Context: an optimization exercise on an open-source flow, tuned for small area, a short achievable clock period and few clock cycles. The choices shown serve that exercise and are no tape-out recipe.
Function was checked by simulation only, so behaviour that the tests miss may differ from the original.
Some runs may be left out. An edit can pass the tests and still lose a function that they never use.
Treat power and IR drop as tool artefacts here; the default activity estimate runs too high for this design.

### M1 wires, run 1

Drawn at 3 px/µm.
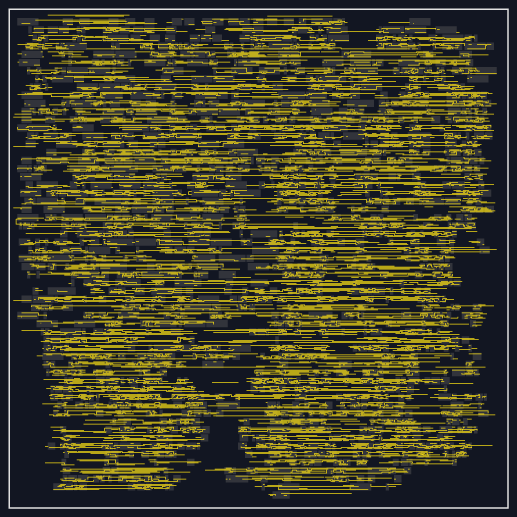
### Signal wires on met2, run 1

Drawn at 3 px/µm.
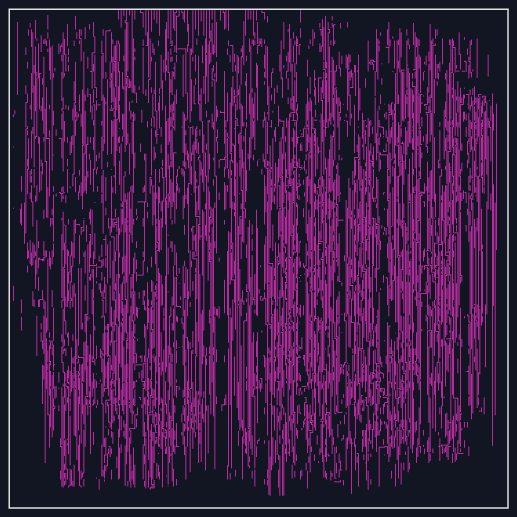
### Metal 3, run 1

Drawn at 3 px/µm.
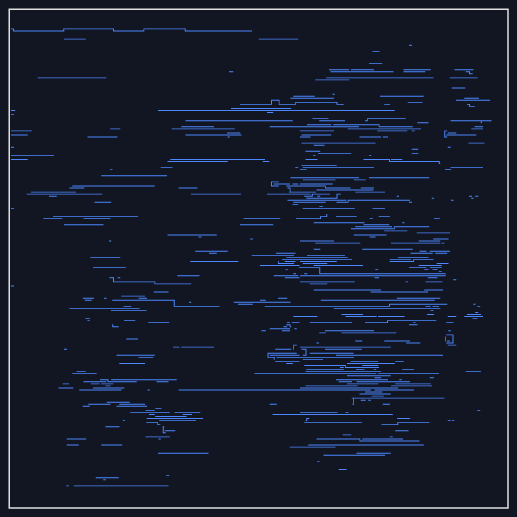
### Signal wires on met4, run 1

Drawn at 3 px/µm.
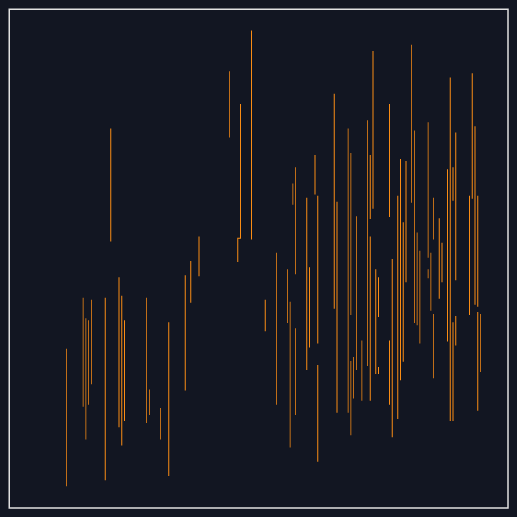
**flow/config.mk**
```make
export PLATFORM = sky130hd
export DESIGN_NAME = cpu16
export DESIGN_NICKNAME = cpu16
export VERILOG_FILES = /design/flow/design.v
export SDC_FILE = /design/flow/constraint.sdc
export NUM_CORES = 8
export LEC_CHECK = 0
export CAP_MARGIN = 20
export CORE_MARGIN = 2
export CORE_UTILIZATION = 40
export SLEW_MARGIN = 20
```
**flow/constraint.sdc**
```tcl
create_clock -name core_clock -period 6.0 [get_ports {clk}]
set_input_delay 1.2000 -clock core_clock [delete_from_list [all_inputs] [get_ports {clk}]]
set_output_delay 1.2000 -clock core_clock [all_outputs]
set_load 0.01 [all_outputs]
```
**flow/design.v**
```verilog
`timescale 1ns / 1ps
module ALU(controlSignal, dataIn, dataOut, RIn, clk, Z, zClear, rst, ZNext);  
input clk, rst;
input [2:0] controlSignal;
input [15:0] dataIn, RIn;
input zClear;
output Z;
output ZNext;  
output [15:0] dataOut;
reg [15:0] dataOut;
reg Z;
reg ZNext;
parameter NOP=2'b000, ADD=2'b001, SUB=2'b010, 
	LSHIFT=2'b011, RSHIFT=3'b100, MOVR=3'b101, INC=3'b110;
always @(controlSignal or dataIn or RIn or zClear)
	begin
		case (controlSignal)
			NOP: dataOut <= dataIn;
			ADD: dataOut <= dataIn + RIn;
			SUB: dataOut <= dataIn-RIn;
			LSHIFT: dataOut <= dataIn << RIn;
			RSHIFT: dataOut <= dataIn >> RIn;
			MOVR: dataOut <= RIn;
			INC: dataOut <= dataIn + 16'd1;
			default dataOut <= 16'b0000000000000000;
		endcase
	end
	always @(*)
	begin
		if (Z==1 && zClear)
			ZNext = 0;
		else if (controlSignal==2 && dataOut==0)
			ZNext = 1;
		else
			ZNext = Z;
	end
	always @(posedge clk)
	begin
		if (rst)
			Z <= 0;
		else
			Z <= ZNext;
	end
endmodule
`timescale 1ns / 1ps
module busAMux(select, AC, AR, PC, DR, TR, busAout, EndOperations, clk);
	input [2:0] select;
	input [15:0] AC, AR, PC,  DR, TR;
	output [15:0] busAout;
	output EndOperations;
	input clk;
	reg [15:0] busAout;
	parameter ac=3'b000, ar=3'b001, pc=3'b010, dr=3'b011, tr=3'b100;
	assign EndOperations = (select == 6) ? 1 : 0;
	always @(select or AC or AR or PC or DR or TR)
	begin
		case (select)
			ac: busAout <= AC;
			ar: busAout <= AR;
			pc: busAout <= PC;
			dr: busAout <= DR;
			tr: busAout <= TR;
			default: busAout <= 0;
		endcase
	end
endmodule
`timescale 1ns / 1ps
module writeEnableMux(select, ACWE, ARWE, DRWE, IRWE, PCWE, RWE, TRWE);
	input [2:0] select;
	output ACWE, ARWE, DRWE, IRWE, PCWE, RWE, TRWE;
	reg ACWE, ARWE, DRWE, IRWE, PCWE, RWE, TRWE;
	parameter ac=3'b000, ar=3'b001, dr=3'b010, ir=3'b011, pc=3'b100, r=3'b101, tr=3'b110, pcanddr=3'b111;
	always @(select)
		begin
			ACWE<=0; ARWE<=0; DRWE<=0; IRWE<=0; PCWE<=0; RWE<=0; TRWE<=0;
			case (select)
				ac: ACWE <= 1;
				ar: ARWE <= 1;
				dr: DRWE <= 1;
				ir: IRWE <= 1;
				pc: PCWE <= 1;
				r: RWE <= 1;
				tr: TRWE <= 1;
				pcanddr: 
					begin
						PCWE <= 1;
						DRWE <= 1;
					end
			endcase
		end
endmodule
`timescale 1ns / 1ps
module register(clk, dataIn, dataOut, writeEnable, rst);
	input clk, writeEnable, rst;
	input [15:0] dataIn;
	output [15:0] dataOut;
	reg [15:0] dataOut;
	always @(posedge clk)
		begin
			if (rst)
				dataOut <= 0;
			else if (writeEnable)
				begin
					dataOut <= dataIn;
				end
		end
endmodule
`timescale 1ns / 1ps
module IRRegister(clk, dataIn, dataOut, writeEnable, rst, dataNext);
	input clk, writeEnable, rst;
	input [5:0] dataIn;
	output [5:0] dataOut;
	reg [5:0] dataOut;
	output [5:0] dataNext;
	assign dataNext = writeEnable ? dataIn : dataOut;
	always @(posedge clk)
		begin
			if (rst)
				dataOut <= 0;
			else if (writeEnable)
				begin
					dataOut <= dataIn;
				end
		end
endmodule
`timescale 1ns / 1ps
module controlUnit(clk, Z2ControlUnit, IR2ControlUnit, instruction2processingUnit, RAMorALUOut2DRIn , opcode, select, rst, EndOperations, IRNext2ControlUnit);
	input clk, Z2ControlUnit, rst, EndOperations;
	input [5:0] IR2ControlUnit, IRNext2ControlUnit;
	output [10:0] instruction2processingUnit;
	output RAMorALUOut2DRIn;
	output [5:0] opcode;  
	output select;  
	reg [18:0] instruction;
	wire [5:0] opcode;
	wire select;
	reg RAMorALUOut2DRIn;
	wire [5:0] opcodeNext;
	assign instruction2processingUnit = instruction[17:7];
	assign select = instruction[0];
	assign opcode = (select)? IR2ControlUnit: instruction[6:1];
	assign opcodeNext = (select)? IRNext2ControlUnit: instruction[6:1];
	parameter 
	fetch1=0,
	fetch2=1,
	fetch3=2,
	fetch4=3,
	ADD1=4,
	SUB1=5,
	NOP=6,
	LDAC1=7,
	LDAC2=8,
	LDAC3=9,
	LDAC4=10,
	LDAC5=11,
	LDAC6=12,
	LDAC7=13,
	MVAC2R1=14,
	MVR2AC1=15,
	MVAC2TR1=16,
	MVTR2DR1=17,
	STAC1=18,
	STAC2=19,
	STAC3=20,
	STAC4=21,
	STAC5=22,
	STAC6=23,
	JUMP1=24,
	JUMP2=25,
	JUMP3=26,
	JUMP4=27,
	JUMPZ1=28,
	JUMPZ2=29,
	JUMPZ3=30,
	JUMPZ4=31,
	CLAC1=32,
	LSHIFT1=33,
	RSHIFT1=34,
	ENDOPS=35,
	LOAD1=36,
	LOAD2=37,
	LOAD3=38,
	LOAD4=39,
	MVTR2AC1=40;
	always @(posedge clk)
		begin
			if (rst)
				RAMorALUOut2DRIn<=0;
			else if (!(EndOperations))
			begin
				case (opcode)
					fetch2: RAMorALUOut2DRIn<=1;
					fetch3: RAMorALUOut2DRIn<=1;
					LDAC2: RAMorALUOut2DRIn<=1;
					LDAC3: RAMorALUOut2DRIn<=1;
					LDAC5: RAMorALUOut2DRIn<=1;
					LDAC6: RAMorALUOut2DRIn<=1;
					STAC2: RAMorALUOut2DRIn<=1;
					STAC3: RAMorALUOut2DRIn<=1;
					JUMP2: RAMorALUOut2DRIn<=1;
					JUMP3: RAMorALUOut2DRIn<=1;
					JUMPZ2: RAMorALUOut2DRIn<=1;
					JUMPZ3: RAMorALUOut2DRIn<=1;
					LOAD2: RAMorALUOut2DRIn<=1;
					LOAD3: RAMorALUOut2DRIn<=1;
					default: RAMorALUOut2DRIn<=0;
				endcase
			end
		end
	always @(posedge clk)
		begin
			if (rst)
				instruction<=1;
			else if (!(EndOperations))
			begin
				if (!(Z2ControlUnit))
					begin
						case (opcodeNext)
							fetch1:instruction<=8706;
							fetch2:instruction<=470532;
							fetch3:instruction<=492550;
							fetch4:instruction<=13825;
							ADD1:instruction<=32768;
							SUB1:instruction<=65536;
							NOP:instruction<=206848;
							LDAC1:instruction<=8720;
							LDAC2:instruction<=470546;
							LDAC3:instruction<=492564;
							LDAC4:instruction<=12822;
							LDAC5:instruction<=291864;
							LDAC6:instruction<=492570;
							LDAC7:instruction<=12288;
							MVAC2R1:instruction<=2560;
							MVR2AC1:instruction<=192512;
							MVAC2TR1:instruction<=3072;
							MVTR2DR1:instruction<=17408;
							STAC1:instruction<=8742;
							STAC2:instruction<=470568;
							STAC3:instruction<=492586;
							STAC4:instruction<=12844;
							STAC5:instruction<=1070;
							STAC6:instruction<=12544;
							JUMP1:instruction<=8754;
							JUMP2:instruction<=470580;
							JUMP3:instruction<=492598;
							JUMP4:instruction<=14336;
							JUMPZ1:instruction<=8762;
							JUMPZ2:instruction<=470588;
							JUMPZ3:instruction<=492606;
							JUMPZ4:instruction<=14464;
							CLAC1:instruction<=258048;
							LSHIFT1:instruction<=98304;
							RSHIFT1:instruction<=131072;
							ENDOPS:instruction<=24646;
							LOAD1:instruction<=586;
							LOAD2:instruction<=291916;
							LOAD3:instruction<=291918;
							LOAD4:instruction<=12288;
							MVTR2AC1:instruction<=16384;
						endcase
					end
				else
					begin
						case (opcodeNext)
							fetch1:instruction<=8706;
							fetch2:instruction<=470532;
							fetch3:instruction<=492550;
							fetch4:instruction<=13825;
							ADD1:instruction<=32768;
							SUB1:instruction<=65536;
							NOP:instruction<=206848;
							LDAC1:instruction<=8720;
							LDAC2:instruction<=470546;
							LDAC3:instruction<=492564;
							LDAC4:instruction<=12822;
							LDAC5:instruction<=291864;
							LDAC6:instruction<=492570;
							LDAC7:instruction<=12288;
							MVAC2R1:instruction<=2560;
							MVR2AC1:instruction<=192512;
							MVAC2TR1:instruction<=3072;
							MVTR2DR1:instruction<=17408;
							STAC1:instruction<=8742;
							STAC2:instruction<=470568;
							STAC3:instruction<=492586;
							STAC4:instruction<=12844;
							STAC5:instruction<=1070;
							STAC6:instruction<=12544;
							JUMP1:instruction<=8754;
							JUMP2:instruction<=470580;
							JUMP3:instruction<=492598;
							JUMP4:instruction<=14336;
							JUMPZ1:instruction<=206976;
							CLAC1:instruction<=258048;
							LSHIFT1:instruction<=98304;
							RSHIFT1:instruction<=131072;
							ENDOPS:instruction<=24646;
							LOAD1:instruction<=586;
							LOAD2:instruction<=291916;
							LOAD3:instruction<=291918;
							LOAD4:instruction<=12288;
							MVTR2AC1:instruction<=16384;
						endcase
					end
				end
		end
endmodule
`timescale 1ns / 1ps
module processingUnit(clk, ALUControlSignal, busAMuxSelect, writeEnableSelect, zClear,
	RAM2DR, AR2BusAMuxRAM, DR2BusAMuxRAM, Z, IROut, RAMorALUOut2DRIn , AC2BusAMux, PC2BusAMux, R2ALU, TR2BusAMux, 
	busA2ALU, ALUOut, rst, EndOperations, IRNext, ZNext);
	input [2:0] ALUControlSignal, busAMuxSelect, writeEnableSelect;
	input clk, zClear, RAMorALUOut2DRIn, rst;
	input [15:0] RAM2DR;
	output [15:0] DR2BusAMuxRAM;
	output [15:0] AR2BusAMuxRAM;
	output [5:0] IROut;
	output Z, EndOperations;
	output ZNext;
	output [5:0] IRNext;
	output [15:0] AC2BusAMux, PC2BusAMux, R2ALU, TR2BusAMux, busA2ALU, ALUOut;  
	wire clk, rst;
	wire [15:0] ALUOut, AC2BusAMux,AR2BusAMuxRAM, PC2BusAMux, DR2BusAMuxRAM, TR2BusAMux, busA2ALU, R2ALU;
	wire [5:0] IROut;
	wire [15:0] RAM2DR;
	wire [15:0] DRInput;  
	assign DRInput = (RAMorALUOut2DRIn) ? RAM2DR : ALUOut;  
	register AC(clk, ALUOut, AC2BusAMux, ACWE, rst);
	register AR(clk, ALUOut, AR2BusAMuxRAM, ARWE, rst);
	register DR(clk, DRInput, DR2BusAMuxRAM, DRWE, rst);
	IRRegister IR(clk, ALUOut[5:0], IROut, IRWE, rst, IRNext);
	register PC(clk, ALUOut, PC2BusAMux, PCWE, rst);
	register R(clk, ALUOut, R2ALU, RWE, rst);
	register TR(clk, ALUOut, TR2BusAMux, TRWE, rst);
	busAMux busAMux(busAMuxSelect, AC2BusAMux, AR2BusAMuxRAM, PC2BusAMux, DR2BusAMuxRAM, TR2BusAMux, busA2ALU, EndOperations, clk);
	writeEnableMux writeEnableMux(writeEnableSelect, ACWE, ARWE, DRWE, IRWE, PCWE, RWE, TRWE);
	ALU ALU(ALUControlSignal, busA2ALU, ALUOut, R2ALU, clk, Z, zClear, rst, ZNext);
endmodule
`timescale 1ns / 1ps
module CPU(clk, RAM2DR, AR2BusAMuxRAM, RAMWriteEnable, DR2BusAMuxRAM, RAMorALUOut2DRIn , IROut, AC2BusAMux, PC2BusAMux, R2ALU, TR2BusAMux, 
	busA2ALU, ALUOut, opcode, select, rst, EndOperations, busAMuxSelect, Z);
	output [15:0] AC2BusAMux, PC2BusAMux, R2ALU, TR2BusAMux, busA2ALU, ALUOut;  
	output [5:0] IROut, opcode;  
	output select, EndOperations;  
	output [2:0] busAMuxSelect;  
	input [15:0] RAM2DR;
	input clk, rst;
	output RAMWriteEnable, Z;
	output [15:0] AR2BusAMuxRAM, DR2BusAMuxRAM;
	output RAMorALUOut2DRIn;
	wire [2:0] ALUControlSignal, busAMuxSelect, writeEnableSelect;
	wire RAMWriteEnable, zClear;
	wire [5:0] IR2ControlUnit, IROut;
	wire [10:0] instruction2processingUnit;
	wire RAMorALUOut2DRIn;
	wire [5:0] IRNext;
	wire Z2ControlUnit, ZNext;
	assign ALUControlSignal = instruction2processingUnit[10:8];
	assign busAMuxSelect = instruction2processingUnit[7:5];
	assign writeEnableSelect = instruction2processingUnit[4:2];
	assign RAMWriteEnable = instruction2processingUnit[1];
	assign zClear = instruction2processingUnit[0];
	assign Z2ControlUnit = ZNext;  
	assign IR2ControlUnit = IROut;
	processingUnit processingUnit(clk, ALUControlSignal, busAMuxSelect, writeEnableSelect,	zClear,
		RAM2DR, AR2BusAMuxRAM, DR2BusAMuxRAM, Z, IROut, RAMorALUOut2DRIn , AC2BusAMux, PC2BusAMux, R2ALU, TR2BusAMux, 
	busA2ALU, ALUOut, rst, EndOperations, IRNext, ZNext);
	controlUnit controlUnit(clk, Z2ControlUnit, IR2ControlUnit, instruction2processingUnit, RAMorALUOut2DRIn ,
	 opcode, select, rst, EndOperations, IRNext);
	wire [5:0] opcode;  
	wire select;  
endmodule
`timescale 1ns / 1ps
module cpu16(clk, rst, mem_rdata, mem_addr, mem_wdata, mem_we, halted);
	input clk, rst;
	input [15:0] mem_rdata;
	output [15:0] mem_addr, mem_wdata;
	output mem_we, halted;
	wire [15:0] AC2BusAMux, PC2BusAMux, R2ALU, TR2BusAMux, busA2ALU, ALUOut;
	wire [5:0] IROut, opcode;
	wire select, RAMorALUOut2DRIn, Z;
	wire [2:0] busAMuxSelect;
	CPU CPU(clk, mem_rdata, mem_addr, mem_we, mem_wdata, RAMorALUOut2DRIn, IROut, AC2BusAMux, PC2BusAMux, R2ALU, TR2BusAMux,
		busA2ALU, ALUOut, opcode, select, rst, halted, busAMuxSelect, Z);
endmodule
```
**flow/run.sh**
```bash
#!/bin/bash
# synth_recipe.tcl (not shown) runs the flow's synth.tcl, then flattens the netlist and writes it again
# the make line also repeats each setting of config.mk as NAME=value (left out here)
make -C /OpenROAD-flow-scripts/flow DESIGN_CONFIG=/design/flow/config.mk WORK_HOME=/design/flow/orfs CLKGATE_MAP_FILE= SYNTH_SCRIPT=/design/flow/synth_recipe.tcl finish
```
==> run notes, run 1 <==
run status=no timing/DRC/antenna violations; Max Freq=roughly 170 MHz; HP Class=flip-flop to flip-flop; GR peak layer=met2; Placed Area=about 12000 µm²; commonest non-fill, non-tap cells in the layout=nor2_1 (239), buf_4 (129), dfxtp_1 (121); Crit. Startpoint=CPU.controlUnit.instruction[13]; NumNets Final=1582; synthesized area=approximately 10000 µm²; post-synth top area share=23.34%; critical path fanouts, max=12; Fillers=roughly 2700; Final TNS setup=0 ns; antenna violations before repair=1; largest reg by FF count=CPU.controlUnit.instruction; skew final=approximately 0.019 ns; pre-CTS setup slack=0.02155 ns; CTS resizes=2; Crit Path Category=flip-flop to flip-flop; number of synthesized flops with an enable pin=0; most frequent CP cell=buf_4; Worst R2R Start=CPU.controlUnit.instruction[13]; Cells after DPL=1862; DRT iter0 DRCs=1571; hold slack=~0.47 ns; Async SR Flop Fraction=0%; remaining global-route overflow=0; Crit path buffers/inverters=5; Clock Sinks=approximately 120; final hold vios=0; vias per cell=6.610; diode count=0; number of global-route vias before repair=11638; max reg flops=18; Synth Net Count=about 1500; area leader, netlist=dfxtp_1; ranking of synthesized cells by area=dfxtp_1 (23%), nor2_1 (8.7%), a211oi_1 (8.4%); Die Y=165.8 µm; setup violators final=0; crit-path leading delay family=compound AO/OA/AOI/OAI gates; DRT Pass-1 Iters=6; CP max stage cell=dfxtp_1; cell row count=59; commonest cells in the netlist=nor2_1 (243), dfxtp_1 (122), a211oi_1 (117); Synth cell types=95; gpl congestion=1.034; Final Max Tran Viols=0; R2R setup slack=0.24 ns; Clk pin slew, worst setup/hold paths=~0.070 ns; Worst Reg-to-Reg Cells=21; crit-path cells=buf_4 > or4bb_1 > o221a_2 > inv_1 > ha_1 > mux2i_1 > o21ai_0 > a221oi_1 > nor4b_1 > o311ai_1 > o31ai_2 > buf_4 > buf_4 > nand3_1 > o2111a_1 > o22ai_1 > o32a_1 > o21ai_4 > buf_4 > or4_1 > a21oi_1; Endpoint, Worst Hold=CPU.controlUnit.instruction[8]; setup repair bufs after CTS=0; # hold bufs at CTS=0; gr usage total=between 30% and 40%; CP peak stage delay=0.49 ns; critical path endpoint=CPU.controlUnit.instruction[5]; TritonCTS buffer count=17; worst hold start=CPU.controlUnit.instruction[8]; Die X=165.8 µm; Max-slew headroom=~31%; CP Depth=21; Tightest Pin Transition=just over 1 ns; H-tree Lvls=4; YS warnings=13; pin count of the biggest net entering global routing=88; CTS tree=built; DRC violations left=0; worst path required time=roughly 6.4 ns; Worst R2R End=CPU.controlUnit.instruction[5]; first-pass GRT wire length=75270 µm; share of the yosys chip area belonging to registers=23.34%; Post-Layout Cell Count=1894; synth-to-layout area growth=19.88%; Synth Register Bits=122; drt wl/cell=roughly 27 µm; final worst path period share=96.07%; fin area=about 13000 µm²; Longest Clk Path Bufs=2; hold path depth=2; CTS Root Cell=clkbuf_16; starting density of the core=~40%; Setup crit end kind=flip-flop; Max-cap violations=0; IO Pins=52; Worst-Skew Late Latency=around 0.43 ns; most common cell after layout, fill and taps aside=nor2_1; critical path startpoint category=flip-flop; Die Area=27480 µm²; count leader, synth=nor2_1; hpwl dp=38100 µm; Routed Antenna Nets=0; syn_area_per_cell=7.101 µm²; share of cells above drive strength 1=between 10% and 20%; Top FF cell, synth=dfxtp_1; crit path time final=about 5.8 ns; Crit path arrival time=6.12 ns; cells after synthesis=about 1500; core area=25910 µm²; Setup WS post-layout=between 0.2 and 0.25 ns; Final Util=48.42%; Buffers on Ports=51
Testbench counts for the RTL of run 1, summed over its fixed seeds: cycles 183,678.
-- 'M1 wires' (at the start) --
longest straight run: 48.8 µm
main direction: horizontal
met1 usage: 46.97%
routed vias: 12520
DRT Wirelength: 50310 µm

-- 'Signal wires on met2' (at the start) --
main direction: vertical
share of all routed wire: 45%
wire length on this layer: 22.5 mm
longest straight run: 117 µm
nets with wire on the layer: 1300
met2 layer usage reported by global route: 55.06%

-- 'Metal 3' (at the start) --
share of all routed wire: 7.5%
longest straight run: 78.7 µm
grt met3 use: 5.863%

-- 'Signal wires on met4' (at the start) --
wire length on this layer: 2930 µm
longest straight run: 114 µm
main direction: vertical
share of all routed wire: 5.8%

-- run 1: layer usage --
metal | up-vias | part of all wire, %
li1 | 5713 | -
met1 | 5938 | 42
met2 | 698 | 45
met3 | 171 | 7.5
met4 | 0 | 5.8
met5 | - | 0
-- run 1: final cells by class --
cell class / instances / area (µm²) / share of cell area, %
timing repair buffer: 182 / 1529 / 12.19
clock inverter: 15 / 150.1 / 1.197
tap: 335 / 419.2 / 3.341
multi-input combinational: 1190 / 7456 / 59.42
clock buffer: 17 / 425.4 / 3.391
sequential: 122 / 2444 / 19.48
inverter: 33 / 123.9 / 0.9872
-- run 1: kinds of logic after synthesis --
kind of cell               share of synthesized area (%)
and+or+nand+nor                                    25.91
AOI/OAI and AO/OA                                  34.76
buffers and inverters                              6.611
DFF                                                23.34
muxes                                              5.894
adders and majority gates                          2.152
xor gates and xnor gates                           1.339
### IR drop over the die, run 1

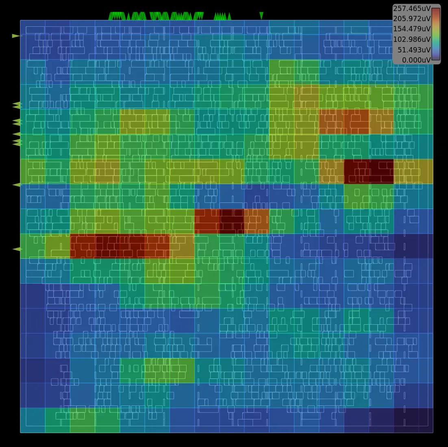

--- run 2 (diff from run 1) ---
==> flow/design.v (replaced) <==
`timescale 1ns / 1ps
module cpu16(clk, rst, mem_rdata, mem_addr, mem_wdata, mem_we, halted);
	input clk, rst;
	input [15:0] mem_rdata;
	output [15:0] mem_addr, mem_wdata;
	output mem_we, halted;
	reg [15:0] P, AC, R, TR;
	reg Z;
	reg [3:0] cnt;
	reg sEX;    
	reg sOLD;   
	reg sOST;   
	reg sOJ;    
	reg sDAT;   
	reg sFET;   
	reg sLDA;   
	reg sSHL;   
	reg sSHR;   
	reg sHLT;   
	reg selD;   
	wire [5:0] op = mem_rdata[5:0];
	wire b0 = op[0], b1 = op[1], b2 = op[2], b3 = op[3], b4 = op[4], b5 = op[5];
	wire g0 = ~b5 & ~b4, g1 = ~b5 & b4, g2 = b5;
	wire dAS     = g0 & ~b3 & ~b1;           
	wire dSUB    = g0 & ~b3 & ~b1 &  b0;
	wire dNOP    = g0 & ~b3 &  b1 & ~b0;
	wire dLDAC   = g0 & ~b3 &  b1 &  b0;
	wire dMVAC2R = g0 &  b3 & ~b0;
	wire dMVR2AC = g0 &  b3 &  b0;
	wire dMVAC2TR= g1 & ~b3 & ~b1 & ~b0;
	wire dSTAC   = g1 & ~b3 &  b1;
	wire dJ      = g1 &  b3;                 
	wire dMVTR2AC= g2 &  b3;
	wire dLOAD   = g2 & ~b3 &  b2;
	wire dCLAC   = g2 & ~b3 & ~b2 & ~b1 & ~b0;
	wire dSH     = g2 & ~b3 & ~b2 & (b1 ^ b0);   
	wire dEND    = g2 & ~b3 & ~b2 &  b1 &  b0;
	wire rbig = |R[15:4];
	wire rnz = |R[3:0];
	wire rmulti = ~rbig & (R[3] | R[2] | R[1]);    
	wire shlast = (cnt == R[3:0]);
	wire shmore = sEX & dSH & rmulti;
	wire sub = b0;
	wire [15:0] Rx = R ^ {16{sub}};
	wire [16:0] sum17 = {AC, sub} + {Rx, sub};
	wire [15:0] sum = sum17[16:1];
	wire eq = ~|(AC ^ R);
	assign mem_addr = selD ? mem_rdata : sLDA ? AC : P;
	assign mem_wdata = AC;
	assign mem_we = sOST;
	assign halted = sHLT;
	wire padv = (sEX & ~dLOAD & ~shmore) | sDAT | sFET | sOJ |
		((sSHL | sSHR) & shlast);
	wire kD = sDAT;
	wire kSL = (sEX & dSH & b0 & ~rbig & rnz) | sSHL;
	wire kSR = (sEX & dSH & b1 & ~rbig & rnz) | sSHR;
	wire kS = sEX & dAS;
	wire kR = sEX & dMVR2AC;
	wire kT = sEX & dMVTR2AC;
	wire kZ = sEX & (dCLAC | (dSH & rbig));
	wire kH = ~(kD | kSL | kSR | kS | kR | kT | kZ);
	wire [15:0] acn = ({16{kD}} & mem_rdata) | ({16{kSL}} & {AC[14:0], 1'b0}) |
		({16{kSR}} & {1'b0, AC[15:1]}) | ({16{kS}} & sum) | ({16{kR}} & R) |
		({16{kT}} & TR) | ({16{kH}} & AC);
	always @(posedge clk) begin
		if (rst) begin
			P <= 16'd0;
			AC <= 16'd0;
			R <= 16'd0;
			TR <= 16'd0;
			Z <= 1'b0;
			sEX <= 1'b0; sOLD <= 1'b0; sOST <= 1'b0; sOJ <= 1'b0;
			sDAT <= 1'b0; sFET <= 1'b1; sLDA <= 1'b0; sSHL <= 1'b0; sSHR <= 1'b0;
			sHLT <= 1'b0; selD <= 1'b0;
			cnt <= 4'd2;
		end else begin
			if (padv)
				P <= mem_addr + 16'd1;
			AC <= acn;
			if (sEX & dMVAC2R) R <= AC;
			if (sEX & dMVAC2TR) TR <= AC;
			if (sEX & dSUB & eq) Z <= 1'b1;
			else if (sOJ & ~selD) Z <= 1'b0;
			cnt <= (sSHL | sSHR) ? cnt + 4'd1 : 4'd2;
			sEX <= (sEX & ~(dNOP | dLDAC | dSTAC | dJ | dLOAD | dEND | shmore))
				| sDAT | sFET | sOJ | ((sSHL | sSHR) & shlast);
			sOLD <= sEX & dLDAC;
			sOST <= sEX & dSTAC;
			sOJ <= sEX & dJ;
			selD <= sEX & (dLDAC | dSTAC | (dJ & (~b2 | ~Z)));
			sDAT <= sOLD | sLDA;
			sFET <= (sEX & dNOP) | sOST;
			sLDA <= sEX & dLOAD;
			sSHL <= (sEX & dSH & b0 & rmulti) | (sSHL & ~shlast);
			sSHR <= (sEX & dSH & b1 & rmulti) | (sSHR & ~shlast);
			sHLT <= (sEX & dEND) | sHLT;
		end
	end
endmodule
--- a/flow/config.mk
+++ b/flow/config.mk
@@ -8,4 +8,5 @@
 export CAP_MARGIN = 20
 export CORE_MARGIN = 2
 export CORE_UTILIZATION = 40
+export SETUP_SLACK_MARGIN = 3.0
 export SLEW_MARGIN = 20
### IR drop over the die, run 2

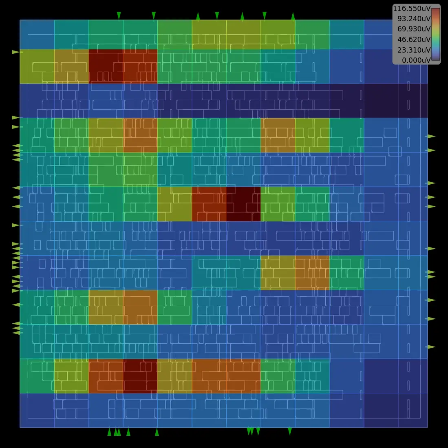

### Congestion heat map, run 2

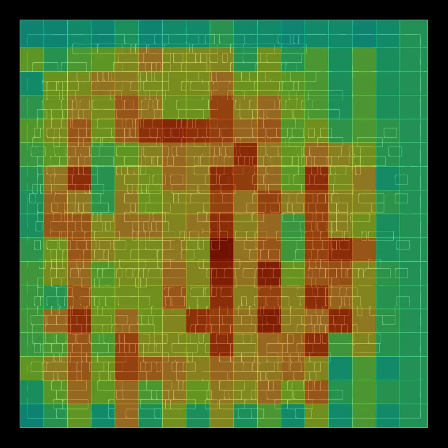
grt met3 use: 4.392%
Final Util: 52.95%
drt wl/cell: 18.75 µm
met1 usage: 31.12%

### Signal wires on met2, run 2

Drawn at 4 px/µm.
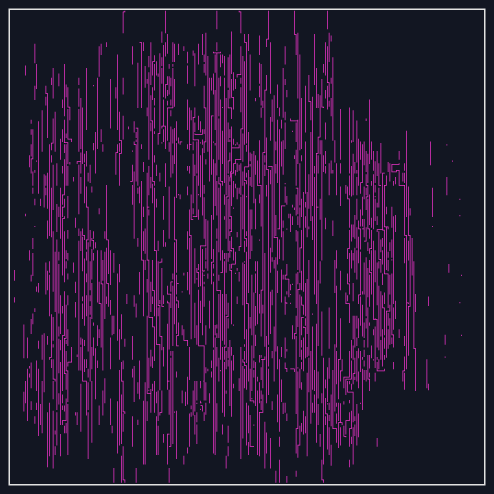
longest straight run: 43.7 µm
nets with wire on the layer: 612
routed vias: 5159
met2 layer usage reported by global route: 36.34%
DRT Wirelength: 16480 µm

==> run 2 against run 1 <==
Still clean on timing, DRC and antenna. Clock skew down 0.011 ns. Cell area down 46%. Synthesized area down 50%. Setup slack better by 2.8 ns. Cell count down 54%. Highest routed layer unchanged.
==> run notes, run 2 <==
DRT iter0 DRCs=376; HP Class=flip-flop to flip-flop; critical path endpoint=mem_addr[2]; Longest Clk Path Bufs=2; Worst Reg-to-Reg Cells=15; H-tree Lvls=3; first-pass GRT wire length=25820 µm; Crit path arrival time=1.80 ns; CP peak stage delay=0.16 ns; final worst path period share=about half; TritonCTS buffer count=9; Max-cap violations=0; skew final=0.007946 ns; cells after synthesis=645; Top FF cell, synth=dfxtp_1; Max Freq=roughly 330 MHz; critical path fanouts, max=6; number of synthesized flops with an enable pin=0; Async SR Flop Fraction=0%; vias per cell=roughly 5.9; Clk pin slew, worst setup/hold paths=0.06 ns; worst path required time=4.80 ns; number of global-route vias before repair=4840; most common cell after layout, fill and taps aside=nand2_1; DRT met1 WL=roughly 7300 µm; CP max stage cell=nand2b_1; remaining global-route overflow=0; Setup WS post-layout=2.998 ns; run status=no timing/DRC/antenna violations; Worst-Skew Late Latency=0.35 ns; pre-CTS setup slack=1.497 ns; IO Pins=52; Synth Register Bits=80; share of the yosys chip area belonging to registers=~30%; syn_area_per_cell=8.126 µm²; setup violators final=0; Tightest Pin Transition=1.098 ns; crit-path cells=buf_4 > nand2b_1 > o21a_1 > buf_2; Crit Path Category=input pin to output pin; core area=about 13000 µm²; Max-slew headroom=approximately a quarter; Die X=118.5 µm; share of cells above drive strength 1=between 20% and 30%; routed wl met3=1169 µm; YS warnings=1; Routed Antenna Nets=0; NumNets Final=739; Buffers on Ports=51; pin count of the biggest net entering global routing=42; ranking of synthesized cells by area=dfxtp_1 (31%), xnor2_1 (6.3%), mux2i_1 (6.3%); Worst R2R End=P[10]; Final TNS setup=0 ns; setup repair bufs after CTS=25; Crit. Startpoint=mem_rdata[2]; hpwl dp=approximately 11000 µm; starting density of the core=between 40% and 50%; DRC violations left=0; critical path startpoint category=input pin; CTS tree=built; cell row count=41; # hold bufs at CTS=0; Placed Area=5832 µm²; Clock Sinks=80; synth-to-layout area growth=28.53%; crit path time final=around 3 ns; synthesized area=between 5000 and 6000 µm²; DRT Pass-1 Iters=5; area leader, netlist=dfxtp_1; Setup crit end kind=output pin; Die Area=14040 µm²; diode count=0; GR peak layer=met2; final hold vios=0; count leader, synth=nand2_1; Post-Layout Cell Count=879; Synth Net Count=682
Testbench counts for the RTL of run 2, summed over its fixed seeds: cycles 48,392.
## run 2: worst min-delay path by stage
stage	start	endpoint	slack, ns	cells after the start
CTS	TR[11]	TR[11]	0.46	2
global route	TR[0]	TR[0]	0.47	2
floorplan	sOLD	sDAT	0.41	2
detailed placement	TR[13]	TR[13]	0.45	2
global placement	sOLD	sDAT	0.42	2
finish	TR[6]	TR[6]	0.45	2
## run 2: area by class of cell
type                       instances  area (µm²)
fill                            1247        5986
clock inverter                     4       28.78
tap                              172       215.2
sequential                        80        1605
clock buffer                      12       256.5
inverter                          14       52.55
timing repair buffer             102       862.1
multi-input combinational        495        3716
## run 2: cell families after synthesis
| logic type | share of synthesized area, % |
|---|---|
| fa+ha+maj | 4.536 |
| xor+xnor | 10.19 |
| flops | 30.56 |
| compound gates | 21.48 |
| mux | 7.591 |
| simple gates | 19.93 |
| buf+inv | 5.705 |
## run 2: critical path, delay by kind of cell
family / cells / cell delay [ns]
AOI/OAI and AO/OA: 1 / 0.15
buffers and inverters: 2 / 0.29
and+or+nand+nor: 1 / 0.16
### Signal wires on met4, run 2

Drawn at 4 px/µm.
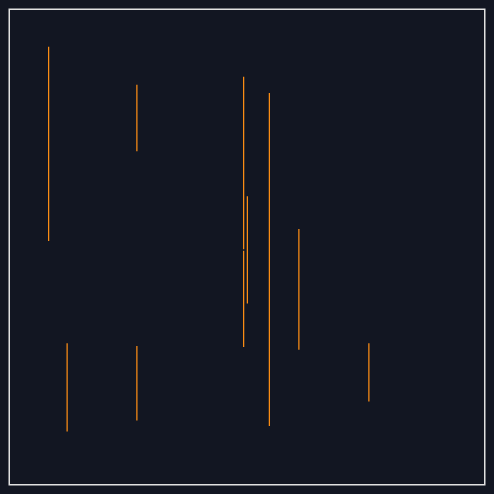

==> run 3: a larger rewrite; changed files in full <==
removed: flow/run.sh
==> flow/design.v <==
`timescale 1ns / 1ps
module cpu16(clk, rst, mem_rdata, mem_addr, mem_wdata, mem_we, halted);
	input clk, rst;
	input [15:0] mem_rdata;
	output [15:0] mem_addr, mem_wdata;
	output mem_we, halted;
	reg [15:0] MAR, RET, AC, R, TR;
	reg [5:0] IB;
	reg Z, WE, patch;
	reg [3:0] cnt;
	reg sEX;    
	reg sLD1;   
	reg sLA1;   
	reg sDAT;   
	reg sST1;   
	reg sST2;   
	reg sSKP;   
	reg sFIL;   
	reg sSHL;   
	reg sSHR;   
	reg sHLT;   
	wire [5:0] op = IB;
	wire b0 = op[0], b1 = op[1], b2 = op[2], b3 = op[3], b4 = op[4], b5 = op[5];
	wire g0 = ~b5 & ~b4, g1 = ~b5 & b4, g2 = b5;
	wire dAS     = g0 & ~b3 & ~b1;           
	wire dSUB    = g0 & ~b3 & ~b1 &  b0;
	wire dNOP    = g0 & ~b3 &  b1 & ~b0;
	wire dLDAC   = g0 & ~b3 &  b1 &  b0;
	wire dMVAC2R = g0 &  b3 & ~b0;
	wire dMVR2AC = g0 &  b3 &  b0;
	wire dMVAC2TR= g1 & ~b3 & ~b1 & ~b0;
	wire dSTAC   = g1 & ~b3 &  b1;
	wire dJ      = g1 &  b3;                 
	wire dMVTR2AC= g2 &  b3;
	wire dLOAD   = g2 & ~b3 &  b2;
	wire dCLAC   = g2 & ~b3 & ~b2 & ~b1 & ~b0;
	wire dSH     = g2 & ~b3 & ~b2 & (b1 ^ b0);   
	wire dEND    = g2 & ~b3 & ~b2 &  b1 &  b0;
	wire jtake = dJ & (~b2 | ~Z);
	wire rbig = |R[15:4];
	wire rnz = |R[3:0];
	wire rmulti = ~rbig & (R[3] | R[2] | R[1]);    
	wire shlast = (cnt == R[3:0]);
	wire shmore = sEX & dSH & rmulti;
	wire shend = (sSHL | sSHR) & shlast;
	wire sub = b0;
	wire [15:0] Rx = R ^ {16{sub}};
	wire [16:0] sum17 = {AC, sub} + {Rx, sub};
	wire [15:0] sum = sum17[16:1];
	wire eq = &(AC ^ Rx);    
	assign mem_addr = MAR;
	assign mem_wdata = AC;
	assign mem_we = WE;
	assign halted = sHLT;
	wire [15:0] inc = MAR + 16'd1;
	wire kD = sDAT;
	wire kSL = (sEX & dSH & b0 & ~rbig & rnz) | sSHL;
	wire kSR = (sEX & dSH & b1 & ~rbig & rnz) | sSHR;
	wire kS = sEX & dAS;
	wire kR = sEX & dMVR2AC;
	wire kT = sEX & dMVTR2AC;
	wire kZ = sEX & (dCLAC | (dSH & rbig));
	wire kH = ~(kD | kSL | kSR | kS | kR | kT | kZ);
	wire nr = ~rst;
	wire [15:0] acn = ({16{kD & nr}} & mem_rdata) | ({16{kSL & nr}} & {AC[14:0], 1'b0}) |
		({16{kSR & nr}} & {1'b0, AC[15:1]}) | ({16{kS & nr}} & sum) | ({16{kR & nr}} & R) |
		({16{kT & nr}} & TR) | ({16{kH & nr}} & AC);
	wire mD = sEX & (dLDAC | dSTAC | jtake);
	wire mA = sEX & dLOAD;
	wire mR = sLD1 | sLA1 | sST1;
	wire mH = shmore | ((sSHL | sSHR) & ~shlast) | sHLT;
	wire mI = ~(mD | mA | mR | mH);
	wire [15:0] marn = ({16{mD & nr}} & mem_rdata) | ({16{mA & nr}} & AC) |
		({16{mR & nr}} & RET) | ({16{mH & nr}} & MAR) | ({16{mI & nr}} & inc);
	always @(posedge clk) begin
		MAR <= marn;
		AC <= acn;
		if (rst) begin
			R <= 16'd0;
			TR <= 16'd0;
		end else begin
			if (sEX & dMVAC2R) R <= AC;
			if (sEX & dMVAC2TR) TR <= AC;
		end
		if (rst) begin
			Z <= 1'b0;
			WE <= 1'b0;
			sEX <= 1'b0; sLD1 <= 1'b0; sLA1 <= 1'b0; sDAT <= 1'b0; sST1 <= 1'b0;
			sST2 <= 1'b0; sSKP <= 1'b1; sFIL <= 1'b0; sSHL <= 1'b0; sSHR <= 1'b0;
			sHLT <= 1'b0;
			cnt <= 4'd2;
		end else begin
			if (sEX & dSUB & eq) Z <= 1'b1;
			else if (sEX & dJ & b2 & Z) Z <= 1'b0;
			WE <= sEX & dSTAC;
			cnt <= (sSHL | sSHR) ? cnt + 4'd1 : 4'd2;
			sEX <= (sEX & ~(dNOP | dLDAC | dSTAC | dJ | dLOAD | dEND | shmore))
				| sDAT | sST2 | sFIL | shend;
			sLD1 <= sEX & dLDAC;
			sLA1 <= sEX & dLOAD;
			sDAT <= sLD1 | sLA1;
			sST1 <= sEX & dSTAC;
			sST2 <= sST1;
			sSKP <= sEX & jtake;
			sFIL <= sSKP | (sEX & (dNOP | (dJ & ~jtake)));
			sSHL <= (sEX & dSH & b0 & rmulti) | (sSHL & ~shlast);
			sSHR <= (sEX & dSH & b1 & rmulti) | (sSHR & ~shlast);
			sHLT <= (sEX & dEND) | sHLT;
		end
		RET <= dLOAD ? MAR : inc;
		if (sEX | sLD1 | sST1 | sFIL | (sST2 & patch))
			IB <= mem_rdata[5:0];
		if (sEX) patch <= (mem_rdata == MAR);
	end
endmodule
==> flow/flow/run.sh <==
#!/bin/bash
# Layout: the standard flow (standard.sh) with one change: the buffers
# that buffer_ports puts on every input and output port are
# sky130_fd_sc_hd__buf_1 rather than its default choice.
# make's output goes to standard_flow.log; ORFS keeps each step's log under orfs/logs.
set -euo pipefail
bash standard.sh "BUFFER_PORTS_ARGS=-buffer_cell sky130_fd_sc_hd__buf_1" finish > standard_flow.log 2>&1
==> flow/standard.sh <==
#!/bin/bash
# synth_recipe.tcl (not shown) runs the flow's synth.tcl, then flattens the netlist and writes it again
# the make line also repeats each setting of config.mk as NAME=value (left out here)
make -C /OpenROAD-flow-scripts/flow DESIGN_CONFIG=/design/flow/config.mk WORK_HOME=/design/flow/orfs CLKGATE_MAP_FILE= SYNTH_SCRIPT=/design/flow/synth_recipe.tcl "${@:-finish}"
==> flow/config.mk <==
export PLATFORM = sky130hd
export DESIGN_NAME = cpu16
export DESIGN_NICKNAME = cpu16
export VERILOG_FILES = /design/flow/design.v
export SDC_FILE = /design/flow/constraint.sdc
export NUM_CORES = 8
export LEC_CHECK = 0
export CAP_MARGIN = 20
export CORE_MARGIN = 2
export CORE_UTILIZATION = 40
export SETUP_SLACK_MARGIN = 3.4
export SLEW_MARGIN = 20
### Signal wires on met4, run 3

Drawn at 4 px/µm.
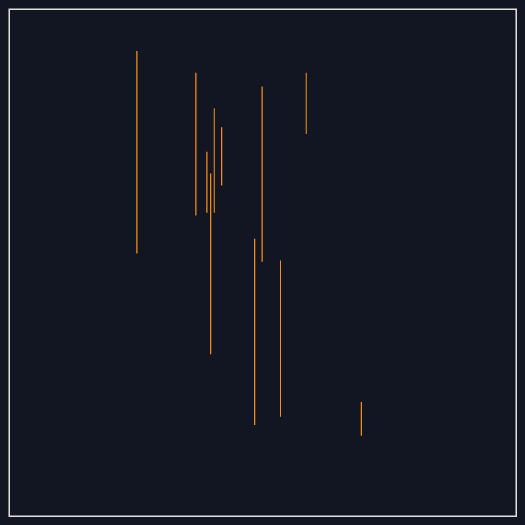
longest straight run: 50.3 µm
wire length on this layer: 337 µm
nets with wire on the layer: 10
routed vias: 5770
DRT Wirelength: 19190 µm

### Metal 3, run 3

Drawn at 4 px/µm.
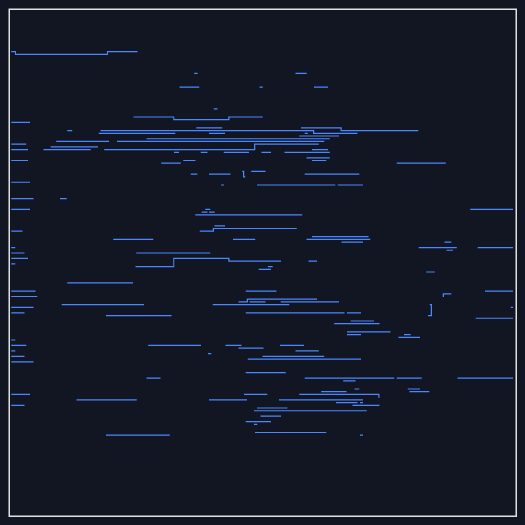
share of all routed wire: 6.8%
nets with wire on the layer: 109
wire length on this layer: 1300 µm
grt met3 use: 4.808%

### IR drop over the die, run 3

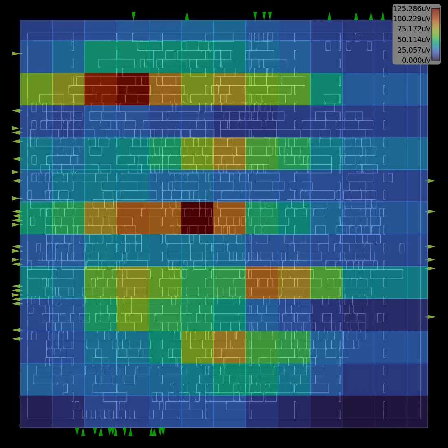

==> run 3 against run 2 <==
Cell area grew 3.6%. Critical path type is now input pin to flip-flop. Utilization is 5.1 points lower. First-iteration DRC count grew 60%. Die area increased by 14%. Worst hold slack better by 0.0020 ns. Synthesized cell count increased by 8.8%. Highest routed layer unchanged. Global-route usage up 0.12 points.
==> run notes, run 3 <==
number of synthesized flops with an enable pin=7; Synth Net Count=around 740; gpl congestion=about 0.85; final hold vios=0; synth-to-layout area growth=16.52%; Max-slew headroom=~50%; Die Area=15970 µm²; Die X=126.4 µm; Die Y=126.4 µm; pin count of the biggest net entering global routing=32; post-synth top area share=approximately 32%; Final Max Tran Viols=0; IO Pins=52; CTS tree=built; Tightest Pin Transition=0.7416 ns; commonest non-fill, non-tap cells in the layout=dfxtp_1 (96), nand2_1 (92), nor2_1 (51); hpwl dp=about 14000 µm; antenna violations before repair=0; commonest cells in the netlist=dfxtp_1 (96), nand2_1 (93), nor2_1 (53); share of cells above drive strength 1=between 10% and 20%; skew final=0.008264 ns; R2R setup slack=3.47 ns; ranking of synthesized cells by area=dfxtp_1 (32%), nand2_1 (5.8%), xnor2_1 (5.1%); Max-cap violations=0; met1 usage=a little under a third; Post-Layout Cell Count=932; drt wl/cell=20.59 µm; DRT iter0 DRCs=602; area leader, netlist=dfxtp_1; Final Util=approximately 48%; multi-input logic area=3774 µm²; # hold bufs at CTS=0; DRT Pass-1 Iters=5; Crit. Startpoint=rst; CP peak stage delay=0.42 ns; Synth Register Bits=103; uppermost layer routed=met4; met2 wire len=between 9000 and 10000 µm; critical path endpoint=MAR[5]; crit-path cells=clkbuf_8 > nor4_4 > o2111ai_4 > or2_4 > or3_2 > o211ai_1; Worst Reg-to-Reg Cells=9; Worst R2R Start=IB[0]; FF/Latch Area=2132 µm²; fin area=6979 µm²; NumNets Final=just under 800; first-pass GRT wire length=around 30000 µm; DRC violations left=0; worst path required time=roughly 6.3 ns; crit path time final=2.534 ns; Routed Antenna Nets=0; final worst path period share=42.23%; Buffers on Ports=roughly 50; most common cell after layout, fill and taps aside=dfxtp_1; Final TNS setup=0 ns; Setup WS post-layout=about 3.5 ns; vias per cell=6.191; cell row count=44; TritonCTS buffer count=9; Worst R2R End=AC[15]; Longest Clk Path Bufs=2; Cells after DPL=approximately 900; hold path depth=2; run status=no timing/DRC/antenna violations; worst hold start=TR[13]; Top FF cell, synth=dfxtp_1; critical path startpoint category=input pin; Crit Path Category=input pin to flip-flop; cells after synthesis=702; count leader, synth=dfxtp_1; Crit path arrival time=2.80 ns
Testbench counts for the RTL of run 3, summed over its fixed seeds: cycles 48,632.
## run 3: cell count changes after synthesis, sizes merged, moves of 11 or more
cell,delta
a222oi,+15
o211ai,+14
dfxtp,+16
mux2i,-15
a211oi,-11
clkbuf,-18
## run 3: cells by family after synthesis
group	count (synthesis)	share of synthesized area (%)
simple gates	249	20.08
compound gates	188	23.63
flops	103	35.60
xor+xnor	66	9.651
buf+inv	60	4.303
mux	19	3.196
fa+ha+maj	17	3.551
## run 3: timing repair
action,in CTS,in global routing
cloned,1,2
endpoints found under the setup margin,32,16
resized for setup,15,25
pin swaps,2,6
buffers inserted,5,4
## run 3: worst min-delay path, cell delays in order (launching register included)
cell     delay, ns
dfxtp_1       0.31
nand2_1       0.05
a21oi_1       0.05
## run 3: area by class of cell
| class | count | share of cell area (%) |
|---|---|---|
| multi-input combinational | 539 | 54.07 |
| timing repair buffer | 73 | 6.651 |
| clock inverter | 4 | 0.9860 |
| tap | 184 | 3.299 |
| inverter | 17 | 0.9143 |
| sequential | 103 | 30.55 |
| clock buffer | 12 | 3.532 |
### M1 wires, run 3

Drawn at 4 px/µm.
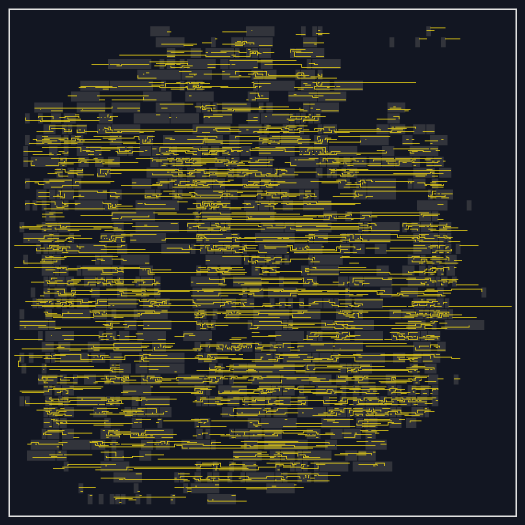

--- run 4 (diff from run 3) ---
--- a/flow/design.v
+++ b/flow/design.v
@@ -1,12 +1,13 @@
 `timescale 1ns / 1ps
 module cpu16(clk, rst, mem_rdata, mem_addr, mem_wdata, mem_we, halted);
+	parameter PMB = 4;
 	input clk, rst;
 	input [15:0] mem_rdata;
 	output [15:0] mem_addr, mem_wdata;
 	output mem_we, halted;
 	reg [15:0] MAR, RET, AC, R, TR;
 	reg [5:0] IB;
-	reg Z, WE, patch;
+	reg Z, WE, pm;
 	reg [3:0] cnt;
 	reg sEX;    
 	reg sLD1;   
@@ -53,6 +54,7 @@
 	assign mem_we = WE;
 	assign halted = sHLT;
 	wire [15:0] inc = MAR + 16'd1;
+	wire pmn = (mem_rdata[PMB-1:0] == MAR[PMB-1:0]);
 	wire kD = sDAT;
 	wire kSL = (sEX & dSH & b0 & ~rbig & rnz) | sSHL;
 	wire kSR = (sEX & dSH & b1 & ~rbig & rnz) | sSHR;
@@ -95,21 +97,21 @@
 			WE <= sEX & dSTAC;
 			cnt <= (sSHL | sSHR) ? cnt + 4'd1 : 4'd2;
 			sEX <= (sEX & ~(dNOP | dLDAC | dSTAC | dJ | dLOAD | dEND | shmore))
-				| sDAT | sST2 | sFIL | shend;
+				| sDAT | (sST2 & ~pm) | sFIL | shend;
 			sLD1 <= sEX & dLDAC;
 			sLA1 <= sEX & dLOAD;
 			sDAT <= sLD1 | sLA1;
 			sST1 <= sEX & dSTAC;
 			sST2 <= sST1;
 			sSKP <= sEX & jtake;
-			sFIL <= sSKP | (sEX & (dNOP | (dJ & ~jtake)));
+			sFIL <= sSKP | (sST2 & pm) | (sEX & (dNOP | (dJ & ~jtake)));
 			sSHL <= (sEX & dSH & b0 & rmulti) | (sSHL & ~shlast);
 			sSHR <= (sEX & dSH & b1 & rmulti) | (sSHR & ~shlast);
 			sHLT <= (sEX & dEND) | sHLT;
 		end
-		RET <= dLOAD ? MAR : inc;
-		if (sEX | sLD1 | sST1 | sFIL | (sST2 & patch))
+		RET <= (dLOAD | (dSTAC & pmn)) ? MAR : inc;
+		if (sEX | sLD1 | sST1 | sFIL)
 			IB <= mem_rdata[5:0];
-		if (sEX) patch <= (mem_rdata == MAR);
+		if (sEX) pm <= pmn;
 	end
 endmodule
==> flow/flow/run.sh (replaced) <==
#!/bin/bash
# Layout: the standard flow (standard.sh) with two changes.
#  1. Synthesis is the standard flow's own script (synth_recipe.tcl) and ORFS's synth.tcl,
#     except that ORFS's abc call maps with flow/abc_area.script, an
#     area-recovering script, instead of ORFS's abc_speed.script. Registers,
#     their names and their cells are those of the standard synthesis.
#  2. The buffers that buffer_ports puts on every input and output port are
#     sky130_fd_sc_hd__buf_1 rather than its default choice.
# make's output goes to standard_flow.log; ORFS keeps each step's log under orfs/logs.
set -euo pipefail
W=$PWD
F=$W/flow
sed 's#^\(\s*\)log_cmd abc {\*}\$abc_args$#\1log_cmd abc {*}[lreplace $abc_args 0 1 -script '"$F"'/abc_area.script]#' \
  "$FLOW_HOME/scripts/synth.tcl" > "$W/synth_own.tcl"
grep -q "abc_area.script" "$W/synth_own.tcl"
sed 's#^source \$::env(SCRIPTS_DIR)/synth.tcl$#source '"$W"'/synth_own.tcl#' "$W/synth_recipe.tcl" > "$W/synth_recipe_own.tcl"
grep -q "synth_own.tcl" "$W/synth_recipe_own.tcl"
bash standard.sh "SYNTH_SCRIPT=$W/synth_recipe_own.tcl" \
  "BUFFER_PORTS_ARGS=-buffer_cell sky130_fd_sc_hd__buf_1" finish > standard_flow.log 2>&1
==> flow/flow/abc_area.script (new file) <==
&get -n
&st
&dch
&nf -R 1000
&st
&syn2
&dch
&nf -R 1000
&put
buffer -c
topo
stime -c
upsize -c
dnsize -c
--- a/flow/config.mk
+++ b/flow/config.mk
@@ -8,5 +8,6 @@
 export CAP_MARGIN = 20
 export CORE_MARGIN = 2
 export CORE_UTILIZATION = 40
+export CTS_BUF_LIST = sky130_fd_sc_hd__clkbuf_8
 export SETUP_SLACK_MARGIN = 3.4
 export SLEW_MARGIN = 20
### M1 wires, run 4

Drawn at 4 px/µm.
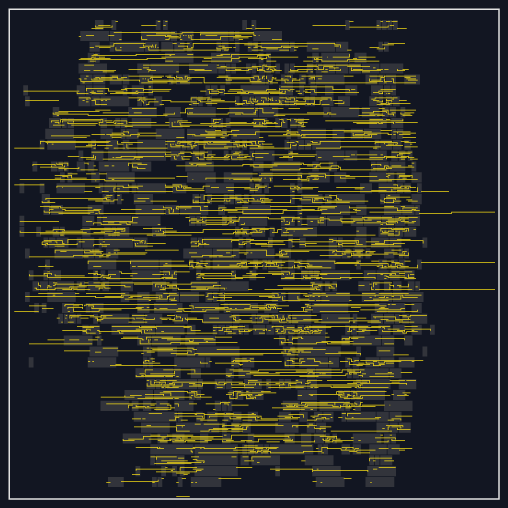
main direction: horizontal
wire length on this layer: 7480 µm
nets with wire on the layer: 684
longest straight run: 35.4 µm
share of all routed wire: 47%
DRT Wirelength: 15870 µm
routed vias: 5100
met1 usage: 28.95%

### Signal wires on met4, run 4

Drawn at 4 px/µm.
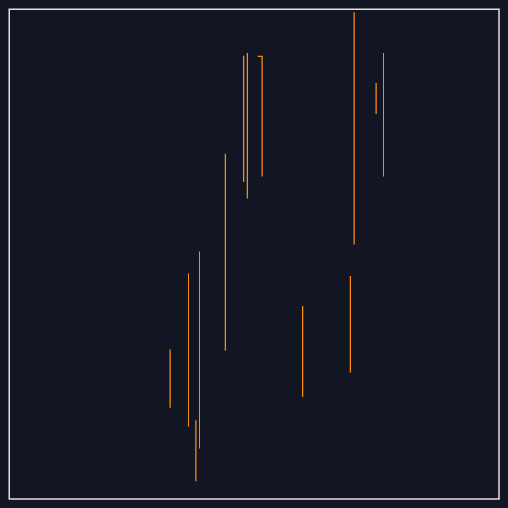
nets with wire on the layer: 11
share of all routed wire: 2.6%

### Congestion heat map, run 4

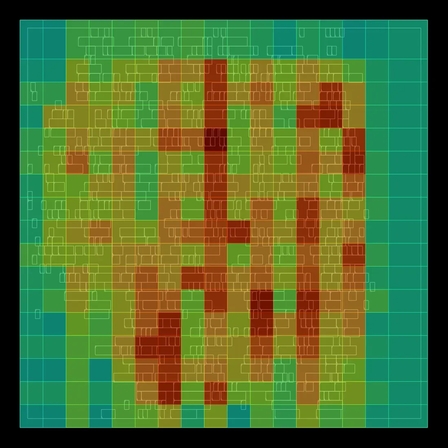
gr usage total: 20.44%
Final Util: 45.61%
met2 layer usage reported by global route: 31.08%
drt wl/cell: 18.06 µm
grt met3 use: 3.324%

==> run 4 against run 3 <==
Register-to-register slack got worse by 0.03 ns. Synthesized area fell by 6.9%. Setup slack got worse by 0.027 ns. Clock skew rose by 0.0087 ns. Highest routed layer unchanged. Non-clock buffer count fell by 7.
==> run notes, run 4 <==
Fillers=1376; R2R setup slack=approximately 3.4 ns; Setup crit end kind=flip-flop; Crit. Startpoint=IB[0]; Worst R2R End=AC[15]; starting density of the core=40.50%; area leader, netlist=dfxtp_1; DRT met1 WL=7484 µm; XOR/XNOR Fraction of Synth Area=8.950%; ClkCell Share=3.685%; critical path fanouts, max=8; uppermost layer routed=met4; Seq Cell Count=103; worst hold start=cnt[0]; Longest Clk Path Bufs=2; NumNets Final=729; most common cell after layout, fill and taps aside=nor2_1; TAP cells=180; run status=no timing/DRC/antenna violations; Synth Net Count=693; hpwl dp=10970 µm; number of global-route vias before repair=4534; Non-clk invs=9; YS warnings=1; CLK BUF=11; Tightest Pin Transition=0.7196 ns; HP Class=flip-flop to flip-flop; TritonCTS buffer count=9; critical path endpoint=AC[15]; synth-to-layout area growth=12.63%; hold path depth=1; antenna violations before repair=0; diode count=0; routed wl met3=828 µm; Synth Register Bits=103; remaining global-route overflow=0; post-synthesis mux area share=0.1795%; Max-slew headroom=51.90%; fraction of area in registers=33.96%; crit path time final=around 2.6 ns; Die Y=122.1 µm; CTS Root Cell=clkbuf_8; CTS resizes=17; DRT Pass-1 Iters=6; cell row count=43; number of synthesized flops with an enable pin=7; Worst-Skew Late Latency=0.38 ns; cells after synthesis=658; multi-input logic area=roughly 3300 µm²; gpl congestion=about 0.84; Buffers on Ports=just over 50; post-synth top area share=approximately a third; Worst Reg-to-Reg Cells=11; skew final=0.01693 ns; # hold bufs at CTS=0; Synth cell types=67; commonest cells in the netlist=nor2_1 (102), dfxtp_1 (96), nand2_1 (69); CTS tree=built; dominant kind of cell=multi-input gates; H-tree Lvls=3; DRT iter0 DRCs=520; Non-clk bufs=66; worst path required time=6.26 ns; fraction of area in multi-input gates=52.54%; Adder-Cell Fraction of Synth Area=3.813%; Data buffer area share=5.696%; met2 wire len=7155 µm; Crit path arrival time=between 2 and 3 ns; Die X=122.1 µm
Testbench counts for the RTL of run 4, summed over its fixed seeds: cycles 48,647.
run 4: cell count changes in the layout (fill, tap and decap cells not counted), sizes merged, moves of 11 or more:
cell    change
nand2      -24
a22oi      -11
o211ai     -12
mux2i      -17
nor2       +52
nor3       +19
run 4: critical path: stages (launching register included):
cell and delay, ns:
edfxtp_1 0.44, buf_12 0.17, buf_4 0.14, buf_4 0.15, xor2_1 0.14, ha_1 0.37, a21oi_1 0.26, o21ai_0 0.18
a21oi_2 0.23, o21ai_2 0.10, xnor2_1 0.17, o21ai_0 0.09
run 4: per-stage QoR:
| stage | cells | setup WS (ns) | hold slack (ns) | instance area [µm²] |
|---|---|---|---|---|
| after floorplan | 658 | 3.401 | 0.4411 | 5602 |
| after global placement | 849 | 2.743 | 0.4615 | 5758 |
| after detailed placement | 849 | 2.691 | 0.4654 | 5758 |
| after CTS | 866 | 3.398 | 0.4858 | 6065 |
| after global routing | 879 | 3.292 | 0.5070 | 6282 |
| final | 879 | 3.439 | 0.4826 | 6282 |
### Signal wires on met2, run 4

Drawn at 4 px/µm.
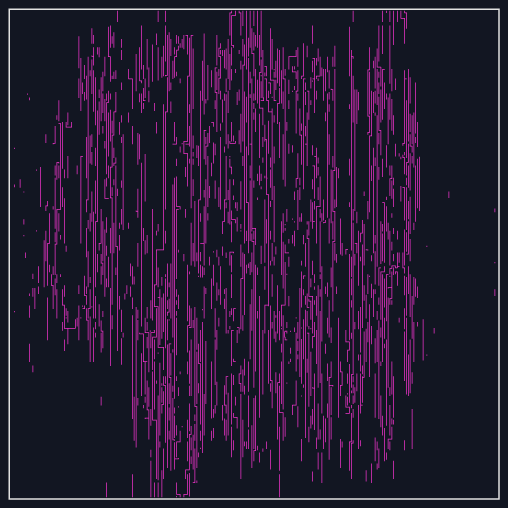

--- run 5 (diff from run 4) ---
--- a/flow/flow/run.sh
+++ b/flow/flow/run.sh
@@ -6,6 +6,8 @@
 #     their names and their cells are those of the standard synthesis.
 #  2. The buffers that buffer_ports puts on every input and output port are
 #     sky130_fd_sc_hd__buf_1 rather than its default choice.
+#  3. Clock tree synthesis runs with ORFS's arguments plus -dont_use_dummy_load
+#     (no dummy load cells to balance the tree).
 # make's output goes to standard_flow.log; ORFS keeps each step's log under orfs/logs.
 set -euo pipefail
 W=$PWD
@@ -16,4 +18,6 @@
 sed 's#^source \$::env(SCRIPTS_DIR)/synth.tcl$#source '"$W"'/synth_own.tcl#' "$W/synth_recipe.tcl" > "$W/synth_recipe_own.tcl"
 grep -q "synth_own.tcl" "$W/synth_recipe_own.tcl"
 bash standard.sh "SYNTH_SCRIPT=$W/synth_recipe_own.tcl" \
-  "BUFFER_PORTS_ARGS=-buffer_cell sky130_fd_sc_hd__buf_1" finish > standard_flow.log 2>&1
+  "BUFFER_PORTS_ARGS=-buffer_cell sky130_fd_sc_hd__buf_1" \
+  "CTS_ARGS=-sink_clustering_enable -repair_clock_nets -dont_use_dummy_load -buf_list sky130_fd_sc_hd__clkbuf_8" \
+  finish > standard_flow.log 2>&1
### Signal wires on met2, run 5

Drawn at 4 px/µm.
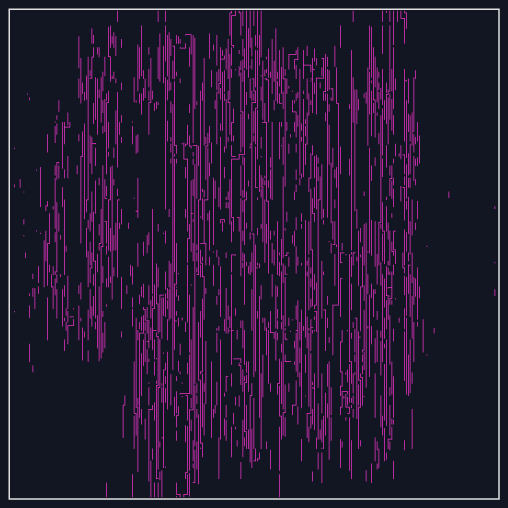
share of all routed wire: 44%
longest straight run: 66.3 µm
met2 layer usage reported by global route: 30.80%
DRT Wirelength: 15700 µm
routed vias: 5084

### Metal 3, run 5

Drawn at 4 px/µm.
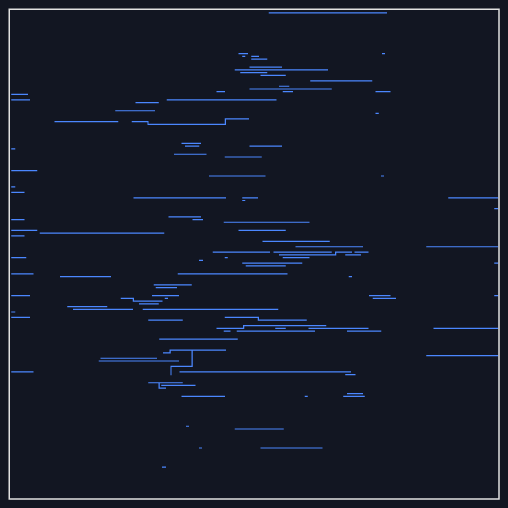
main direction: horizontal
longest straight run: 42.6 µm
grt met3 use: 3.699%

### Congestion heat map, run 5

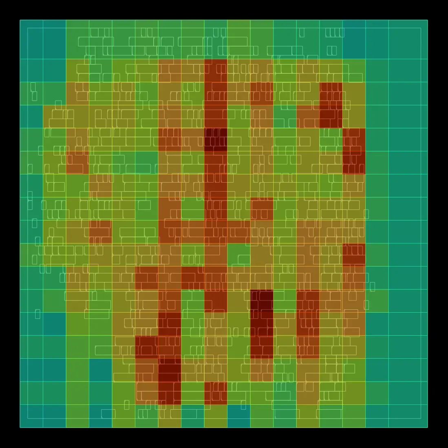
gr usage total: 20.44%
drt wl/cell: 18.02 µm

==> run 5 against run 4 <==
Still clean. Sequential share of layout area rose by 0.61 points. Worst hold slack got worse by 0.0036 ns. Utilization fell by 0.80 points. Register-to-register slack barely moved. Clock-buffer cell count fell by 2. Critical endpoint is now AC[5]. Largest cell class unchanged. Highest routed layer unchanged.
==> run notes, run 5 <==
H-tree Lvls=3; Placed Area=5758 µm²; post-synth top area share=between 30% and 40%; CP peak stage delay=approximately 0.43 ns; number of global-route vias before repair=4519; crit path time final=2.555 ns; share of the yosys chip area belonging to registers=38.22%; crit-path leading delay family=compound AO/OA/AOI/OAI gates; Crit Path Category=flip-flop to flip-flop; Final Util=44.81%; HP Class=flip-flop to flip-flop; CTS tree=built; cell row count=43; starting density of the core=40.50%; Die Y=122.1 µm; count leader, synth=nor2_1; Max Freq=391.4 MHz; Final Max Tran Viols=0; Setup WS post-layout=3.445 ns; synth-to-layout area growth=10.66%; Endpoint, Worst Hold=cnt[0]; XOR/XNOR Fraction of Synth Area=8.950%; vias per cell=between 5 and 6; worst path required time=6.23 ns; NumNets Final=728; commonest non-fill, non-tap cells in the layout=nor2_1 (98), dfxtp_1 (95), nand2_1 (63); ranking of synthesized cells by area=dfxtp_1 (34%), nor2_1 (6.9%), a222oi_1 (5.6%); Crit path arrival time=2.79 ns; number of synthesized flops with an enable pin=7; DRT Pass-1 Iters=6; Longest Clk Path Bufs=2; Async SR Flop Fraction=0%; Synth Area in Compound Gates=18.62%; Setup crit end kind=flip-flop; Die Area=~15000 µm²; Worst R2R Start=IB[0]; Post-Layout Cell Count=871; run status=no timing/DRC/antenna violations; critical path fanouts, max=8; Worst-Skew Late Latency=0.38 ns; skew final=0.02863 ns; Synth Area in Simple Gates=24.90%; Top FF cell, synth=dfxtp_1; TritonCTS buffer count=9; gpl congestion=0.8440; Worst R2R End=AC[5]; IO Pins=between 50 and 60; hold path depth=1; main combinational cell family by area after synthesis=simple AND/OR/NAND/NOR gates; RSZ-0062 raised after global routing=true; pin count of the biggest net entering global routing=32; commonest cells in the netlist=nor2_1 (102), dfxtp_1 (96), nand2_1 (69); synthesized area=5578 µm²; Clock Sinks=103; Synth Net Count=between 600 and 700; area leader, netlist=dfxtp_1; Clk pin slew, worst setup/hold paths=0.08 ns; setup violators final=0; Synth Register Bits=about 100; Die X=122.1 µm; first-pass GRT wire length=24160 µm; Worst Reg-to-Reg Cells=13; most common cell after layout, fill and taps aside=nor2_1; Adder-Cell Fraction of Synth Area=3.813%; Crit path buffers/inverters=3; share of cells above drive strength 1=10.71%; Tightest Pin Transition=0.7251 ns; DRC violations left=0; pre-CTS setup slack=~2.7 ns; antenna violations before repair=0; syn_area_per_cell=8.477 µm²; Max-slew headroom=between 50% and 60%; # hold bufs at CTS=0; remaining global-route overflow=0; worst hold start=cnt[0]; Max-cap violations=0; final hold vios=0; CP max stage cell=edfxtp_1; crit-path cells=buf_12 > xor2_1 > ha_1 > a21oi_1 > o21ai_2 > nand3_1 > nand2_2 > buf_4 > buf_4 > nor2_1 > a211oi_1 > a221oi_1 > nand3_1; critical path endpoint=AC[5]; CTS Root Cell=clkbuf_8; CP Depth=13; Buffers on Ports=51; DRT iter0 DRCs=roughly 500; fin area=6172 µm²; Cells after DPL=approximately 850; hold slack=0.4790 ns; Routed Antenna Nets=0; critical path startpoint category=flip-flop; Synth cell types=67; diode count=0; hpwl dp=10970 µm; Final TNS setup=0 ns; final worst path period share=42.58%; R2R setup slack=between 3 and 4 ns; YS warnings=1; post-synthesis mux area share=0.1795%; cells after synthesis=approximately 660; core area=13770 µm²; Crit. Startpoint=IB[0]
## run 5: cell count changes in the layout (fill, tap and decap cells not counted)
cell,change
inv_1,-1
o21ai_0,+1
nand3_2,+1
o21ai_2,-1
bufinv_16,-2
clkbuf_8,-2
nand3_1,-1
a21oi_2,+1
inv_6,-1
buf_4,-1
a21oi_1,-1
clkinvlp_4,-1
## run 5: routing by layer
| metal | track usage [%] | up-vias | share of wire [%] | routed length [µm] |
|---|---|---|---|---|
| met1 | 28.92 | 2395 | 46 | 7285 |
| met5 | 0 | - | 0 | 0 |
| met2 | 30.80 | 189 | 44 | 6948 |
| met4 | 8.046 | 0 | 2.7 | 426 |
| met3 | 3.699 | 28 | 6.6 | 1040 |
| li1 | - | 2472 | - | - |
## run 5: final cells by class
cell class,count,area [µm²]
fillers,1389,7601
multi-input cells,505,3306
flip-flops and latches,103,2133
repair buffers,65,350.3
well taps,180,225.2
clock buffers,9,123.9
inverters,9,33.78
## run 5: timing repair
action                     in CTS  in global routing
pin swaps                       1                 13
resized for setup              16                 25
setup buffers                   1                 10
gates cloned                    0                  2
setup endpoints to repair      43                 22

[separate check: timing with driven ports]
The flow's constraints put no driver on any port. The routed layouts listed below were extracted and timed again, unchanged, in two steps. Step 1 sets driving cells, clkbuf_16 on the clock port and buf_2 on the other inputs (assumed; they add their load-dependent delay and slew). Step 2 also shifts input and output timing later by t, the mid clock arrival at the registers, as if the neighbouring blocks saw the same clock. Three values: ideal, step 1, step 2; two values: the first two.
| run | shift t [ns] | setup slack, ns | slew at the worst register clock pin (ns) |
|---|---|---|---|
| run 1 | 0.473 | 0.236 / 0.236 / 0.236 | 0.08 / 0.08 |
| run 2 | 0.387 | 2.998 / 2.869 / 2.558 | 0.06 / 0.06 |
| run 3 | 0.383 | 3.466 / 3.467 / 3.095 | 0.07 / 0.07 |
| run 4 | 0.408 | 3.439 / 3.439 / 3.129 | 0.11 / 0.11 |
| run 5 | 0.400 | 3.445 / 3.445 / 3.143 | 0.10 / 0.10 |
After both steps setup and hold are still met in every run listed. The setup slack of run 2, which loses most, moves by -0.129 ns with the drivers and by -0.440 ns with both steps.
